Source: an optimization exercise on an open RTL-to-GDS flow (aim: small area and a short achievable clock period). Production flows keep margins and buffers that such runs may drop.
RTL that was checked went through simulation tests only; none was proved equivalent to the original.
The series may have gaps, and a smaller design here may also do less where the tests do not look.
Only the layout flow was run in runs 8 and 9; the RTL was not checked for function there.

### Register map, names as in the netlist, run 1

Other sequential cells in the stronger grey, the rest of the logic in the fainter grey.
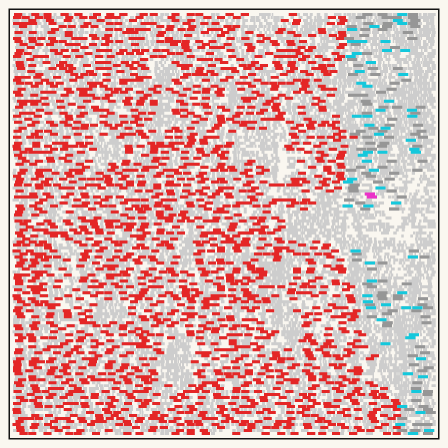
### Drive-strength map, run 1

Scale bar: 100 µm.
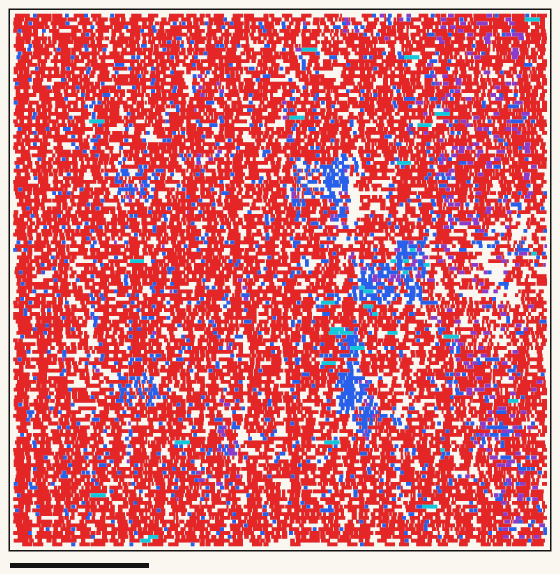
### Wiring by layer, run 1

Two of the layers only.
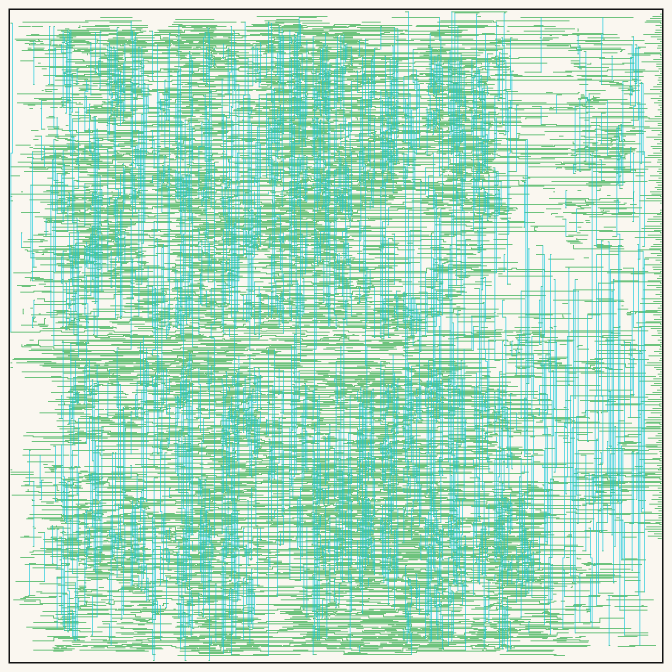
**flow/design.v**
```verilog
module ao222n (input  logic s0, d0, s1, d1, s2, d2,
               output logic y);
    assign y = ~((s0 & d0) | (s1 & d1) | (s2 & d2));
endmodule
module ao22 (input  logic we, d, wen, q,
             output logic y);
    assign y = (we & d) | (wen & q);
endmodule
module nand11 (input  logic [10:0] n,
               output logic y);
    assign y = ~&n;
endmodule
module dec5 (input  logic [4:0] a,
             output logic [30:0] y);
    always_comb
        for (int k = 0; k < 31; k++) y[k] = a == k;
endmodule
module carryx #(parameter L = 9)
              (input  logic [L-1:0] a, b,
               input  logic s,
               output logic e);
    logic [L-1:0] G, T;
    always_comb begin
        G = a & b;
        T = a | b;
        for (int k = 1; k < L; k = k * 2)
            for (int i = L-1; i >= k; i--) begin
                G[i] = G[i] | (T[i] & G[i-k]);
                T[i] = T[i] & T[i-k];
            end
        e = G[L-1] ^ s;
    end
endmodule
module addlo #(parameter L = 9)
             (input  logic [L-1:0] a, b,
              output logic [L-1:0] y);
    assign y = a + b;
endmodule
module prefand #(parameter W = 55)
               (input  logic [W-1:0] w,
                output logic [W-1:0] T);
    always_comb begin
        T = {w[W-2:0], 1'b1};
        for (int k = 1; k < W; k = k * 2)
            for (int i = W-1; i >= k; i--)
                T[i] = T[i] & T[i-k];
    end
endmodule
module flipand (input  logic h, t, e,
                output logic y);
    assign y = h ^ (t & e);
endmodule
module addsx #(parameter W = 64, L = 9, C = 1)
             (input  logic [W-1:0] a,
              input  logic [L-1:0] b,
              output logic [W-1:0] y);
    localparam H = W - L;
    logic [C-1:0] e;
    logic [H-1:0] T;
    addlo   #(L) lo (.a(a[L-1:0]), .b(b), .y(y[L-1:0]));
    prefand #(H) pr (.w(a[W-1:L] ^ {H{b[L-1]}}), .T(T));
    genvar i;
    for (i = 0; i < C; i++) begin : g_c
        carryx #(L) c (.a(a[L-1:0]), .b(b), .s(b[L-1]), .e(e[i]));
    end
    for (i = 0; i < H; i++) begin : g_hi
        flipand f (.h(a[L+i]), .t(T[i]), .e(e[i * C / H]), .y(y[L+i]));
    end
endmodule
module bkadd #(parameter W = 64)
             (input  logic [W-1:0] a, b,
              input  logic cin,
              output logic [W-1:0] s, g, p);
    logic [W-1:0] G, P;
    always_comb begin
        g = a & b;
        p = a ^ b;
        G = g;
        P = p;
        G[0] = g[0] | (p[0] & cin);
        for (int l = 0; (1 << l) < W; l++)
            for (int i = (2 << l) - 1; i < W; i += (2 << l)) begin
                G[i] = G[i] | (P[i] & G[i - (1 << l)]);
                P[i] = P[i] & P[i - (1 << l)];
            end
        for (int l = 5; l >= 0; l--)
            for (int i = 3 * (1 << l) - 1; i < W; i += (2 << l)) begin
                G[i] = G[i] | (P[i] & G[i - (1 << l)]);
                P[i] = P[i] & P[i - (1 << l)];
            end
        s[0] = p[0] ^ cin;
        for (int i = 1; i < W; i++) s[i] = p[i] ^ G[i-1];
    end
endmodule
module alu #(parameter N = 64)
            (input  logic [N-1:0] a, b,
             input  logic [10:0] op,
             output logic [N-1:0] result);
    logic [N-1:0] sum, g, p;
    bkadd #(N) add (.a(a), .b(b ^ {N{op[9]}}), .cin(op[9]), .s(sum), .g(g), .p(p));
    assign result = op[3] ? sum : (g | ({N{op[8]}} & p));
endmodule
module processor_arm #(parameter N = 64)
                      (input  logic CLOCK_50, reset,
                       input  logic ExtIRQ,
                       output logic [N-1:0] IM_addr,
                       input  logic [31:0] IM_readData,
                       output logic [N-1:0] DM_writeData, DM_addr,
                       input  logic [N-1:0] DM_readData,
                       output logic DM_writeEnable, DM_readEnable,
                       output logic ExtIAck);
    logic [31:0] instr;
    logic [10:0] op;
    assign instr = IM_readData;
    assign op    = instr[31:21];
    logic isR, isLD, isST, isCBZ, isBR, isERET, isMRS, valid;
    assign isR    = (op == 11'b100_0101_1000) | (op == 11'b110_0101_1000) |
                    (op == 11'b100_0101_0000) | (op == 11'b101_0101_0000);
    assign isLD   = op == 11'b111_1100_0010;
    assign isST   = op == 11'b111_1100_0000;
    assign isCBZ  = op[10:3] == 8'b1011_0100;
    assign isERET = op == 11'b110_1011_0100;
    assign isMRS  = op == 11'b110_1010_1001;
    assign isBR   = op == 11'b110_1011_0000;
    assign valid  = isR | isLD | isST | isCBZ | isERET | isMRS | isBR;
    logic regWrite;
    assign regWrite       = (isR | isLD | isMRS) & ~reset;
    assign DM_writeEnable = isST & ~reset;
    assign DM_readEnable  = isLD & ~reset;
    logic [N-1:0] PC, ERR, ELR;
    logic [3:0]   ESR;
    assign IM_addr = PC;
    logic [N*31-1:0] regs;
    logic [N-1:0]    rd1, rd2, wd;
    logic [4:0]      ra1, ra2, wa;
    assign ra1 = instr[9:5];
    assign ra2 = instr[25] ? instr[20:16] : instr[4:0];
    assign wa  = instr[4:0];
    genvar i, b;
    for (i = 0; i < 31; i++) begin : g_reg
        logic         we, wen;
        logic [N-1:0] d;
        assign we  = regWrite && wa == i;
        assign wen = ~we;
        for (b = 0; b < N; b++) begin : g_hold
            ao22 h (.we(we), .d(wd[b]), .wen(wen), .q(regs[i*N + b]), .y(d[b]));
        end
        always_ff @(posedge CLOCK_50)
            regs[i*N +: N] <= d;
    end
    logic [30:0] sel1 [0:3];
    logic [30:0] sel2 [0:1];
    for (i = 0; i < 4; i++) begin : g_dec1
        dec5 d1 (.a(ra1), .y(sel1[i]));
    end
    for (i = 0; i < 2; i++) begin : g_dec2
        dec5 d2 (.a(ra2), .y(sel2[i]));
    end
    for (b = 0; b < N; b++) begin : g_bit
        logic [10:0] n1, n2;
        logic [30:0] s1, s2;
        assign s1 = sel1[b / 16];
        assign s2 = sel2[b / 32];
        for (i = 0; i < 10; i++) begin : g_grp
            ao222n c1 (.s0(s1[3*i]),   .d0(regs[(3*i)*N + b]),
                       .s1(s1[3*i+1]), .d1(regs[(3*i+1)*N + b]),
                       .s2(s1[3*i+2]), .d2(regs[(3*i+2)*N + b]), .y(n1[i]));
            ao222n c2 (.s0(s2[3*i]),   .d0(regs[(3*i)*N + b]),
                       .s1(s2[3*i+1]), .d1(regs[(3*i+1)*N + b]),
                       .s2(s2[3*i+2]), .d2(regs[(3*i+2)*N + b]), .y(n2[i]));
        end
        assign n1[10] = ~(s1[30] & regs[30*N + b]);
        assign n2[10] = ~(s2[30] & regs[30*N + b]);
        nand11 o1 (.n(n1), .y(rd1[b]));
        nand11 o2 (.n(n2), .y(rd2[b]));
    end
    addsx #(N, 9, 4) AGU (.a(rd1), .b(instr[20:12]), .y(DM_addr));
    assign DM_writeData = rd2;
    logic [N-1:0] aluRes, excData;
    alu #(N) ALU (.a(rd1), .b(rd2), .op(op), .result(aluRes));
    always_comb
        case (instr[13:12])
            2'b00:   excData = ERR;
            2'b01:   excData = ELR;
            2'b10:   excData = {{(N-4){1'b0}}, ESR};
            default: excData = '0;
        endcase
    assign wd = ~instr[28] ? aluRes : (instr[26] ? excData : DM_readData);
    logic         zero, cbzTaken, regTaken, atVec, irq, eproc;
    logic [18:0]  incr;
    logic [N-3:0] seqHi;
    logic [N-1:0] seqPC, nextPC;
    assign zero     = ~(|rd2);
    assign cbzTaken = isCBZ & zero;
    assign regTaken = (isBR | isERET) & zero;
    assign incr     = cbzTaken ? instr[23:5] : 19'd1;
    addsx #(N-2, 19, 1) PCADD (.a(PC[N-1:2]), .b(incr), .y(seqHi));
    assign seqPC    = {seqHi, PC[1:0]};
    assign nextPC   = regTaken ? (instr[23] ? ERR : rd1) : seqPC;
    assign atVec   = PC == 64'hD8;
    assign irq     = ExtIRQ & ~atVec;
    assign eproc   = (irq | ~valid) & ~reset;
    assign ExtIAck = ExtIRQ & atVec;
    always_ff @(posedge CLOCK_50, posedge reset)
        if (reset)      PC <= '0;
        else if (eproc) PC <= 64'hD8;
        else            PC <= nextPC;
    always_ff @(posedge CLOCK_50, posedge reset)
        if (reset) begin
            ERR <= '0;
            ELR <= '0;
            ESR <= '0;
        end else if (eproc) begin
            ERR <= nextPC;
            ELR <= PC;
            ESR <= irq ? 4'd1 : 4'd2;
        end
endmodule
```
**flow/run.sh**
```bash
#!/bin/bash
# synth_recipe.tcl (not shown) runs the flow's synth.tcl, then flattens the netlist and writes it again
# the make line also repeats each setting of config.mk as NAME=value (left out here)
make -C /OpenROAD-flow-scripts/flow DESIGN_CONFIG=/design/flow/config.mk WORK_HOME=/design/flow/orfs CLKGATE_MAP_FILE= SYNTH_SCRIPT=/design/flow/synth_recipe.tcl finish
```
**flow/config.mk**
```make
export PLATFORM = sky130hd
export DESIGN_NAME = processor_arm
export DESIGN_NICKNAME = processor_arm
export VERILOG_FILES = /design/flow/design.v
export SDC_FILE = /design/flow/constraint.sdc
export NUM_CORES = 4
export LEC_CHECK = 0
export CAP_MARGIN = 20
export CORE_MARGIN = 2
export CORE_UTILIZATION = 65
export CTS_BUF_LIST = sky130_fd_sc_hd__clkbuf_4
export SETUP_SLACK_MARGIN = 5
export SLEW_MARGIN = 20
export SYNTH_HIERARCHICAL = 1
```
**flow/constraint.sdc**
```tcl
create_clock -name core_clock -period 17.0 [get_ports {CLOCK_50}]
set_input_delay 3.4000 -clock core_clock [delete_from_list [all_inputs] [get_ports {CLOCK_50}]]
set_output_delay 3.4000 -clock core_clock [all_outputs]
set_load 0.01 [all_outputs]
```
==> impl_metrics.yaml, run 1 <==
critical_path:
  crit_type: "in -> reg"
  endpoint_kind: "flip-flop"
  critical_path_buf_inv_count: 4
  rr_startpoint: "regs[1555]"
  critPathTopFamily: "simple AND/OR/NAND/NOR gates"
global_route:
  grt_max_degree: 72
  grt_use_total: 0.5845
  grt_first_pass_wirelength_mm: 659.6
  use_met3: 0.3591
timing:
  drv_slew: 3
  min_period_over_period: 0.7186
  setup_viol: 0
  timing.final.crit_period_ns: 12.22
  finalSetupTns_ns: 0
  slew_headroom: -0.1546
  hold_viol: 0
clocking:
  cts_tree: "yes"
  cts.sinks: 2178
run_status:
  status: "finished with violations"
  violations: "capacitance limit, slew limit"
floorplanning:
  die_y_um: 389.0
  dieArea_mm2: 0.1513
  core.rowCount: 141
  ios: 294
placed_design:
  io_buffers: 293
  gp_congestion: 1.066
routing:
  ant_nets: 0
  wire_per_inst_um: 38.46
logic_synthesis:
  syn_area_per_cell_um2: 10.99
  synthCells: 8765
  syn_area_mm2: 0.09634
finish:
  drive_gt1_frac: 0.1697
min_path:
  min_path_cells: 1
run:
  cap_violations: 1
Back to the opening pictures, 'Register map, names as in the netlist':
Key: red = regs [flops 1984, where all over the die]; magenta = ESR [flops 2]; cyan = ERR [flops 64, where a column on the right]
Another 128 sequential cells are not coloured.

Back to the opening pictures, 'Drive-strength map':
Key: purple = _2 cells [cells 324, share 3.2%]; red = _0 and _1 cells [cells 8472, share 83%]; blue = _3 and _4 cells [cells 1373, share 13%]; cyan = _6 and larger [cells 35, share 0.34%]

Back to the opening pictures, 'Wiring by layer':
Key: cyan = metal 4 [wire length 48.3 mm]; green = metal 3 [wire length 98.1 mm]

[run 1: layer usage]
metal,vias to the layer above,wire (µm)
li1,40280,-
met4,64,48300
met2,11820,171000
met1,48550,148600
met3,3529,98110
met5,-,1720
[run 1: sequential cells by signal (all words and copies together) (netlist names)]
name / flops
ELR: 64
ESR: 2
PC: 64
ERR: 64
regs: 1984
[run 1: through the flow]
| step | cell area, µm² | instances | hold slack [ns] | worst slack [ns] |
|---|---|---|---|---|
| after floorplan | 96350 | 8765 | 0.4599 | 5.785 |
| after global placement | 104500 | 11170 | 0.4722 | 3.719 |
| after detailed placement | 104600 | 11170 | 0.4753 | 4.075 |
| after CTS | 111800 | 12120 | 0.4954 | 5.003 |
| after global routing | 112400 | 12150 | 0.5078 | 4.917 |
| final | 112400 | 12160 | 0.4972 | 4.784 |
[run 1: worst max-delay path by stage]
stage	start	to	slack, ns	cells after the start
floorplan	reset	regs[1792]	5.79	5
global placement	IM_readData[2]	ERR[51]	3.72	24
detailed placement	IM_readData[3]	ERR[51]	4.08	24
CTS	IM_readData[9]	DM_addr[62]	5.00	17
global route	IM_readData[2]	ERR[51]	4.92	24
finish	IM_readData[2]	ERR[51]	4.78	24
[run 1: timing repair]
action	CTS	global route
setup endpoints to repair	55	102
pin swaps	13	19
resized for setup	44	51
cloned	0	2
buffers inserted	10	8
[run 1: layout make-up]
class	count	area [µm²]
antenna	28	70.07
clock buffer	811	6088
clock inverter	127	795.8
fill	10300	35060
inverter	162	615.6
multi-input combinational	6253	51860
sequential	2178	44570
tap	1930	2415
timing repair buffer	673	6008
### Congestion heat map, run 1

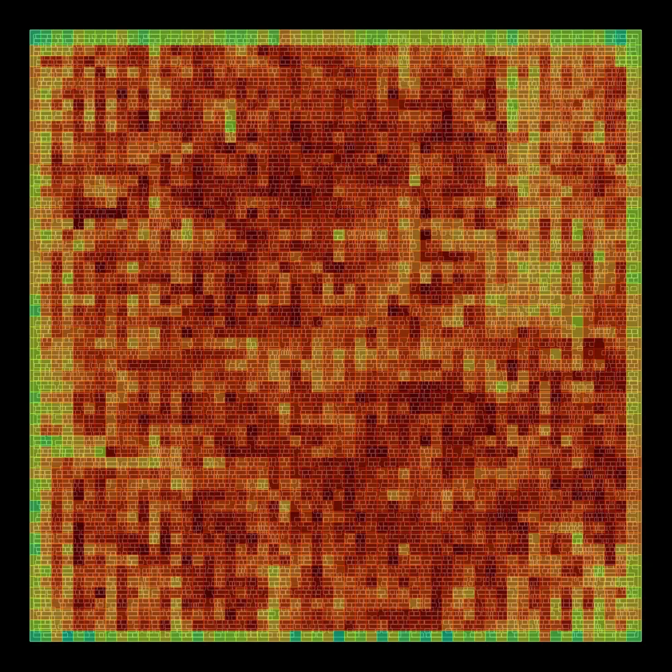

--- run 2 (diff from run 1) ---
--- a/flow/design.v
+++ b/flow/design.v
@@ -67,37 +67,43 @@
         flipand f (.h(a[L+i]), .t(T[i]), .e(e[i * C / H]), .y(y[L+i]));
     end
 endmodule
-module bkadd #(parameter W = 64)
-             (input  logic [W-1:0] a, b,
-              input  logic cin,
-              output logic [W-1:0] s, g, p);
+module pgen #(parameter W = 64)
+            (input  logic [W-1:0] a, b,
+             output logic [W-1:0] g, p);
+    assign g = a & b;
+    assign p = a ^ b;
+endmodule
+module carries #(parameter W = 64)
+               (input  logic [W-1:0] g, p,
+                input  logic cin,
+                output logic [W-1:0] c);
     logic [W-1:0] G, P;
     always_comb begin
-        g = a & b;
-        p = a ^ b;
         G = g;
         P = p;
         G[0] = g[0] | (p[0] & cin);
         for (int l = 0; (1 << l) < W; l++)
-            for (int i = (2 << l) - 1; i < W; i += (2 << l)) begin
-                G[i] = G[i] | (P[i] & G[i - (1 << l)]);
-                P[i] = P[i] & P[i - (1 << l)];
-            end
-        for (int l = 5; l >= 0; l--)
-            for (int i = 3 * (1 << l) - 1; i < W; i += (2 << l)) begin
-                G[i] = G[i] | (P[i] & G[i - (1 << l)]);
-                P[i] = P[i] & P[i - (1 << l)];
-            end
-        s[0] = p[0] ^ cin;
-        for (int i = 1; i < W; i++) s[i] = p[i] ^ G[i-1];
-    end
+            for (int i = 0; i < W; i++)
+                if (((i >> l) & 1) == 1) begin
+                    G[i] = G[i] | (P[i] & G[((i >> l) << l) - 1]);
+                    P[i] = P[i] & P[((i >> l) << l) - 1];
+                end
+        c = {G[W-2:0], cin};
+    end
+endmodule
+module sumx #(parameter W = 64)
+            (input  logic [W-1:0] p, c,
+             output logic [W-1:0] s);
+    assign s = p ^ c;
 endmodule
 module alu #(parameter N = 64)
             (input  logic [N-1:0] a, b,
              input  logic [10:0] op,
              output logic [N-1:0] result);
-    logic [N-1:0] sum, g, p;
-    bkadd #(N) add (.a(a), .b(b ^ {N{op[9]}}), .cin(op[9]), .s(sum), .g(g), .p(p));
+    logic [N-1:0] sum, g, p, c;
+    pgen    #(N) pg (.a(a), .b(b ^ {N{op[9]}}), .g(g), .p(p));
+    carries #(N) cr (.g(g), .p(p), .cin(op[9]), .c(c));
+    sumx    #(N) sm (.p(p), .c(c), .s(sum));
     assign result = op[3] ? sum : (g | ({N{op[8]}} & p));
 endmodule
 module processor_arm #(parameter N = 64)
@@ -149,18 +155,16 @@
             regs[i*N +: N] <= d;
     end
     logic [30:0] sel1 [0:3];
-    logic [30:0] sel2 [0:1];
-    for (i = 0; i < 4; i++) begin : g_dec1
+    logic [30:0] sel2 [0:3];
+    for (i = 0; i < 4; i++) begin : g_dec
         dec5 d1 (.a(ra1), .y(sel1[i]));
-    end
-    for (i = 0; i < 2; i++) begin : g_dec2
         dec5 d2 (.a(ra2), .y(sel2[i]));
     end
     for (b = 0; b < N; b++) begin : g_bit
         logic [10:0] n1, n2;
         logic [30:0] s1, s2;
         assign s1 = sel1[b / 16];
-        assign s2 = sel2[b / 32];
+        assign s2 = sel2[b / 16];
         for (i = 0; i < 10; i++) begin : g_grp
             ao222n c1 (.s0(s1[3*i]),   .d0(regs[(3*i)*N + b]),
                        .s1(s1[3*i+1]), .d1(regs[(3*i+1)*N + b]),
==> flow/flow/run.sh (new file) <==
#!/bin/bash
# Layout flow: the standard synthesis, then the standard ORFS layout with
#  - small buffers on the ports,
#  - a clock tree of clkbuf_8 on clusters of up to 16 flip-flops, no dummy loads.
set -euo pipefail
bash standard.sh synth > synth.log 2>&1
bash standard.sh SETUP_SLACK_MARGIN=6.5 \
  "BUFFER_PORTS_ARGS=-buffer_cell sky130_fd_sc_hd__buf_2" \
  "CTS_ARGS=-sink_clustering_enable -repair_clock_nets -buf_list sky130_fd_sc_hd__clkbuf_8 -dont_use_dummy_load -sink_clustering_size 16 -sink_clustering_max_diameter 50" \
  finish > layout.log 2>&1
==> flow/standard.sh (new file) <==
#!/bin/bash
# synth_recipe.tcl (not shown) runs the flow's synth.tcl, then flattens the netlist and writes it again
# the make line also repeats each setting of config.mk as NAME=value (left out here)
make -C /OpenROAD-flow-scripts/flow DESIGN_CONFIG=/design/flow/config.mk WORK_HOME=/design/flow/orfs CLKGATE_MAP_FILE= SYNTH_SCRIPT=/design/flow/synth_recipe.tcl "${@:-finish}"
--- a/flow/config.mk
+++ b/flow/config.mk
@@ -7,8 +7,6 @@
 export LEC_CHECK = 0
 export CAP_MARGIN = 20
 export CORE_MARGIN = 2
-export CORE_UTILIZATION = 65
-export CTS_BUF_LIST = sky130_fd_sc_hd__clkbuf_4
-export SETUP_SLACK_MARGIN = 5
+export CORE_UTILIZATION = 50
 export SLEW_MARGIN = 20
 export SYNTH_HIERARCHICAL = 1
removed: flow/run.sh
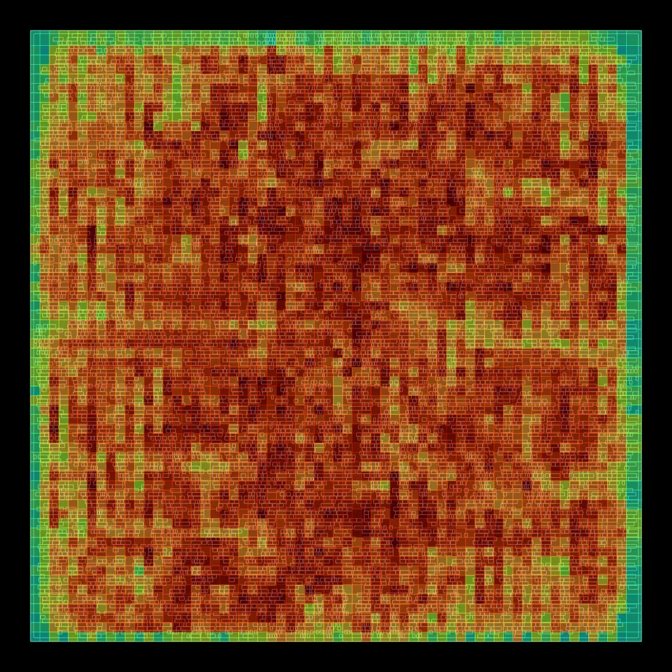
*Congestion heat map, run 2*
drt wl/cell: 43.47 µm
met1 Use GR: 0.6140
All-Layer GR Usage: 0.5156
Final Util: 0.5813

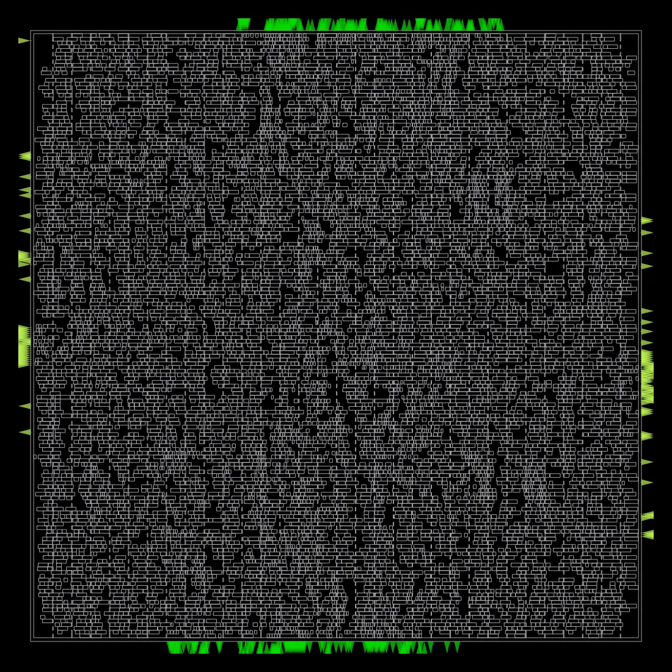
*Cell placement, run 2*
FP Rows: 162
Core ar.: 0.1944 mm²

==> run 2 against run 1 <==
Now clean on timing, DRC and antenna. Via count about the same. Design area up 0.50%. Maximum frequency up 11%. Critical path depth down 4. Non-clock buffer count up 257.
==> impl_metrics.yaml, run 2 <==
floorplanning:
  ios: 294
  dieArea_mm2: 0.1986
  die_y_um: 445.6
logic_synthesis:
  syn_area_mm2: 0.09751
  synth_warnings: 15
  syn_area_per_cell_um2: 10.86
  synthCells: 8983
min_path:
  min_path_cells: 1
  min_path_type: "reg -> reg"
routing:
  wirelength_mm: 542.2
  firstDrtPassIters: 23
  drt_iter0_markers: 26120
  via_per_inst: 8.363
  ant_nets: 0
  vias: 104300
clocking:
  ctsHoldBuffers: 0
  cts_tree: "yes"
  cts.sinks: 2178
placed_design:
  io_buffers: 293
  detailed_place.area_mm2: 0.1053
  dp.cells: 12050
  gp_congestion: 1.042
  pre_cts_ws_ns: 4.082
timing:
  min_period_over_period: 0.6489
  fin_skew_ns: 0.1232
  rsz0062_at_grt: "true"
  timing.final.crit_period_ns: 11.03
  setup_slack_ns: 5.968
  finalSetupTns_ns: 0
  drv_slew: 0
  hold_viol: 0
  setup_viol: 0
  whs_ns: 0.4912
  slew_headroom: 0.1601
critical_path:
  ff2ff_path_depth: 23
  worstPathArrival_ns: 7.63
  crit_required_ns: 13.60
  endpoint_kind: "output pin"
  crit_type: "in -> out"
  startpoint_type: "input pin"
  reg2reg_slack_ns: 10.30
global_route:
  use_met3: 0.2422
  grt_first_pass_wirelength_mm: 738.8
  grt_max_degree: 87
  use_met2: 0.6948
  overflow: 0
finish:
  top_register: "regs"
  postLayoutCellArea_mm2: 0.1130
  largest_reg_flops: 1984
  stdcell_count: 12470
  drive_gt1_frac: 0.1839
run_status:
  status: "finished clean"
run:
  cap_violations: 0
-- run 2: cell types whose count changed in the layout (fill, tap and decap cells not counted), moves of 63 or more --
cell / previous run / this run
clkbuf_8: 0 / 218
mux2i_1: 98 / 3
nand2_1: 342 / 267
nor2_1: 246 / 347
o221ai_1: 5 / 68
buf_2: 3 / 265
clkbuf_4: 813 / 0
buf_4: 365 / 535
clkdlybuf4s50_1: 280 / 0
clkinv_1: 95 / 0
buf_6: 8 / 76
-- run 2: timing repair --
| action | in CTS | in global routing |
|---|---|---|
| resized for setup | 375 | 154 |
| gates cloned | 18 | 5 |
| endpoints found under the setup margin | 407 | 994 |
| pin swaps | 131 | 130 |
| setup buffers | 113 | 37 |
-- run 2: final cells by class --
| cell class | instances | area [µm²] |
|---|---|---|
| inverter | 104 | 402.9 |
| tap | 2542 | 3181 |
| multi-input combinational | 6473 | 54340 |
| clock buffer | 218 | 3000 |
| antenna | 29 | 72.57 |
| sequential | 2178 | 44570 |
| fill | 16580 | 81390 |
| timing repair buffer | 930 | 7422 |
-- run 2: final timing paths --
kind	from	endpoint
max in group asynchronous	reset	ERR[22]
max reg2reg	regs[768]	regs[1398]
min in group asynchronous	reset	ESR[1]
min reg2reg	ELR[9]	ELR[9]
min	ELR[9]	ELR[9]
max	IM_readData[5]	DM_addr[61]
-- run 2: per-layer routing --
| metal | share of wire | vias to the layer above |
|---|---|---|
| met1 | 0.33 | 50010 |
| met3 | 0.17 | 3015 |
| met4 | 0.11 | 42 |
| met5 | 0.0012 | - |
| li1 | - | 40760 |
| met2 | 0.38 | 10490 |
-- run 2: worst max-delay path, cell delays in order --
cell and delay [ns]:
buf_16 0.15, buf_12 0.16, nand3_1 0.23, nor2_1 0.09
buf_4 0.23, a222oi_1 0.45, nand4_1 0.40, or3_1 0.51
buf_4 0.24, xor2_4 0.16, nand4_1 0.10, buf_4 0.20
nor3_2 0.23, nand4_4 0.16, buf_8 0.19, clkbuf_16 0.17
nor3_4 0.11, nand2_1 0.08, xnor2_1 0.16, buf_2 0.15
### Wiring by layer, run 2

Two of the layers only.
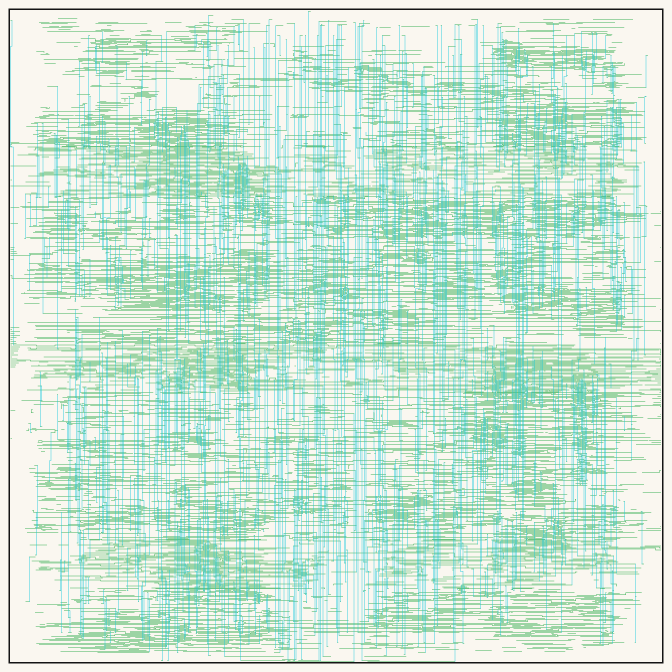

--- run 3 (diff from run 2) ---
--- a/flow/design.v
+++ b/flow/design.v
@@ -6,9 +6,25 @@
              output logic y);
     assign y = (we & d) | (wen & q);
 endmodule
+module and4g (input  logic [3:0] a,
+              output logic y);
+    assign y = &a;
+endmodule
+module and3g (input  logic [2:0] a,
+              output logic y);
+    assign y = &a;
+endmodule
+module nand3g (input  logic [2:0] a,
+               output logic y);
+    assign y = ~&a;
+endmodule
 module nand11 (input  logic [10:0] n,
                output logic y);
-    assign y = ~&n;
+    logic [2:0] m;
+    and4g  g0 (.a(n[3:0]), .y(m[0]));
+    and4g  g1 (.a(n[7:4]), .y(m[1]));
+    and3g  g2 (.a(n[10:8]), .y(m[2]));
+    nand3g g3 (.a(m), .y(y));
 endmodule
 module dec5 (input  logic [4:0] a,
              output logic [30:0] y);
--- a/flow/config.mk
+++ b/flow/config.mk
@@ -6,7 +6,10 @@
 export NUM_CORES = 4
 export LEC_CHECK = 0
 export CAP_MARGIN = 20
+export CELL_PAD_IN_SITES_DETAIL_PLACEMENT = 1
+export CELL_PAD_IN_SITES_GLOBAL_PLACEMENT = 1
 export CORE_MARGIN = 2
 export CORE_UTILIZATION = 50
+export PLACE_DENSITY = 0.55
 export SLEW_MARGIN = 20
 export SYNTH_HIERARCHICAL = 1
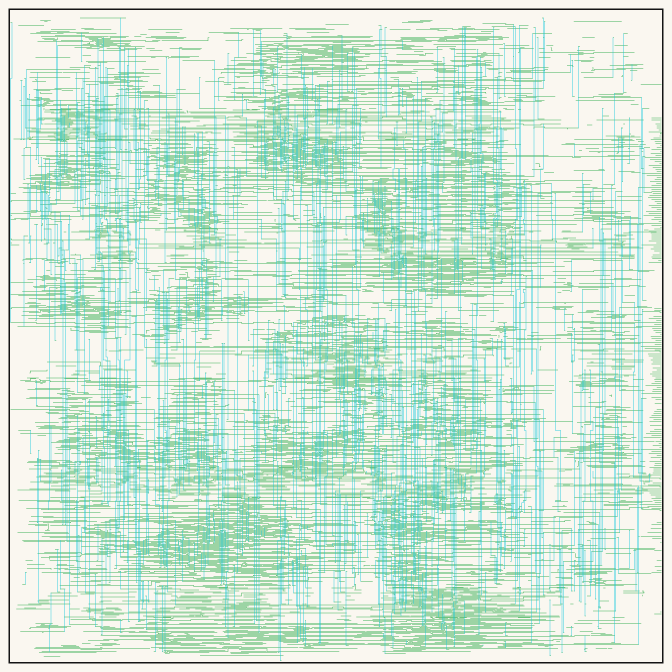
*Wiring by layer, run 3*
Two of the layers only.
Key: green = metal 3 [wire length 88.6 mm]; cyan = metal 4 [wire length 49.3 mm]

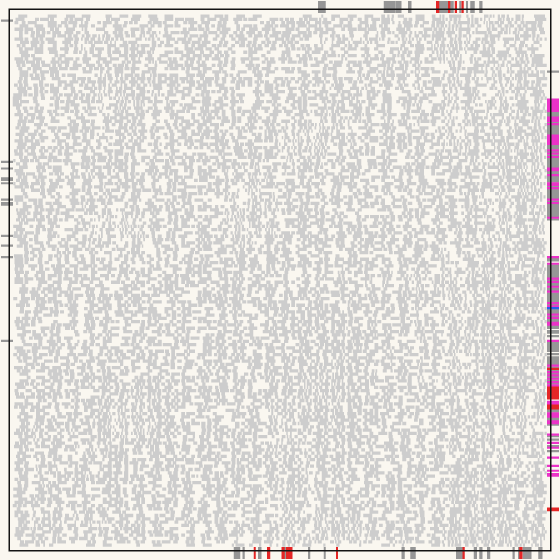
*Pin map, run 3*
Pins as bars across the die edge, other pins in grey.
Key: magenta = IM_addr [pins 64, direction output, edge right]; blue = ExtIAck [pins 1, direction output, edge right]; red = IM_readData [pins 32, direction input, edge 14 right, 13 bottom, 5 top]

==> run 3 against run 2 <==
The layout now fails its checks (capacitance limit, slew limit). Setup slack gained 0.025 ns. Count of clock-buffer cells in the layout fell by 1. Critical path type unchanged.
==> impl_metrics.yaml, run 3 <==
global_route:
  overflow: 0
  grt_first_pass_wirelength_mm: 746.0
  grt_max_degree: 79
finish:
  postLayoutCellArea_mm2: 0.1137
  drive_gt1_frac: 0.1895
  largest_reg_flops: 1984
min_path:
  min_path_type: "reg -> reg"
  hold_start: "ESR[1]"
timing:
  setup_viol: 0
  drv_slew: 6
  hold_viol: 0
clocking:
  ctsHoldBuffers: 0
  cts.sinks: 2178
placed_design:
  gp_congestion: 1.026
  pre_cts_ws_ns: 4.093
  dp.cells: 12120
floorplanning:
  ios: 294
  core_mm2: 0.1950
logic_synthesis:
  synth_warnings: 15
  syn_area_mm2: 0.09816
critical_path:
  startpoint_type: "input pin"
  startpoint: "IM_readData[8]"
  crit_required_ns: 13.60
run_status:
  violations: "capacitance limit, slew limit"
  status: "finished with violations"
routing:
  ant_nets: 0
  met3WireLength_mm: 88.61
  firstDrtPassIters: 19
run:
  cap_violations: 2
-- run 3: critical path: stages --
cell      delay (ns)
buf_12          0.17
buf_16          0.21
nand3b_1        0.19
buf_4           0.16
nor2_1          0.05
buf_4           0.22
a222oi_1        0.49
and4_4          0.36
nand3_4         0.29
xor2_4          0.30
nand3_4         0.17
nor4_4          0.35
buf_12          0.17
buf_6           0.10
nand3_4         0.12
buf_4           0.17
nor3_2          0.09
nand2_1         0.11
xnor2_1         0.25
buf_2           0.18
-- run 3: layout make-up --
cell class,count,area (µm²)
sequential,2178,44570
antenna,18,45.04
fill,20580,81340
multi-input combinational,6473,54780
timing repair buffer,931,7591
inverter,104,400.4
tap,2624,3283
clock buffer,217,2987
-- run 3: layer usage --
| layer | GRT usage | vias up |
|---|---|---|
| li1 | - | 40720 |
| met5 | 0.002930 | - |
| met4 | 0.3798 | 32 |
| met3 | 0.2332 | 2636 |
| met1 | 0.6093 | 51890 |
| met2 | 0.7046 | 9498 |
-- run 3: per-stage QoR --
stage	utilization	hold slack (ns)
floorplan	-	0.4585
global placement	0.5432	0.4683
detailed placement	0.5438	0.4781
CTS	0.5749	0.4908
global route	0.5828	0.5123
finish	0.5829	0.4919
-- run 3: path summary, 6_finish.rpt --
kind                                    end  slack [ns]  depth (start not counted)
min in group asynchronous            ELR[6]        2.54                          2
max in group asynchronous           ERR[46]       12.47                          4
worst max register to register      ERR[61]       10.06                         22
worst max-delay path            DM_addr[52]        5.99                         20
worst min-delay path                 ESR[1]        0.49                          1
worst min register to register       ESR[1]        0.49                          1
-- run 3: what timing repair did --
item                       4_1_cts  5_1_grt
resized for setup              349      221
gates cloned                    15        6
pin swaps                       79       76
setup buffers                  113       51
setup endpoints to repair      238      779
### Congestion heat map, run 3

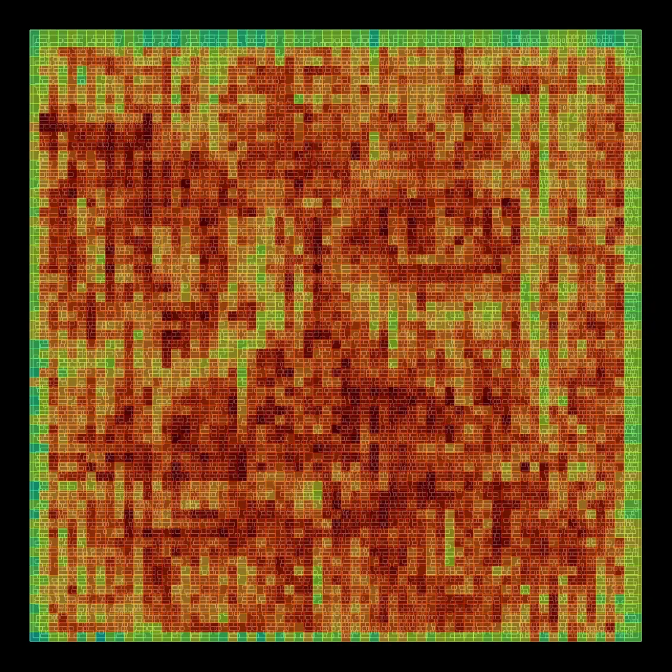

--- run 4 (diff from run 3) ---
==> flow/flow/run.sh (replaced) <==
#!/bin/bash
# Layout flow: the standard synthesis, then the standard ORFS layout with
#  - small buffers on the ports,
#  - a clock tree of clkbuf_8 on clusters of up to 16 flip-flops, no dummy loads,
#  - no gate cloning in the repair after global routing (a clone can overload
#    its driver once the nets are routed).
set -euo pipefail
CTS="-sink_clustering_enable -repair_clock_nets -buf_list sky130_fd_sc_hd__clkbuf_8 -dont_use_dummy_load -sink_clustering_size 16 -sink_clustering_max_diameter 50"
bash standard.sh synth > synth.log 2>&1
bash standard.sh SETUP_SLACK_MARGIN=6.5 \
  "BUFFER_PORTS_ARGS=-buffer_cell sky130_fd_sc_hd__buf_2" "CTS_ARGS=$CTS" \
  cts > layout_cts.log 2>&1
bash standard.sh SETUP_SLACK_MARGIN=6.5 SKIP_GATE_CLONING=1 \
  "BUFFER_PORTS_ARGS=-buffer_cell sky130_fd_sc_hd__buf_2" "CTS_ARGS=$CTS" \
  finish > layout.log 2>&1
--- a/flow/config.mk
+++ b/flow/config.mk
@@ -5,11 +5,11 @@
 export SDC_FILE = /design/flow/constraint.sdc
 export NUM_CORES = 4
 export LEC_CHECK = 0
-export CAP_MARGIN = 20
+export CAP_MARGIN = 30
 export CELL_PAD_IN_SITES_DETAIL_PLACEMENT = 1
 export CELL_PAD_IN_SITES_GLOBAL_PLACEMENT = 1
 export CORE_MARGIN = 2
 export CORE_UTILIZATION = 50
 export PLACE_DENSITY = 0.55
-export SLEW_MARGIN = 20
+export SLEW_MARGIN = 30
 export SYNTH_HIERARCHICAL = 1
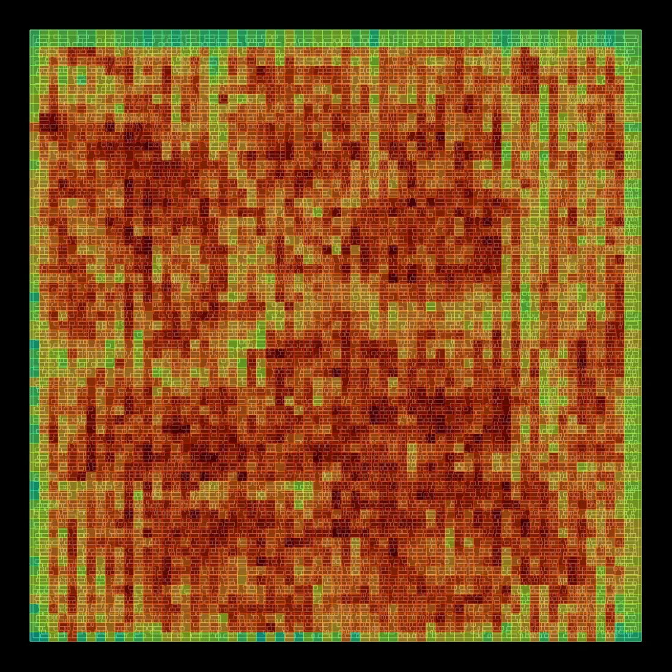
*Congestion heat map, run 4*
Final Util: 0.5822
Top Usage Layer GRT: met2
All-Layer GR Usage: 0.5082

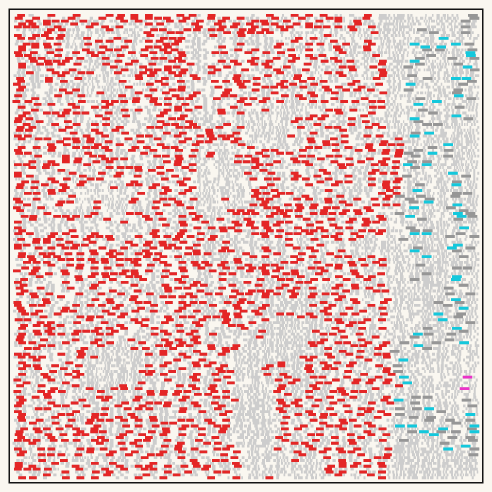
*Register map, names as in the netlist, run 4*
Other sequential cells in the stronger grey, the rest of the logic in the fainter grey.
Key: red = regs [flops 1984, where all over the die]; magenta = ESR [flops 2]; cyan = ERR [flops 64, where a column on the right]
Another 128 sequential cells are not coloured.

==> run 4 against run 3 <==
Now clean on timing, DRC and antenna. Highest routed layer unchanged. Sequential share of layout area is essentially flat. Sequential cell count is the same. Maximum frequency grew 0.81%. Largest cell class unchanged.
==> impl_metrics.yaml, run 4 <==
run_status:
  status: "finished clean"
logic_synthesis:
  synth_nets: 9174
  synth_warnings: 15
critical_path:
  crit_required_ns: 13.60
  slowest_stage: "and4_1"
  cp_cell_sequence: "buf_16 -> buf_16 -> or2_4 -> buf_4 -> nor2_4 -> buf_12 -> a222oi_1 -> and4_1 -> nand3_2 -> xor2_1 -> nand3_2 -> buf_4 -> nor3_2 -> nand3_1 -> nor3_1 -> nand2_1 -> xnor2_1 -> buf_2"
  critPathTopFamily: "simple AND/OR/NAND/NOR gates"
  critical_path_buf_inv_count: 6
  cpPeakStageDelay_ns: 0.43
  startpoint_type: "input pin"
timing:
  slew_headroom: 0.2103
  setup_viol: 0
  max_freq_ghz: 0.09159
  drv_slew: 0
  timing.final.crit_period_ns: 10.92
  hold_viol: 0
routing:
  ant_nets: 0
  drcViolationCount: 0
  firstDrtPassIters: 15
min_path:
  min_path_type: "reg -> reg"
finish:
  seqCellArea_mm2: 0.04457
  layout_common_cells: "a22o_1, dfxtp_1, a222oi_1"
  postLayoutCellArea_mm2: 0.1135
  drive_gt1_frac: 0.1881
  multiInputGateArea_mm2: 0.05473
  final.fill_count: 20480
  largest_reg_flops: 1984
global_route:
  overflow: 0
  grt_first_pass_wirelength_mm: 745.7
clocking:
  cts.sinks: 2178
run:
  cap_violations: 0
placed_design:
  gp_congestion: 1.026
floorplanning:
  ios: 294
  core_mm2: 0.1950
run 4: changes by cell type in the layout (fill, tap and decap cells not counted), sizes merged:
cell	previous run	this run
a21oi	242	240
buf	925	929
clkbuf	222	216
diode	18	28
mux2	195	194
nand3	185	186
run 4: final cells by class:
class                      instances  area share
inverter                         104    0.003505
tap                             2624     0.02892
clock buffer                     212     0.02570
antenna                           28   0.0006172
sequential                      2178      0.3926
multi-input combinational       6471      0.4821
timing repair buffer             934     0.06657
run 4: final timing paths:
kind                           startpoint          end  slack [ns]  cells after the start
setup / recovery           IM_readData[9]  DM_addr[30]        6.08                     18
setup reg to reg                regs[198]      ERR[62]       10.12                     22
max in group asynchronous           reset      ERR[46]       12.41                      4
hold reg to reg                    ELR[3]       ELR[3]        0.49                      1
hold / removal                     ELR[3]       ELR[3]        0.49                      1
min in group asynchronous           reset       ERR[3]        2.52                      2
run 4: timing repair:
item | CTS | global route
resized for setup | 383 | 174
endpoints found under the setup margin | 205 | 176
buffers inserted | 117 | 41
hold buffers | 0 | 0
pin swaps | 96 | 45
gates cloned | 22 | 0
run 4: layer usage:
| layer | share of wire | global-route usage |
|---|---|---|
| met4 | 0.091 | 0.3808 |
| met3 | 0.17 | 0.2294 |
| met1 | 0.35 | 0.6121 |
| met2 | 0.40 | 0.7041 |
| met5 | 0.0016 | 0.01050 |
run 4: through the flow:
step                      worst slack, ns  instances  hold slack, ns  utilization
after CTS                           6.434      12480          0.4945       0.5751
after floorplan                     6.911       8983          0.4585            -
after detailed placement            4.088      12130          0.4783       0.5443
after global routing                6.123      12540          0.5110       0.5820
final                               6.082      12550          0.4934       0.5822
after global placement              3.394      12120          0.4683       0.5432
### Cell placement, run 4

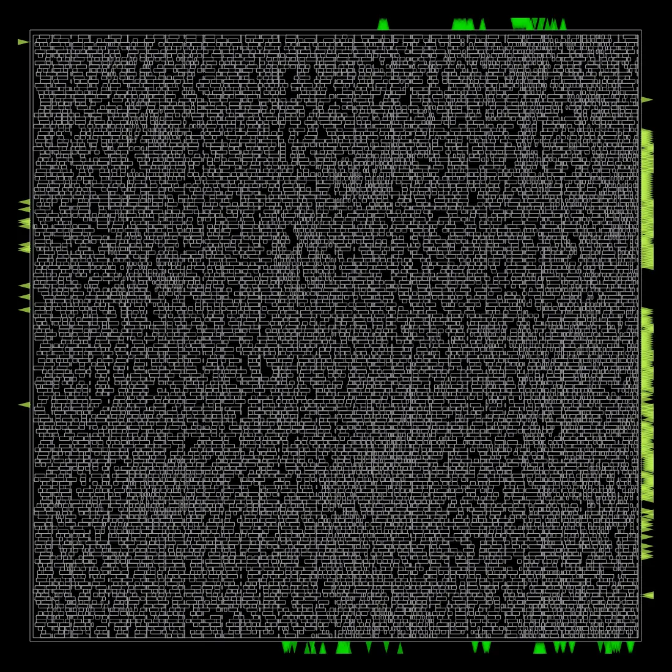

--- run 5 (diff from run 4) ---
==> flow/flow/run.sh (replaced) <==
#!/bin/bash
# Layout flow: the standard synthesis, then the standard ORFS layout with
#  - small buffers on the ports,
#  - a clock tree of clkbuf_8 on clusters of up to 16 flip-flops, no dummy loads,
#  - no gate cloning in timing repair (a clone can overload its driver once
#    the nets are routed).
set -euo pipefail
CTS="-sink_clustering_enable -repair_clock_nets -buf_list sky130_fd_sc_hd__clkbuf_8 -dont_use_dummy_load -sink_clustering_size 16 -sink_clustering_max_diameter 50"
bash standard.sh synth > synth.log 2>&1
bash standard.sh SETUP_SLACK_MARGIN=6.5 SKIP_GATE_CLONING=1 \
  "BUFFER_PORTS_ARGS=-buffer_cell sky130_fd_sc_hd__buf_2" "CTS_ARGS=$CTS" \
  cts > layout_cts.log 2>&1
bash standard.sh SETUP_SLACK_MARGIN=6.5 SKIP_GATE_CLONING=1 \
  "BUFFER_PORTS_ARGS=-buffer_cell sky130_fd_sc_hd__buf_2" "CTS_ARGS=$CTS" \
  finish > layout.log 2>&1
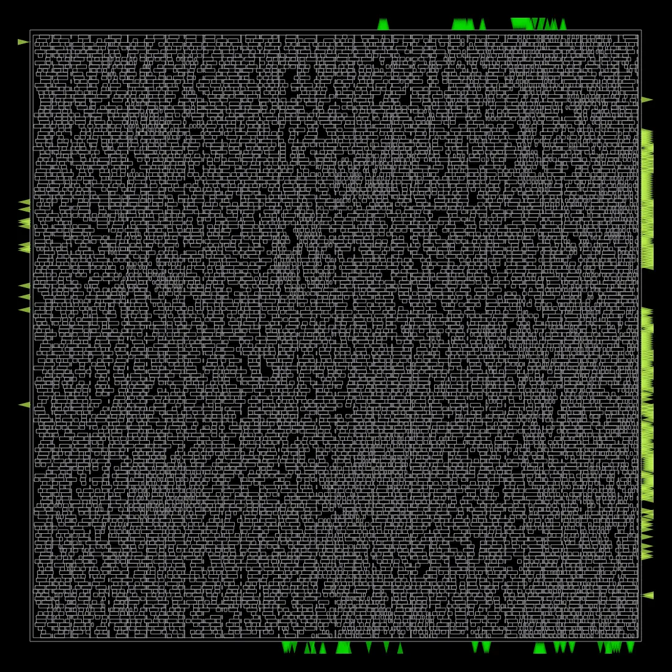
*Cell placement, run 5*
tapcell count: 2624
Finished Layout Cells: 12540
fill count: 20480
Core ar.: 0.1950 mm²
sequential cell count: 2178

==> run 5 against run 4 <==
Worst hold slack better by 0.0018 ns. Sequential share of layout area about the same. Critical path depth up 1. First-iteration DRC count up 1.2%. Non-clock buffer count down 2. Critical path type unchanged. Highest routed layer unchanged.
==> impl_metrics.yaml, run 5 <==
timing:
  rsz0062_at_grt: "true"
  drv_slew: 0
  setup_slack_ns: 5.977
  max_freq_ghz: 0.09072
  setup_viol: 0
  timing.final.crit_period_ns: 11.02
  slew_headroom: 0.1869
  hold_viol: 0
logic_synthesis:
  synthCells: 8983
  synth_nets: 9174
  synth_warnings: 15
routing:
  firstDrtPassIters: 17
  ant_nets: 0
  wirelength_mm: 532.9
  drcViolationCount: 0
critical_path:
  critical_path_buf_inv_count: 7
  critPathTopFamily: "simple AND/OR/NAND/NOR gates"
  ff2ff_path_depth: 21
  slowest_stage: "or3b_4"
  crit_required_ns: 13.60
  cp_cell_sequence: "buf_6 -> buf_12 -> buf_16 -> or3b_4 -> nor2_4 -> buf_12 -> buf_4 -> a222oi_1 -> and4_1 -> nand3_2 -> xor2_1 -> nand3_1 -> nor4_4 -> buf_6 -> nand4_4 -> nor4_2 -> nand2_1 -> xnor2_1 -> buf_2"
  cp.depth: 19
  cpPeakStageDelay_ns: 0.40
  startpoint_type: "input pin"
global_route:
  grt_max_degree: 79
  grt_use_total: 0.4985
  overflow: 0
  grt_first_pass_wirelength_mm: 734.2
clocking:
  clock_path_buffers: 3
  clk_pin_slew_worst_paths_ns: 0.08
  ctsHoldBuffers: 0
  cts_tree: "yes"
  cts.sinks: 2178
min_path:
  min_path_type: "reg -> reg"
  min_path_cells: 1
finish:
  postLayoutCellArea_mm2: 0.1134
  final_nets: 10090
  largest_reg_flops: 1984
  drive_gt1_frac: 0.1883
  layout_common_cells: "a22o_1, dfxtp_1, a222oi_1"
run_status:
  status: "finished clean"
placed_design:
  dp.cells: 12130
  gp_congestion: 1.026
  dpl.hpwl_mm: 327.6
floorplanning:
  core.rowCount: 162
  ios: 294
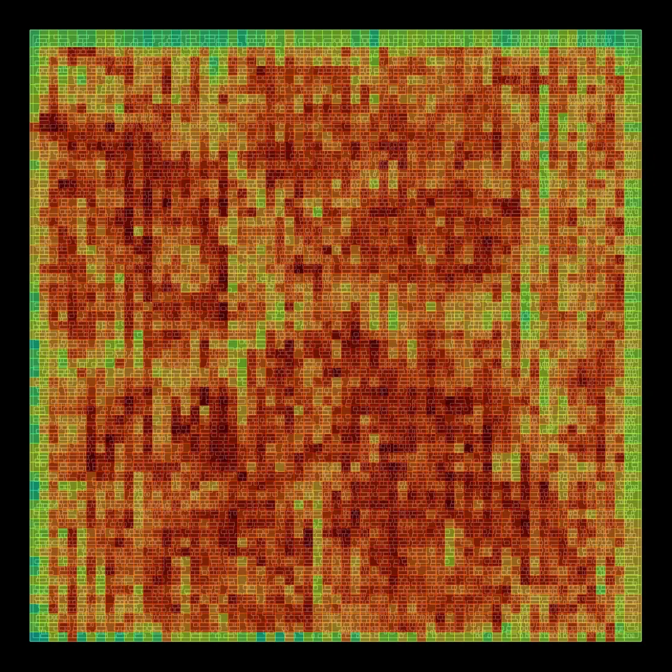
*Congestion heat map, run 5*
drt wl/cell: 42.50 µm
Final Util: 0.5817

run 5: cell types whose count changed in the layout (fill, tap and decap cells not counted), moves of 6 or more:
cell	delta
nor2_4	-8
diode_2	-11
nand2_2	-7
buf_4	-7
and4_1	-6
nand3_1	-6
and4_2	+10
buf_16	-8
buf_12	+9
nor2_1	+7
run 5: worst paths after layout:
check / start / to / slack [ns]
min in group asynchronous: reset / ELR[6] / 2.50
max in group asynchronous: reset / ELR[49] / 12.42
min reg2reg: ELR[3] / ELR[3] / 0.50
min: ELR[3] / ELR[3] / 0.50
max reg2reg: regs[401] / regs[950] / 10.13
max: IM_readData[6] / DM_addr[63] / 5.98
run 5: timing repair:
action / 4_1_cts / 5_1_grt
endpoints found under the setup margin: 205 / 147
resized for setup: 218 / 300
buffers inserted: 76 / 102
pin swaps: 42 / 55
run 5: cell type report:
| class | count | area [µm²] | area share |
|---|---|---|---|
| diodes | 17 | 42.54 | 0.0003751 |
| multi-input cells | 6470 | 54740 | 0.4826 |
| inverters | 104 | 397.9 | 0.003508 |
| flip-flops and latches | 2178 | 44570 | 0.3930 |
| well taps | 2624 | 3283 | 0.02895 |
| repair buffers | 932 | 7470 | 0.06586 |
| clock buffers | 212 | 2918 | 0.02573 |
run 5: through the flow:
step                hold slack, ns
global route                0.5093
detailed placement          0.4783
floorplan                   0.4585
global placement            0.4683
CTS                         0.4945
finish                      0.4952
run 5: layer usage:
metal  global-route usage  up-vias  routed length (µm)
li1                     -    40710                   -
met2               0.6928     9398              211600
met3               0.2158     2507               88350
met1               0.6074    51920              186200
met4               0.3674       28               46400
met5             0.003663        -                 303
### Register map, names as in the netlist, run 5

Other sequential cells in the stronger grey, the rest of the logic in the fainter grey.
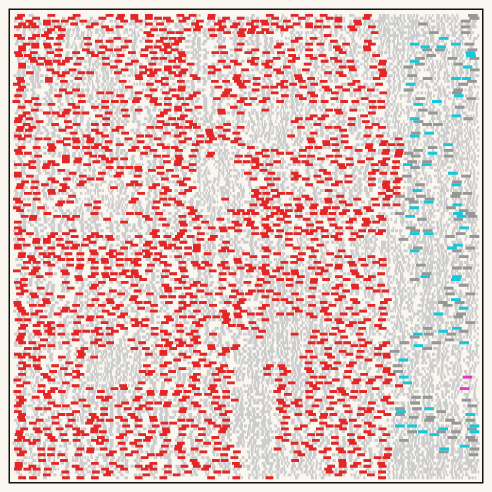

--- run 6 (diff from run 5) ---
--- a/flow/design.v
+++ b/flow/design.v
@@ -171,16 +171,18 @@
             regs[i*N +: N] <= d;
     end
     logic [30:0] sel1 [0:3];
-    logic [30:0] sel2 [0:3];
-    for (i = 0; i < 4; i++) begin : g_dec
+    logic [30:0] sel2 [0:1];
+    for (i = 0; i < 4; i++) begin : g_dec1
         dec5 d1 (.a(ra1), .y(sel1[i]));
+    end
+    for (i = 0; i < 2; i++) begin : g_dec2
         dec5 d2 (.a(ra2), .y(sel2[i]));
     end
     for (b = 0; b < N; b++) begin : g_bit
         logic [10:0] n1, n2;
         logic [30:0] s1, s2;
         assign s1 = sel1[b / 16];
-        assign s2 = sel2[b / 16];
+        assign s2 = sel2[b / 32];
         for (i = 0; i < 10; i++) begin : g_grp
             ao222n c1 (.s0(s1[3*i]),   .d0(regs[(3*i)*N + b]),
                        .s1(s1[3*i+1]), .d1(regs[(3*i+1)*N + b]),
--- a/flow/config.mk
+++ b/flow/config.mk
@@ -9,7 +9,7 @@
 export CELL_PAD_IN_SITES_DETAIL_PLACEMENT = 1
 export CELL_PAD_IN_SITES_GLOBAL_PLACEMENT = 1
 export CORE_MARGIN = 2
-export CORE_UTILIZATION = 50
-export PLACE_DENSITY = 0.55
+export CORE_UTILIZATION = 58
+export PLACE_DENSITY = 0.62
 export SLEW_MARGIN = 30
 export SYNTH_HIERARCHICAL = 1
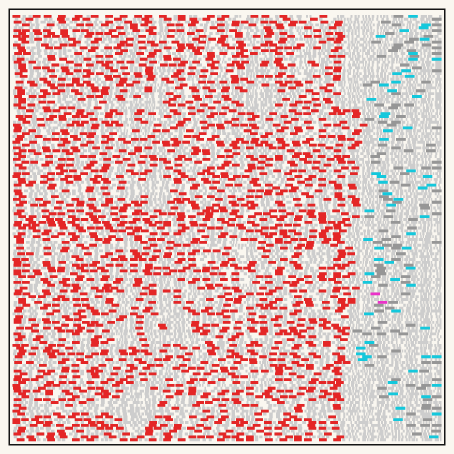
*Register map, names as in the netlist, run 6*
Other sequential cells in the stronger grey, the rest of the logic in the fainter grey.
Key: magenta = ESR [flops 2]; red = regs [flops 1984, where all over the die]; cyan = ERR [flops 64, where a column on the right]
Another 128 sequential cells are not coloured.

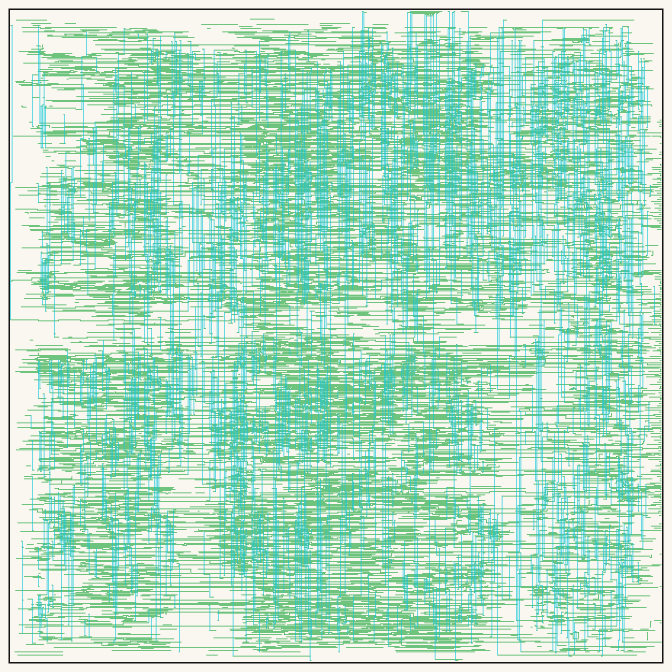
*Wiring by layer, run 6*
Two of the layers only.
Key: cyan = metal 4 [wire length 51.4 mm]; green = metal 3 [wire length 109 mm]

==> run 6 against run 5 <==
The layout now fails its checks (capacitance limit, slew limit). Via count is 3.1% higher. Sequential cell count is the same. Synthesized cell count down 2.2%. Non-clock buffer count down 101. Count of clock-buffer cells in the layout decreased by 21. Register-to-register slack lost 0.71 ns. Wire length grew 1.3%.
==> impl_metrics.yaml, run 6 <==
finish:
  final.fill_count: 16590
  final_nets: 9832
  seqCellArea_mm2: 0.04457
  top_register: "regs"
  multiInputGateArea_mm2: 0.05470
  drive_gt1_frac: 0.1900
  postLayoutCellArea_mm2: 0.1119
  layout_common_cells: "a22o_1, dfxtp_1, a222oi_1"
  largest_reg_flops: 1984
critical_path:
  slowest_stage: "xor2_2"
  startpoint_type: "input pin"
  cp_cell_sequence: "buf_6 -> buf_12 -> buf_16 -> buf_16 -> nand3_4 -> nor2_1 -> buf_6 -> buf_4 -> a222oi_1 -> and4_4 -> nand3_4 -> xor2_2 -> nand4_1 -> nor3_4 -> nand4_4 -> and2b_2 -> nand2_2 -> xnor2_4 -> buf_6"
  cpPeakStageDelay_ns: 0.76
  crit_required_ns: 13.60
routing:
  wirelength_mm: 539.6
  firstDrtPassIters: 17
  drcViolationCount: 0
  wire_per_inst_um: 45.52
  ant_nets: 0
floorplanning:
  die_y_um: 412.7
  core_mm2: 0.1654
  dieArea_mm2: 0.1703
  core.rowCount: 149
placed_design:
  dpl.hpwl_mm: 299.3
  gp_congestion: 1.020
timing:
  rsz0062_at_grt: "true"
  setup_slack_ns: 5.101
  setup_viol: 0
  hold_viol: 0
  slew_headroom: -0.3464
  timing.final.crit_period_ns: 11.90
  drv_slew: 4
  max_freq_ghz: 0.08404
  fin_skew_ns: 0.1187
  min_period_over_period: 0.6999
clocking:
  clock_path_buffers: 3
  clk_pin_slew_worst_paths_ns: 0.09
  cts_tree: "yes"
  ctsHoldBuffers: 0
  cts.sinks: 2178
logic_synthesis:
  synth_nets: 8980
  synthCells: 8789
  synth_warnings: 15
run_status:
  violations: "capacitance limit, slew limit"
  status: "finished with violations"
global_route:
  grt_max_degree: 79
  grt_use_total: 0.5636
  grt_first_pass_wirelength_mm: 713.1
  overflow: 0
min_path:
  min_path_type: "reg -> reg"
run:
  cap_violations: 2
run 6: per-stage QoR:
step	hold WS [ns]	instances	utilization
final	0.5070	11850	0.6770
after global placement	0.4722	11430	0.6266
after CTS	0.5013	11730	0.6627
after global routing	0.5201	11830	0.6767
after detailed placement	0.4768	11430	0.6286
after floorplan	0.4599	8789	-
run 6: worst paths after layout:
kind | from | depth (start not counted) | slack, ns | end
min reg2reg | regs[293] | 1 | 0.51 | regs[293]
max | IM_readData[6] | 19 | 5.10 | DM_addr[57]
min in group asynchronous | reset | 3 | 2.77 | ERR[30]
max reg2reg | regs[624] | 20 | 9.42 | PC[26]
max in group asynchronous | reset | 4 | 12.92 | ELR[49]
min | regs[293] | 1 | 0.51 | regs[293]
run 6: critical path: cells and delay by family:
kind	cells	cell delay, ns
AND/OR/NAND/NOR	9	2.54
AO/OA/AOI/OAI	1	0.37
XOR/XNOR	2	1.07
buffers and inverters	7	1.08
run 6: final cells by class:
type / instances / share of cell area
multi-input combinational: 6302 / 0.4887
sequential: 2178 / 0.3982
timing repair buffer: 831 / 0.06002
tap: 2189 / 0.02447
clock buffer: 191 / 0.02348
inverter: 137 / 0.004627
antenna: 25 / 0.0005589
run 6: what timing repair did:
action	in CTS	in global routing
buffers inserted	108	91
pin swaps	99	135
gates resized for setup	443	277
endpoints found under the setup margin	170	153
run 6: metal layers:
metal	global-route usage	wire [µm]	up-vias
li1	-	-	39530
met1	0.6714	173400	51920
met2	0.7596	204000	12250
met3	0.3197	108800	4015
met4	0.3822	51370	60
met5	0.02092	1945	-
### Congestion heat map, run 6

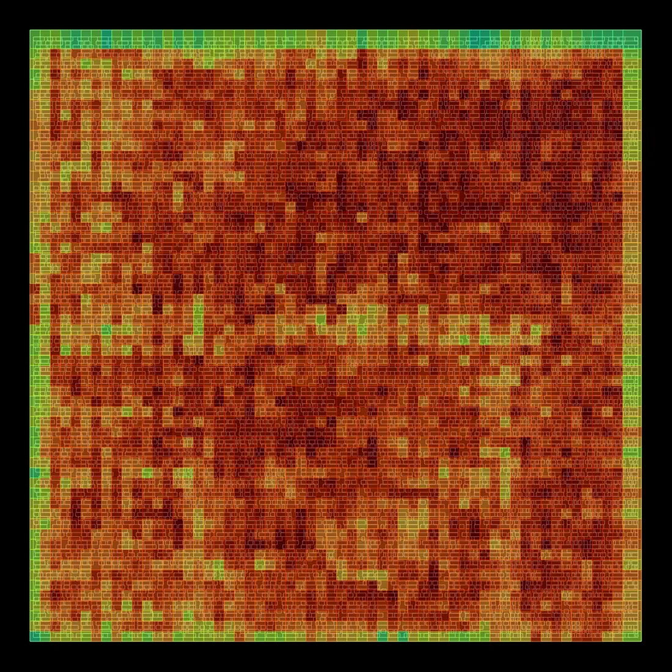

--- run 7 (diff from run 6) ---
==> flow/flow/run.sh (replaced) <==
#!/bin/bash
# Layout flow: the standard synthesis, then the standard ORFS layout with
#  - small buffers on the ports,
#  - a clock tree of clkbuf_8 on clusters of up to 16 flip-flops, no dummy loads,
#  - no gate cloning in the repair after global routing (a clone can overload
#    its driver once the nets are routed).
set -euo pipefail
CTS="-sink_clustering_enable -repair_clock_nets -buf_list sky130_fd_sc_hd__clkbuf_8 -dont_use_dummy_load -sink_clustering_size 16 -sink_clustering_max_diameter 50"
bash standard.sh synth > synth.log 2>&1
bash standard.sh SETUP_SLACK_MARGIN=7 \
  "BUFFER_PORTS_ARGS=-buffer_cell sky130_fd_sc_hd__buf_2" "CTS_ARGS=$CTS" \
  cts > layout_cts.log 2>&1
bash standard.sh SETUP_SLACK_MARGIN=7 SKIP_GATE_CLONING=1 \
  "BUFFER_PORTS_ARGS=-buffer_cell sky130_fd_sc_hd__buf_2" "CTS_ARGS=$CTS" \
  finish > layout.log 2>&1
--- a/flow/config.mk
+++ b/flow/config.mk
@@ -9,7 +9,7 @@
 export CELL_PAD_IN_SITES_DETAIL_PLACEMENT = 1
 export CELL_PAD_IN_SITES_GLOBAL_PLACEMENT = 1
 export CORE_MARGIN = 2
-export CORE_UTILIZATION = 58
-export PLACE_DENSITY = 0.62
+export CORE_UTILIZATION = 50
+export PLACE_DENSITY = 0.55
 export SLEW_MARGIN = 30
 export SYNTH_HIERARCHICAL = 1
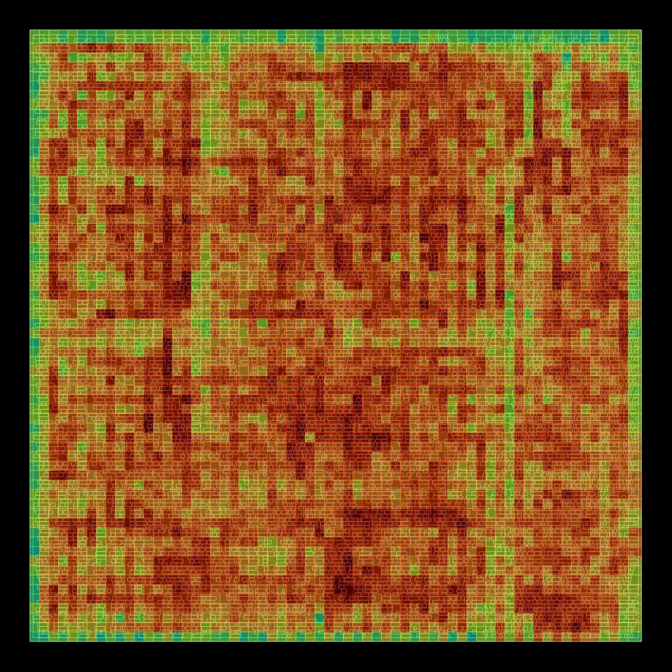
*Congestion heat map, run 7*
met1 Use GR: 0.6195
GRT met3 Usage: 0.2343
Final Util: 0.5931
All-Layer GR Usage: 0.4823

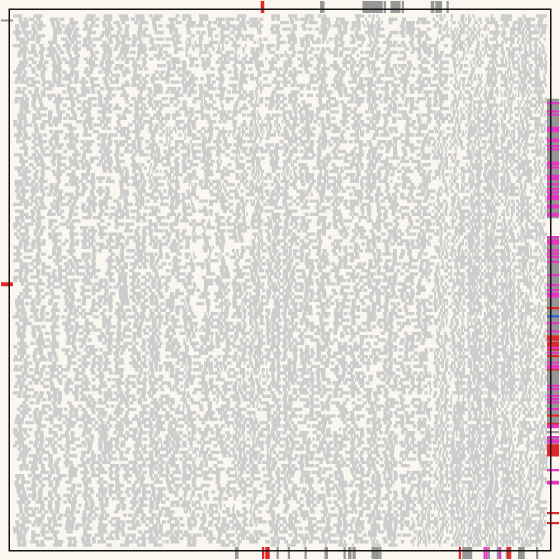
*Pin map, run 7*
Pins as bars across the die edge, other pins in grey.
Key: red = IM_readData [pins 32, direction input, edge 21 right, 7 bottom, 2 top, 2 left]; blue = ExtIAck [pins 1, direction output, edge right]; magenta = IM_addr [pins 64, direction output, edge 61 right, 3 bottom]
All pins by edge: 206 right, 45 bottom, 40 top, 3 left.

==> run 7 against run 6 <==
The run now finishes clean. Worst hold slack got worse by 0.0081 ns. Synthesized area did not move. Setup slack improved by 0.84 ns. Utilization fell by 8.4 points. Highest routed layer unchanged.
==> impl_metrics.yaml, run 7 <==
run_status:
  status: "finished clean"
placed_design:
  dpl.hpwl_mm: 297.4
  dp.cells: 11750
  gp_congestion: 1.029
routing:
  wirelength_mm: 507.1
  drcViolationCount: 0
  wire_per_inst_um: 41.48
finish:
  layout_common_cells: "a22o_1, dfxtp_1, a222oi_1"
  multiInputGateArea_mm2: 0.05576
  seqCellArea_mm2: 0.04457
clocking:
  cts_tree: "yes"
  cts.sinks: 2178
  clock_path_buffers: 3
floorplanning:
  die_y_um: 444.2
  dieArea_mm2: 0.1973
  core_mm2: 0.1926
  core.rowCount: 161
timing:
  rsz0062_at_grt: "true"
  max_freq_ghz: 0.09043
  hold_viol: 0
  fin_skew_ns: 0.1545
  slew_headroom: 0.2619
critical_path:
  cpPeakStageDelay_ns: 0.75
  reg2reg_slack_ns: 10.05
  startpoint: "IM_readData[5]"
  rr_endpoint: "ERR[51]"
  crit_required_ns: 13.60
  startpoint_type: "input pin"
min_path:
  min_path_type: "reg -> reg"
global_route:
  overflow: 0
logic_synthesis:
  synthCells: 8789
-- run 7: changes by cell type in the layout (fill, tap and decap cells not counted), moves of 11 or more --
cell / change
buf_12: +19
and4_1: -11
nand3_1: -24
nand2_8: +26
and4_2: +14
nor2_1: -27
nand2_1: -20
xnor2_1: -12
nor2_4: +37
nand3_2: +19
xnor2_4: +11
buf_4: -12
clkbuf_8: +21
buf_6: +17
-- run 7: critical path, delay by kind of cell --
kind            cells  cell delay [ns]
compound gates      1             0.75
xor+xnor            2             0.40
buf+inv             6             1.07
simple gates        9             2.00
-- run 7: worst max path at each step --
stage / slack, ns / endpoint / cells after the start
after global placement: 3.90 / DM_addr[59] / 14
final: 5.94 / DM_addr[60] / 18
after floorplan: 7.00 / regs[146] / 21
after CTS: 6.31 / DM_addr[53] / 17
after detailed placement: 3.99 / ERR[58] / 25
after global routing: 5.95 / DM_addr[53] / 19
-- run 7: cell type report --
| cell class | instances | share of cell area |
|---|---|---|
| clock buffers | 213 | 0.02567 |
| repair buffers | 847 | 0.06340 |
| flip-flops and latches | 2178 | 0.3902 |
| multi-input cells | 6308 | 0.4882 |
| inverters | 137 | 0.004535 |
| well taps | 2526 | 0.02767 |
| diodes | 15 | 0.0003286 |
-- run 7: per-layer routing --
| layer | wire, µm | global-route usage | up-vias | share of wire |
|---|---|---|---|---|
| li1 | - | - | 39580 | - |
| met1 | 185000 | 0.6195 | 50670 | 0.36 |
| met2 | 202000 | 0.6655 | 8867 | 0.40 |
| met3 | 90000 | 0.2343 | 2001 | 0.18 |
| met4 | 29450 | 0.2390 | 18 | 0.058 |
| met5 | 581 | 0.02686 | - | 0.0011 |
-- run 7: timing repair --
item                                   4_1_cts  5_1_grt
setup endpoints to repair                  245      224
cloned                                      19        0
resized for setup                          630      269
buffers inserted                           185       42
endpoints found under the hold margin        0        0
pin swaps                                  129      128
-- run 7: metrics by stage --
stage	setup WS [ns]	cell area, µm²	hold WS, ns
2_1_floorplan	7.000	97110	0.4599
6_report	5.942	114200	0.4989
5_1_grt	5.950	114200	0.5146
3_3_place_gp	3.903	104000	0.4720
3_5_place_dp	3.993	104500	0.4780
4_1_cts	6.309	112500	0.4979
### Cell placement, run 7

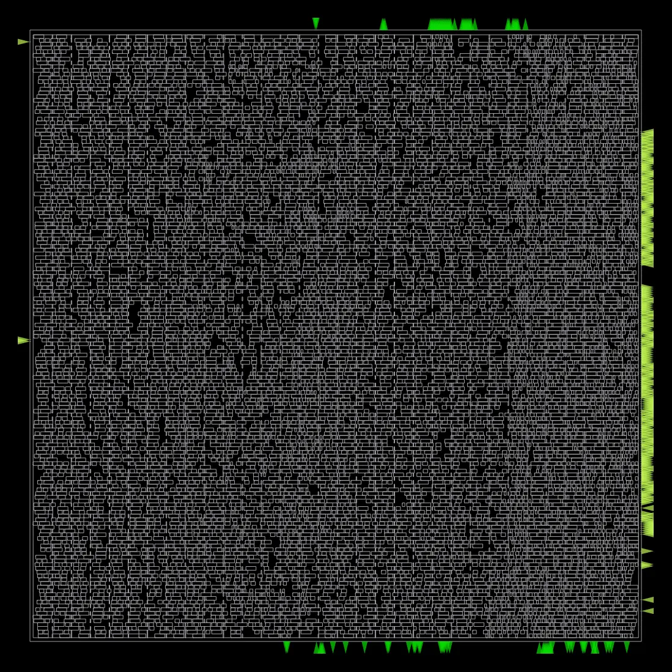

## Run 8: files that changed since run 7, shown whole
==> flow/design.v <==
module ao222n (input  logic s0, d0, s1, d1, s2, d2,
               output logic y);
    assign y = ~((s0 & d0) | (s1 & d1) | (s2 & d2));
endmodule
module processor_arm #(parameter N = 64)
                      (input  logic CLOCK_50, reset,
                       input  logic ExtIRQ,
                       output logic [N-1:0] IM_addr,
                       input  logic [31:0] IM_readData,
                       output logic [N-1:0] DM_writeData, DM_addr,
                       input  logic [N-1:0] DM_readData,
                       output logic DM_writeEnable, DM_readEnable,
                       output logic ExtIAck);
    logic [31:0] instr;
    logic [10:0] op;
    assign instr = IM_readData;
    assign op    = instr[31:21];
    logic isR, isLD, isST, isCBZ, isBR, isERET, isMRS, valid;
    assign isR    = (op == 11'b100_0101_1000) | (op == 11'b110_0101_1000) |
                    (op == 11'b100_0101_0000) | (op == 11'b101_0101_0000);
    assign isLD   = op == 11'b111_1100_0010;
    assign isST   = op == 11'b111_1100_0000;
    assign isCBZ  = op[10:3] == 8'b1011_0100;
    assign isERET = op == 11'b110_1011_0100;
    assign isMRS  = op == 11'b110_1010_1001;
    assign isBR   = op == 11'b110_1011_0000;
    assign valid  = isR | isLD | isST | isCBZ | isERET | isMRS | isBR;
    logic regWrite;
    assign regWrite       = (isR | isLD | isMRS) & ~reset;
    assign DM_writeEnable = isST & ~reset;
    assign DM_readEnable  = isLD & ~reset;
    logic [N-1:0] PC, ERR, ELR;
    logic [3:0]   ESR;
    assign IM_addr = PC;
    logic [N*31-1:0] regs;
    logic [N-1:0]    rd1, rd2, wd;
    logic [4:0]      ra1, ra2, wa;
    assign ra1 = instr[9:5];
    assign ra2 = instr[25] ? instr[20:16] : instr[4:0];
    assign wa  = instr[4:0];
    genvar i, b;
    for (i = 0; i < 31; i++) begin : g_reg
        always_ff @(posedge CLOCK_50)
            if (regWrite && wa == i) regs[i*N +: N] <= wd;
    end
    logic [30:0] sel1, sel2;
    for (i = 0; i < 31; i++) begin : g_sel
        assign sel1[i] = ra1 == i;
        assign sel2[i] = ra2 == i;
    end
    for (b = 0; b < N; b++) begin : g_bit
        logic [10:0] n1, n2;
        for (i = 0; i < 10; i++) begin : g_grp
            ao222n c1 (.s0(sel1[3*i]),   .d0(regs[(3*i)*N + b]),
                       .s1(sel1[3*i+1]), .d1(regs[(3*i+1)*N + b]),
                       .s2(sel1[3*i+2]), .d2(regs[(3*i+2)*N + b]), .y(n1[i]));
            ao222n c2 (.s0(sel2[3*i]),   .d0(regs[(3*i)*N + b]),
                       .s1(sel2[3*i+1]), .d1(regs[(3*i+1)*N + b]),
                       .s2(sel2[3*i+2]), .d2(regs[(3*i+2)*N + b]), .y(n2[i]));
        end
        assign n1[10] = ~(sel1[30] & regs[30*N + b]);
        assign n2[10] = ~(sel2[30] & regs[30*N + b]);
        assign rd1[b] = ~&n1;
        assign rd2[b] = ~&n2;
    end
    logic [9:0]   addrLo;
    logic [N-10:0] hiA, hiZ;    
    logic         up, dn;
    assign addrLo = {1'b0, rd1[8:0]} + {1'b0, instr[20:12]};
    assign up     = addrLo[9] & ~instr[20];
    assign dn     = ~addrLo[9] & instr[20];
    always_comb begin
        hiA[0] = 1'b1;
        hiZ[0] = 1'b1;
        for (int k = 1; k <= N-10; k++) begin
            hiA[k] = hiA[k-1] & rd1[9+k-1];
            hiZ[k] = hiZ[k-1] & ~rd1[9+k-1];
        end
    end
    assign DM_addr      = {rd1[N-1:9] ^ ((hiA & {(N-9){up}}) | (hiZ & {(N-9){dn}})), addrLo[8:0]};
    assign DM_writeData = rd2;
    logic [N:0]   sum;
    logic [N-1:0] aluRes, excData;
    assign sum = {rd1, 1'b1} + {rd2 ^ {N{instr[30]}}, instr[30]};
    always_comb
        if (instr[24])      aluRes = sum[N:1];
        else if (instr[29]) aluRes = rd1 | rd2;
        else                aluRes = rd1 & rd2;
    always_comb
        case (instr[13:12])
            2'b00:   excData = ERR;
            2'b01:   excData = ELR;
            2'b10:   excData = {{(N-4){1'b0}}, ESR};
            default: excData = '0;
        endcase
    assign wd = ~instr[28] ? aluRes : (instr[26] ? excData : DM_readData);
    logic         zero, cbzTaken, regTaken, atVec, irq, eproc;
    logic [N-3:0] incr;
    logic [N-1:0] seqPC, nextPC;
    assign zero     = ~(|rd2);
    assign cbzTaken = isCBZ & zero;
    assign regTaken = (isBR | isERET) & zero;
    assign incr     = cbzTaken ? {{(N-21){instr[23]}}, instr[23:5]} : {{(N-3){1'b0}}, 1'b1};
    assign seqPC    = {PC[N-1:2] + incr, PC[1:0]};
    assign nextPC   = regTaken ? (instr[23] ? ERR : rd1) : seqPC;
    assign atVec   = PC == 64'hD8;
    assign irq     = ExtIRQ & ~atVec;
    assign eproc   = (irq | ~valid) & ~reset;
    assign ExtIAck = ExtIRQ & atVec;
    always_ff @(posedge CLOCK_50, posedge reset)
        if (reset)      PC <= '0;
        else if (eproc) PC <= 64'hD8;
        else            PC <= nextPC;
    always_ff @(posedge CLOCK_50, posedge reset)
        if (reset) begin
            ERR <= '0;
            ELR <= '0;
            ESR <= '0;
        end else if (eproc) begin
            ERR <= nextPC;
            ELR <= PC;
            ESR <= irq ? 4'd1 : 4'd2;
        end
endmodule
==> flow/flow/run.sh <==
#!/bin/bash
set -euo pipefail
bash standard.sh synth > synth.log 2>&1
bash standard.sh SETUP_SLACK_MARGIN=6 finish > layout.log 2>&1
==> flow/config.mk <==
export PLATFORM = sky130hd
export DESIGN_NAME = processor_arm
export DESIGN_NICKNAME = processor_arm
export VERILOG_FILES = /design/flow/design.v
export SDC_FILE = /design/flow/constraint.sdc
export NUM_CORES = 4
export LEC_CHECK = 0
export CAP_MARGIN = 20
export CORE_MARGIN = 2
export CORE_UTILIZATION = 40
export SLEW_MARGIN = 20
export SYNTH_HIERARCHICAL = 1
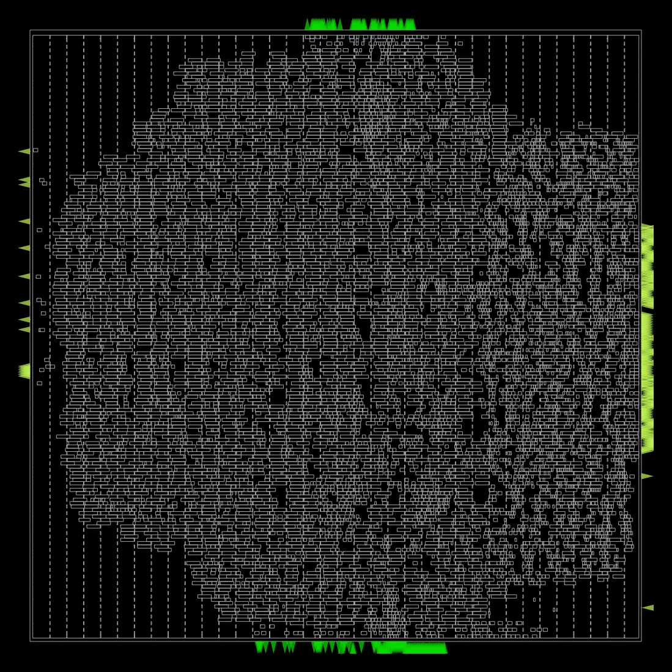
*Cell placement, run 8*
Seq/total area: 0.5354
tapcell count: 3202

==> run 8 against run 7 <==
Worst hold slack worse by 0.022 ns. Count of clock-buffer cells in the layout rose by 56. Synthesized cell count is 22% lower. Synthesized area increased by 1.3%. Wire length shrank 4.3%. Sequential share of layout area is 15 points higher. Utilization fell by 9.9 points. Highest routed layer unchanged. Critical path type unchanged. Setup slack worse by 2.2 ns. Still clean. Die area increased by 26%. Critical endpoint is now DM_addr[63]. Design area grew 5.4%. Final cell count shrank 8.8%.
==> impl_metrics.yaml, run 8 <==
logic_synthesis:
  synth-edff-count: 1984
  synth_warnings: 7
  synthCells: 6819
clocking:
  cts_tree: "yes"
  clock_path_buffers: 3
  clock_latency_ns: 0.93
  cts.sinks: 2178
routing:
  wirelength_mm: 485.4
  drcViolationCount: 0
  wire_per_inst_um: 43.53
  firstDrtPassIters: 22
finish:
  layout_common_cells: "edfxtp_1, a222oi_1, nand2_1"
  area_growth_pct: 22.61
  largest_reg_flops: 1984
  drive_gt1_frac: 0.1828
critical_path:
  crit_required_ns: 13.60
  slowest_stage: "a222oi_1"
  cp.depth: 28
  critical_path_buf_inv_count: 9
  startpoint_type: "input pin"
  cpPeakStageDelay_ns: 0.92
  critPathTopFamily: "compound AO/OA/AOI/OAI gates"
  endpoint_kind: "output pin"
timing:
  setup_slack_ns: 3.786
  slew_headroom: 0.1473
  rsz0062_at_grt: "true"
  drv_slew: 0
  max_freq_ghz: 0.07567
  worstMarginPinSlew_ns: 1.276
  hold_viol: 0
  fin_skew_ns: 0.1025
floorplanning:
  core.rowCount: 181
  core_mm2: 0.2437
  die_y_um: 499.4
  dieArea_mm2: 0.2494
placed_design:
  gp_congestion: 1.060
min_path:
  min_path_type: "reg -> reg"
run_status:
  status: "finished clean"
global_route:
  grt_use_total: 0.3699
  overflow: 0
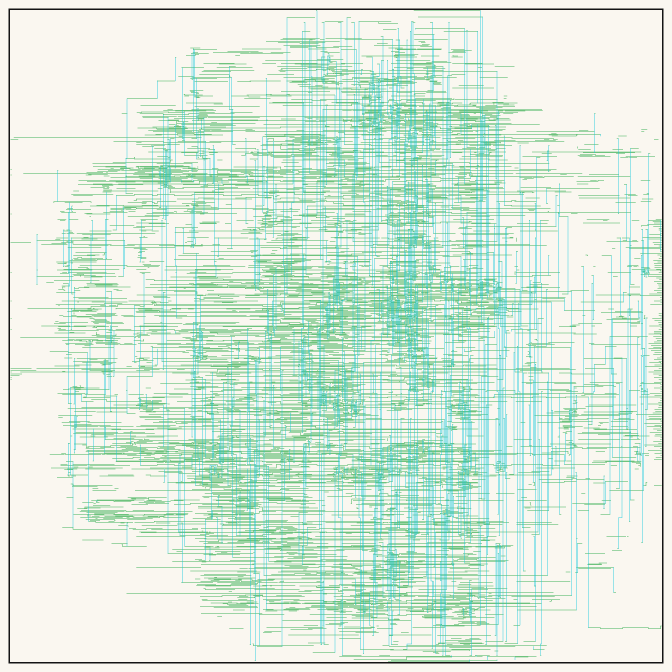
*Wiring by layer, run 8*
Two of the layers only.
Key: green = metal 3 [wire length 81.4 mm]; cyan = metal 4 [wire length 40.5 mm]

==> run 8: worst min-delay path, delay by kind of cell, from the launching register on <==
kind / cells / cell delay [ns]
AND/OR/NAND/NOR: 2 / 0.10
flip-flops: 1 / 0.34
==> run 8: layout make-up <==
type	instances	area [µm²]
inverter	47	190.2
multi-input combinational	4410	35710
clock inverter	157	1658
clock buffer	269	5868
timing repair buffer	861	8407
antenna	27	67.56
tap	3202	4006
sequential	2178	64430
fill	20670	123300
==> run 8: worst paths after layout <==
| path | startpoint | to | slack, ns |
|---|---|---|---|
| worst max-delay path | IM_readData[5] | DM_addr[63] | 3.79 |
| worst min-delay path | ELR[16] | ELR[16] | 0.48 |
| worst max register to register | regs[23] | regs[447] | 9.61 |
| worst min register to register | ELR[16] | ELR[16] | 0.48 |
| max in group asynchronous | reset | ELR[61] | 12.19 |
| min in group asynchronous | reset | ERR[32] | 3.29 |
==> run 8: timing repair <==
action,CTS,global route
gates resized for setup,571,195
hold buffers,0,0
buffers inserted,127,76
setup endpoints to repair,978,651
cloned,14,10
pin swaps,131,121
==> run 8: kinds of logic after synthesis <==
kind of cell	share of synthesized area
fa+ha+maj	0.02333
xor+xnor	0.02061
mux	0.01483
buf+inv	0.009573
compound gates	0.1933
simple gates	0.08194
flops	0.6564
==> run 8: Yosys stat by module, one instance, submodules excluded <==
module / flops+latches / area, µm² / cells inside / times used
ao222n: 0 / 10.01 / 1 / 1280
processor_arm: 2178 / 85340 / 5539 / 1
==> run 8: routing by layer <==
metal | routed length (µm) | vias to the layer above | part of all wire | track usage
li1 | - | 32340 | - | -
met1 | 161100 | 41680 | 0.33 | 0.4576
met2 | 201300 | 8394 | 0.41 | 0.5368
met3 | 81440 | 1909 | 0.17 | 0.1455
met4 | 40510 | 48 | 0.083 | 0.2388
met5 | 1092 | - | 0.0022 | 0.007718
==> run 8: metrics by stage <==
stage               utilization  cells  cell area, µm²  hold WS, ns
floorplan                     -   6819           98760       0.4457
global placement         0.4446  10460          108300       0.4580
detailed placement       0.4447  10470          108400       0.4634
CTS                      0.4861  11030          118500       0.4800
global route             0.4936  11130          120300       0.4963
finish                   0.4939  11150          120300       0.4768
### Register map, names as in the netlist, run 8

Other sequential cells in the stronger grey, the rest of the logic in the fainter grey.
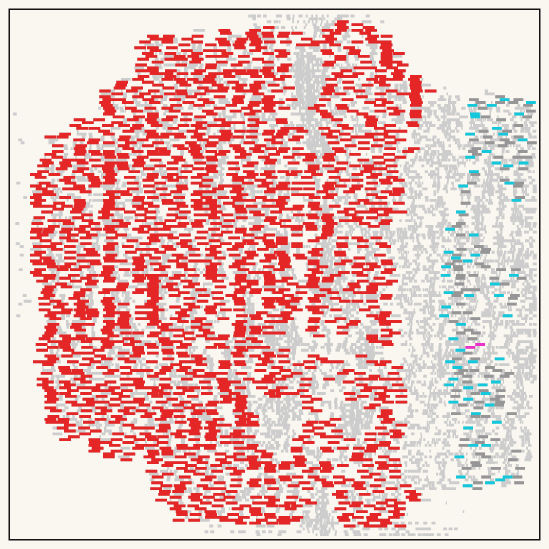

--- run 9 (changed files replaced; the others as in run 8) ---
removed: flow/flow/run.sh
removed: flow/standard.sh
==> flow/design.v <==
module mux2 #(parameter N = 64)
             (input logic [N-1:0] d0, d1,
              input logic s,
              output logic [N-1:0] y);
    assign y = s ? d1 : d0;
endmodule
module mux4 #(parameter N=64)
                (input logic [N-1:0] d0, d1, d2, d3,
                 input logic [1:0] s,
                 output logic [N-1:0] y);
assign y = s[1] ? (s[0] ? d3 : d2):(s[0] ? d1 : d0);
endmodule
module adder #(parameter N = 64)
              (input logic [N-1:0] a, b,
               output logic [N-1:0] y);
    assign y = a + b;
endmodule
module sl2 #(parameter N = 64)
            (input logic [N-1:0] a,
             output logic [N-1:0] y);
    assign y[0] = 1'b0;
    assign y[1] = 1'b0;
    assign y[N-1:2] = a[N-3:0];
endmodule
module flopr #(parameter N = 64)
              (input logic clk, reset,
               input logic [N-1: 0] d,
               output logic [N-1: 0] q);
    always_ff @(posedge clk, posedge reset)
        if (reset) q <= 'b0;
        else       q <= d;
endmodule
module flopr_e #(parameter N = 64)
                (input logic clk, reset, enable,
                input logic [N-1: 0] d,
                output logic [N-1: 0] q);
    always_ff @(posedge clk, posedge reset)
        if (reset)       q <= '0;
        else if (enable) q <= d;
endmodule
module comp_n #(parameter N=64)
               (input logic [N-1:0] a, b,
                output logic eq);
    assign eq = a == b;
endmodule
module alu #(parameter N=64)
            (input logic [N-1:0] a, b,
             input logic [3:0] ALUControl,
             output logic [N-1:0] result,
             output logic zero);
    always_comb begin
        casez(ALUControl)
            4'b0000: result = a & b;
            4'b0001: result = a | b;
            4'b0010: result = a + b;
            4'b0110: result = a - b;
            4'b0111: result = b;
            default: result = '1;
        endcase
        zero = ~(|result); 
    end
endmodule
module aludec (input  logic [10:0] funct,
                    input  logic [1:0]  aluop,
                    output logic [3:0] alucontrol);
    always_comb
        if (aluop == 2'b00) alucontrol = 4'b0010;          
        else if (aluop == 2'b01) alucontrol = 4'b0111;     
        else if((aluop == 2'b10)  & (funct == 11'b10001011000)) alucontrol = 4'b0010;    
        else if((aluop == 2'b10)  & (funct == 11'b11001011000)) alucontrol = 4'b0110;    
        else if((aluop == 2'b10)  & (funct == 11'b10001010000)) alucontrol = 4'b0000;    
        else if((aluop == 2'b10)  & (funct == 11'b10101010000)) alucontrol = 4'b0001;    
        else alucontrol = 4'b0000;
endmodule
module maindec(
    input logic [10:0] Op,
    input logic ExtIRQ, reset,
    output logic Reg2Loc, MemtoReg, RegWrite, MemRead, MemWrite, Branch, ERet, Exc, BReg,
    output logic [3:0] EStatus,
    output logic [1:0] ALUSrc,
    output logic [1:0] ALUOp);
    logic NotAnInstr;  
    logic [12:0] out;
    assign {Reg2Loc,     
            ALUSrc,      
            MemtoReg,    
            RegWrite,    
            MemRead,     
            MemWrite,    
            Branch,      
            ALUOp,       
            ERet,        
            BReg,        
            NotAnInstr   
            } = out;
    assign Exc = ExtIRQ | NotAnInstr;
    always_comb begin
        if (reset) begin
            {out, EStatus} = '0;
        end
        else begin
            casez (Op)
                11'b100_0101_1000,
                11'b110_0101_1000,
                11'b100_0101_0000,
                11'b101_0101_0000: {out, EStatus} = {13'b0_00_0_1_0_0_0_10_0_0_0, 4'b0000};
                11'b111_1100_0010: {out, EStatus} = {13'b0_01_1_1_1_0_0_00_0_0_0, 4'b0000};
                11'b111_1100_0000: {out, EStatus} = {13'b1_01_0_0_0_1_0_00_0_0_0, 4'b0000};
                11'b101_1010_0???: {out, EStatus} = {13'b1_00_0_0_0_0_1_01_0_0_0, 4'b0000};
                11'b110_1011_0100: {out, EStatus} = {13'b0_00_0_0_0_0_1_01_1_0_0, 4'b0000};
                11'b110_1010_1001: {out, EStatus} = {13'b1_10_0_1_0_0_0_01_0_0_0, 4'b0000};
                11'b110_1011_0000: {out, EStatus} = {13'b0_00_0_0_0_0_1_01_0_1_0, 4'b0000};
                default:           {out, EStatus} = {13'b0_00_0_0_0_0_0_00_0_0_1, 4'b0010};
            endcase
            if (ExtIRQ) EStatus = 4'b0001;
        end
    end
endmodule
module controller(input logic [10:0] instr,
                        input logic ExtIRQ, reset, ExcAck,
                        output logic [1:0] AluSrc,
                        output logic [3:0] AluControl, EStatus,
                        output logic reg2loc, regWrite,Branch,
                                memtoReg, memRead, memWrite, ERet, Exc, ExtIAck, BReg);
    logic [1:0] AluOp_s;
    logic IRQ;
    assign IRQ = ExtIRQ & ~ExcAck;
    maindec     decPpal     (.Op(instr),
                            .ExtIRQ(IRQ),
                            .reset(reset),
                            .Reg2Loc(reg2loc),
                            .ALUSrc(AluSrc),
                            .MemtoReg(memtoReg),
                            .RegWrite(regWrite),
                            .MemRead(memRead),
                            .MemWrite(memWrite),
                            .Branch(Branch),
                            .ALUOp(AluOp_s),
                            .ERet(ERet),
                            .Exc(Exc),
                            .BReg(BReg),
                            .EStatus(EStatus));
    aludec     decAlu     (.funct(instr),
                            .aluop(AluOp_s),
                            .alucontrol(AluControl));
    assign ExtIAck = ExcAck & ExtIRQ;
endmodule
module signext (input logic [31:0] a,
                output logic [63:0] y);
    always_comb
        casez (a[31:21])            
            11'b111_1100_00?0: y = {{55{a[20]}}, a[20:12]};
            11'b101_1010_????: y = {{45{a[23]}}, a[23:5]};   
            default: y = '0;
        endcase
endmodule
module regfile #(parameter N=64)
                (input logic clk,    we3,
                  input logic [4:0] ra1, ra2, wa3,
                  input logic [N-1:0] wd3,
                  output logic [N-1:0] rd1, rd2);
    logic [N-1:0] REGS [0:31];
    always @(posedge clk)
        if (we3)
            REGS[wa3] <= wd3;
        always_comb begin
            rd1 = (ra1 == 5'd31) ? 64'b0 : REGS[ra1];
            rd2 = (ra2 == 5'd31) ? 64'b0 : REGS[ra2];
        end
endmodule
module esync (input logic Exc, resetEsync, reset,
              output logic out);
    assign out = Exc & ~reset;
endmodule
module exception (input logic clk, reset, Exc, ERet,
                  input logic [3:0] EStatus,
                  input logic [63:0] NextPC_X, imem_addr_X, ALUBranch_X,
                  input logic [1:0] EDataSel,
                  output logic ExcAck, EProc_X,
                  output logic [63:0] PCBranch_X, readData_X,
                  output logic [63:0] EVAddr_X);
    logic [63:0] Exc_vector;
    assign Exc_vector = 64'hD8;
    assign EVAddr_X = Exc_vector;
    logic comp_out, sync_out, EProc;
    assign EProc = sync_out & ~reset;
    assign EProc_X = EProc;
    assign ExcAck = comp_out;
    comp_n  #(64) EV_Comp (imem_addr_X, Exc_vector, comp_out);
    esync         ESync   (Exc, comp_out, reset, sync_out);
    logic [63:0] ERR_out, ELR_out;
    logic [3:0] ESR_out;
    flopr_e #(64) ERR     (clk, reset, EProc, NextPC_X, ERR_out);
    flopr_e #(64) ELR     (clk, reset, EProc, imem_addr_X, ELR_out);
    flopr_e #(4)  ESR     (clk, reset, EProc, EStatus , ESR_out);
    mux2    #(64) RET_SEL (ALUBranch_X, ERR_out, ERet, PCBranch_X);
    mux4    #(64) D_SEL   (ERR_out, ELR_out, {60'b0, ESR_out}, 64'b0, EDataSel, readData_X);
endmodule
module fetch #(parameter N=64)
              (input logic PCSrc_F, clk, reset, EProc_F,
               input logic [N-1:0] PCBranch_F, EVAddr_F,
               output logic[N-1:0] imem_addr_F, NextPC_F);
    logic [N-1:0] PC_out, adder_out, mux1_out, mux2_out;
    flopr #(N) PC   (clk, reset, mux2_out, PC_out);
    adder #(N) Add  (PC_out, 64'h4, adder_out);
    mux2  #(N) MUX1 (adder_out, PCBranch_F, PCSrc_F, mux1_out);
    mux2  #(N) MUX2 (mux1_out, EVAddr_F, EProc_F, mux2_out);
    assign imem_addr_F = PC_out;
    assign NextPC_F = mux1_out;
endmodule
module decode #(parameter N = 64)
               (input logic regWrite_D, reg2loc_D, clk,
                input logic [N-1:0] writeData3_D,
                input logic [31:0] instr_D,
                output logic [N-1:0] signImm_D, readData1_D, readData2_D);
    logic [4:0] ra2;
    mux2 #(5) ra2mux    (.d0(instr_D[20:16]), .d1(instr_D[4:0]), .s(reg2loc_D), .y(ra2));
    regfile   registers (.clk(clk), .we3(regWrite_D), .ra1(instr_D[9:5]), .ra2(ra2), .wa3(instr_D[4:0]),
                         .wd3(writeData3_D), .rd1(readData1_D), .rd2(readData2_D));
    signext   ext       (.a(instr_D), .y(signImm_D));
endmodule
module execute #(parameter N=64)
                (input logic [1:0] AluSrc,
                 input logic [3:0] AluControl,
                 input logic [N-1:0] PC_E, signImm_E, readData1_E, readData2_E, readData3_E,
                 output logic [N-1:0] PCBranch_E, aluResult_E, writeData_E,
                 output logic zero_E);
    logic [N-1:0] mux_out, sl2_out;
    mux4  #(N) MUX_E(readData2_E, signImm_E, readData3_E, readData3_E, AluSrc, mux_out);
    alu        ALU(readData1_E, mux_out, AluControl, aluResult_E, zero_E);
    sl2   #(N) ShiftLeft_E(signImm_E, sl2_out);
    adder #(N) Add_E(sl2_out, PC_E, PCBranch_E);
    assign writeData_E = readData2_E;
endmodule
module memory (input logic Branch_M, zero_M,
               output logic PCSrc_M);
    assign PCSrc_M = Branch_M & zero_M;
endmodule
module writeback #(parameter N = 64)
                  (input logic [N-1:0] aluResult_W, DM_readData_W,
                   input logic memtoReg,
                   output logic [N-1:0] writeData3_W);
    mux2 #(64) MtoRmux (.d0(aluResult_W), .d1(DM_readData_W), .s(memtoReg), .y(writeData3_W));
endmodule
module datapath #(parameter N = 64)
                 (input logic reset, clk,
                  input logic reg2loc,
                  input logic [1:0] AluSrc,
                  input logic [3:0] AluControl,
                  input logic Branch,
                  input logic memRead,
                  input logic memWrite,
                  input logic regWrite,
                  input logic memtoReg,
                  input logic BReg,
                  input logic [31:0] IM_readData,
                  input logic [N-1:0] DM_readData,
                  input logic [3:0] EStatus,
                  input logic Exc, ERet,
                  output logic [N-1:0] IM_addr, DM_addr, DM_writeData,
                  output logic DM_writeEnable, DM_readEnable,
                  output logic ExcAck);
    logic PCSrc;
    logic [N-1:0] E_Branch, PCBranch, writeData3, PCBranch_F;
    logic [N-1:0] signImm, readData1, readData2, readData3;
    logic [N-1:0] NextPC, EVAddr;
    logic EProc;
    logic zero;
    fetch #(64)     FETCH      (.PCSrc_F(PCSrc),
                                .clk(clk),
                                .reset(reset),
                                .EProc_F(EProc),
                                .PCBranch_F(PCBranch_F),
                                .EVAddr_F(EVAddr),
                                .imem_addr_F(IM_addr),
                                .NextPC_F(NextPC));
    decode #(64)    DECODE     (.regWrite_D(regWrite),
                                .reg2loc_D(reg2loc),
                                .clk(clk),
                                .writeData3_D(writeData3),
                                .instr_D(IM_readData),
                                .signImm_D(signImm),
                                .readData1_D(readData1),
                                .readData2_D(readData2));
    execute #(64)   EXECUTE    (.AluSrc(AluSrc),
                                .AluControl(AluControl),
                                .PC_E(IM_addr),
                                .signImm_E(signImm),
                                .readData1_E(readData1),
                                .readData2_E(readData2),
                                .readData3_E(readData3),
                                .PCBranch_E(E_Branch),
                                .aluResult_E(DM_addr),
                                .writeData_E(DM_writeData),
                                .zero_E(zero));
    memory          MEMORY     (.Branch_M(Branch),
                                .zero_M(zero),
                                .PCSrc_M(PCSrc));
    writeback #(64) WRITEBACK  (.aluResult_W(DM_addr),
                                .DM_readData_W(DM_readData),
                                .memtoReg(memtoReg),
                                .writeData3_W(writeData3));
    exception       EXCEPTION  (.clk(clk), .reset(reset),
                                .Exc(Exc), .ERet(ERet),
                                .EStatus(EStatus),
                                .NextPC_X(NextPC),
                                .imem_addr_X(IM_addr),
                                .ALUBranch_X(E_Branch),
                                .EDataSel(IM_readData[13:12]),
                                .ExcAck(ExcAck),
                                .EProc_X(EProc),
                                .PCBranch_X(PCBranch),
                                .readData_X(readData3),
                                .EVAddr_X(EVAddr));
    mux2 MUX_BReg (.s(BReg), .y(PCBranch_F), .d0(PCBranch), .d1(readData1));
    assign DM_writeEnable = memWrite;
    assign DM_readEnable = memRead;
endmodule
module processor_arm #(parameter N = 64)
                      (input logic CLOCK_50, reset,
                       input logic ExtIRQ,
                       output logic [N-1:0] IM_addr,
                       input  logic [31:0] IM_readData,
                       output logic [N-1:0] DM_writeData, DM_addr,
                       input  logic [N-1:0] DM_readData,
                       output logic DM_writeEnable, DM_readEnable,
                       output logic ExtIAck);
    logic [31:0] q;
    logic [3:0] AluControl;
    logic reg2loc, regWrite, memtoReg, memRead, memWrite, BReg;
    logic [1:0] AluSrc;
    logic Exc, ExcAck, ERet, Branch;
    logic [3:0] EStatus;
    assign q = IM_readData;
    controller      c  (.reset(reset),
                        .instr(q[31:21]),
                        .ExcAck(ExcAck),
                        .ExtIRQ(ExtIRQ),
                        .AluControl(AluControl),
                        .reg2loc(reg2loc),
                        .regWrite(regWrite),
                        .AluSrc(AluSrc),
                        .Branch(Branch),
                        .memtoReg(memtoReg),
                        .memRead(memRead),
                        .memWrite(memWrite),
                        .Exc(Exc),
                        .ERet(ERet),
                        .EStatus(EStatus),
                        .ExtIAck(ExtIAck),
                        .BReg(BReg));
    datapath #(64)  dp (.reset(reset),
                        .clk(CLOCK_50),
                        .reg2loc(reg2loc),
                        .AluSrc(AluSrc),
                        .AluControl(AluControl),
                        .Branch(Branch),
                        .memRead(memRead),
                        .memWrite(memWrite),
                        .regWrite(regWrite),
                        .memtoReg(memtoReg),
                        .IM_readData(q),
                        .DM_readData(DM_readData),
                        .IM_addr(IM_addr),
                        .DM_addr(DM_addr),
                        .DM_writeData(DM_writeData),
                        .DM_writeEnable(DM_writeEnable),
                        .DM_readEnable(DM_readEnable),
                        .Exc(Exc),
                        .ERet(ERet),
                        .EStatus(EStatus),
                        .ExcAck(ExcAck),
                        .BReg(BReg));
endmodule
==> flow/run.sh <==
#!/bin/bash
# synth_recipe.tcl (not shown) runs the flow's synth.tcl, then flattens the netlist and writes it again
# the make line also repeats each setting of config.mk as NAME=value (left out here)
make -C /OpenROAD-flow-scripts/flow DESIGN_CONFIG=/design/flow/config.mk WORK_HOME=/design/flow/orfs CLKGATE_MAP_FILE= SYNTH_SCRIPT=/design/flow/synth_recipe.tcl finish
==> flow/config.mk <==
export PLATFORM = sky130hd
export DESIGN_NAME = processor_arm
export DESIGN_NICKNAME = processor_arm
export VERILOG_FILES = /design/flow/design.v
export SDC_FILE = /design/flow/constraint.sdc
export NUM_CORES = 4
export LEC_CHECK = 0
export CAP_MARGIN = 20
export CORE_MARGIN = 2
export CORE_UTILIZATION = 40
export SETUP_SLACK_MARGIN = 0.5
export SLEW_MARGIN = 20
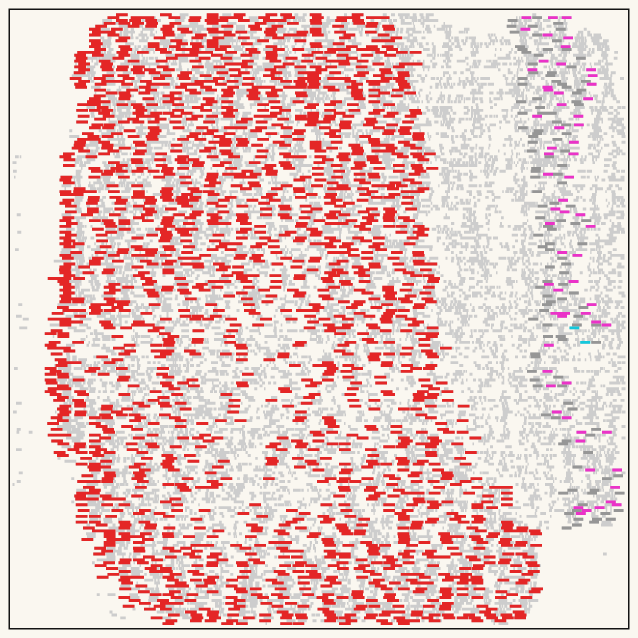
*Register map, names as in the netlist, run 9*
Other sequential cells in the stronger grey, the rest of the logic in the fainter grey.
Key: red = dp.DECODE.registers.REGS [flops 2048]; cyan = dp.EXCEPTION.ESR.q [flops 2]; magenta = dp.FETCH.PC.q [flops 64, where a column on the right]
Another 128 sequential cells are not coloured.

==> run 9 against run 8 <==
Still clean on timing, DRC and antenna. Sequential share of layout area shrank 11 points. Via count grew 47%. Synthesized cell count grew 66%. Worst hold slack lost 0.011 ns. Setup slack lost 3.3 ns. Register-to-register slack lost 2.9 ns. Non-clock buffer count grew 642. Count of clock-buffer cells in the layout grew 42.
==> impl_metrics.yaml, run 9 <==
routing:
  wl_met1_mm: 263.0
  firstDrtPassIters: 12
  wl_met2_mm: 306.8
  highest_layer: "met5"
  drcViolationCount: 0
  met3WireLength_mm: 131.1
timing:
  worstMarginPinSlew_ns: 1.327
  whs_ns: 0.4654
  rsz0062_at_grt: "true"
  fin_skew_ns: 0.08460
  setup_slack_ns: 0.5098
  drv_slew: 0
  slew_headroom: 0.1151
  hold_viol: 0
clocking:
  cts.sinks: 2242
  cts_tree: "yes"
  clock_latency_ns: 0.97
  clock_path_buffers: 4
  ctsHoldBuffers: 0
global_route:
  overflow: 0
  grt.busiest_layer: "met2"
  grtUsageMet1: 0.5471
placed_design:
  gp_congestion: 1.034
critical_path:
  reg2reg_slack_ns: 6.66
  startpoint: "IM_readData[24]"
  slowest_stage: "or4_4"
  endpoint_kind: "output pin"
  crit_required_ns: 13.60
  rr_startpoint: "dp.DECODE.registers.REGS[5][12]"
  cpPeakStageDelay_ns: 0.73
  startpoint_type: "input pin"
logic_synthesis:
  yosys-top-cells-area: "edfxtp_1, mux4_2, nand2_1, dfrtp_1, mux2i_1"
  synth.most_common_cell: "edfxtp_1"
  synth-edff-count: 2048
  synth_warnings: 8
  synthCells: 11300
run_status:
  status: "finished clean"
finish:
  final_nets: 12290
  postLayoutCellArea_mm2: 0.1574
  drive_gt1_frac: 0.2308
  layout_common_cells: "edfxtp_1, nand2_1, buf_4"
  largest_reg_flops: 2048
min_path:
  hold_start: "dp.EXCEPTION.ELR.q[54]"
  min_path_type: "reg -> reg"
floorplanning:
  core_mm2: 0.3300
  die_y_um: 579.7
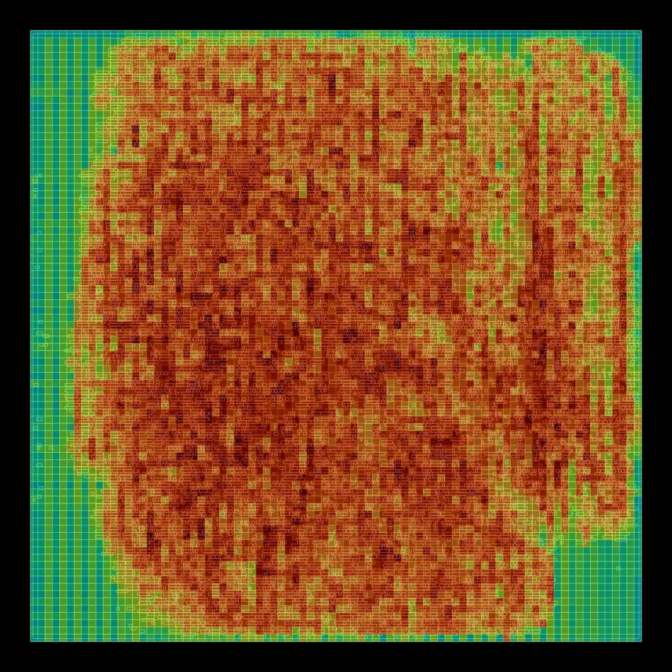
*Congestion heat map, run 9*
drt wl/cell: 46.11 µm
GRT met3 Usage: 0.2047
grt met2 use: 0.6059
All-Layer GR Usage: 0.4429

-- run 9: cell types whose count changed in the layout (fill, tap and decap cells not counted), sizes merged, moves of 232 or more --
cell	before	now
mux2i	97	394
o21ai	171	493
a31oi	21	253
nand2	561	1637
a222oi	1280	2
buf	613	1222
nand3	66	443
mux4	0	732
a2111oi	14	289
-- run 9: timing repair --
item	in CTS	in global routing
gates resized for setup	30	41
cloned	2	2
endpoints found under the setup margin	20	16
pin swaps	10	15
buffers inserted	16	22
-- run 9: metrics by stage --
step / util / instances / TNS [ns]
finish: 0.4768 / 16710 / 0
detailed placement: 0.4472 / 16110 / -0.6007
global route: 0.4763 / 16640 / 0
CTS: 0.4750 / 16610 / 0
floorplan: - / 11300 / 0
global placement: 0.4468 / 16110 / -0.6809
-- run 9: logic make-up (layout without fill, tap and decap cells) --
kind of cell / count (synthesis) / in the layout / synth area share
xor+xnor: 217 / 217 / 0.01434
simple gates: 3544 / 3546 / 0.1228
fa+ha+maj: 133 / 133 / 0.01263
compound gates: 2735 / 2735 / 0.1449
other cells: 0 / 70 / 0
flops: 2242 / 2242 / 0.5005
buf+inv: 1137 / 2105 / 0.03664
mux: 1291 / 1291 / 0.1682
-- run 9: final cells by class --
cell class	instances	area (µm²)
antenna	70	175.2
multi-input combinational	7922	62660
inverter	122	485.5
sequential	2242	66350
tap	4366	5463
timing repair buffer	1503	13350
fill	29230	172700
clock inverter	169	1783
clock buffer	311	7077
-- run 9: worst max-delay path: cells and delay by family --
kind | cells | cell delay, ns
xor+xnor | 1 | 0.17
simple gates | 7 | 1.96
buf+inv | 15 | 3.45
fa+ha+maj | 1 | 0.35
mux | 1 | 0.17
compound gates | 15 | 3.56
-- run 9: final timing paths --
path,to
min,dp.EXCEPTION.ELR.q[54]
min in group asynchronous,dp.FETCH.PC.q[22]
max in group asynchronous,dp.FETCH.PC.q[59]
max,DM_addr[56]
min reg2reg,dp.EXCEPTION.ELR.q[54]
max reg2reg,dp.FETCH.PC.q[15]

==> separate check: timing with driven ports <==
The results above use ideal ports. As a check the final layouts listed here were re-extracted and re-timed, cells and wires unchanged. Step 1 sets driving cells, clkbuf_16 on the clock port and buf_2 on the other inputs (assumed; they add their load-dependent delay and slew). Step 2 also shifts input and output timing later by t, the mid clock arrival at the registers, as if the neighbouring blocks saw the same clock. Slacks: no drivers / after step 1 / after step 2; pairs: no drivers / after step 1.
| run | t, ns | setup slack, ns | hold WS [ns] | worst register clock-pin slew, ns | pins driven straight from the clock port |
|---|---|---|---|---|---|
| run 1 | 1.415 | 4.784 / 4.792 / 3.377 | 0.497 / 0.497 / 0.497 | 0.08 / 0.08 | 1 |
| run 2 | 1.144 | 5.968 / 5.483 / 5.287 | 0.491 / 0.491 / 0.491 | 0.11 / 0.11 | 1 |
| run 3 | 1.124 | 5.993 / 5.928 / 5.302 | 0.492 / 0.492 / 0.492 | 0.11 / 0.11 | 1 |
| run 4 | 1.115 | 6.082 / 5.965 / 5.350 | 0.493 / 0.493 / 0.493 | 0.11 / 0.11 | 1 |
| run 5 | 1.123 | 5.977 / 5.936 / 5.326 | 0.495 / 0.495 / 0.495 | 0.11 / 0.11 | 1 |
| run 6 | 1.079 | 5.101 / 5.019 / 4.657 | 0.507 / 0.507 / 0.507 | 0.12 / 0.12 | 1 |
| run 7 | 1.124 | 5.942 / 5.877 / 5.390 | 0.499 / 0.499 / 0.499 | 0.11 / 0.11 | 1 |
| run 8 | 0.986 | 3.786 / 3.712 / 3.712 | 0.477 / 0.477 / 0.477 | 0.07 / 0.07 | 1 |
| run 9 | 1.030 | 0.510 / 0.477 / 0.477 | 0.465 / 0.465 / 0.465 | 0.08 / 0.08 | 1 |
The setup slack of run 1, which loses most, moves by +0.008 ns with the drivers and by -1.407 ns with both steps.
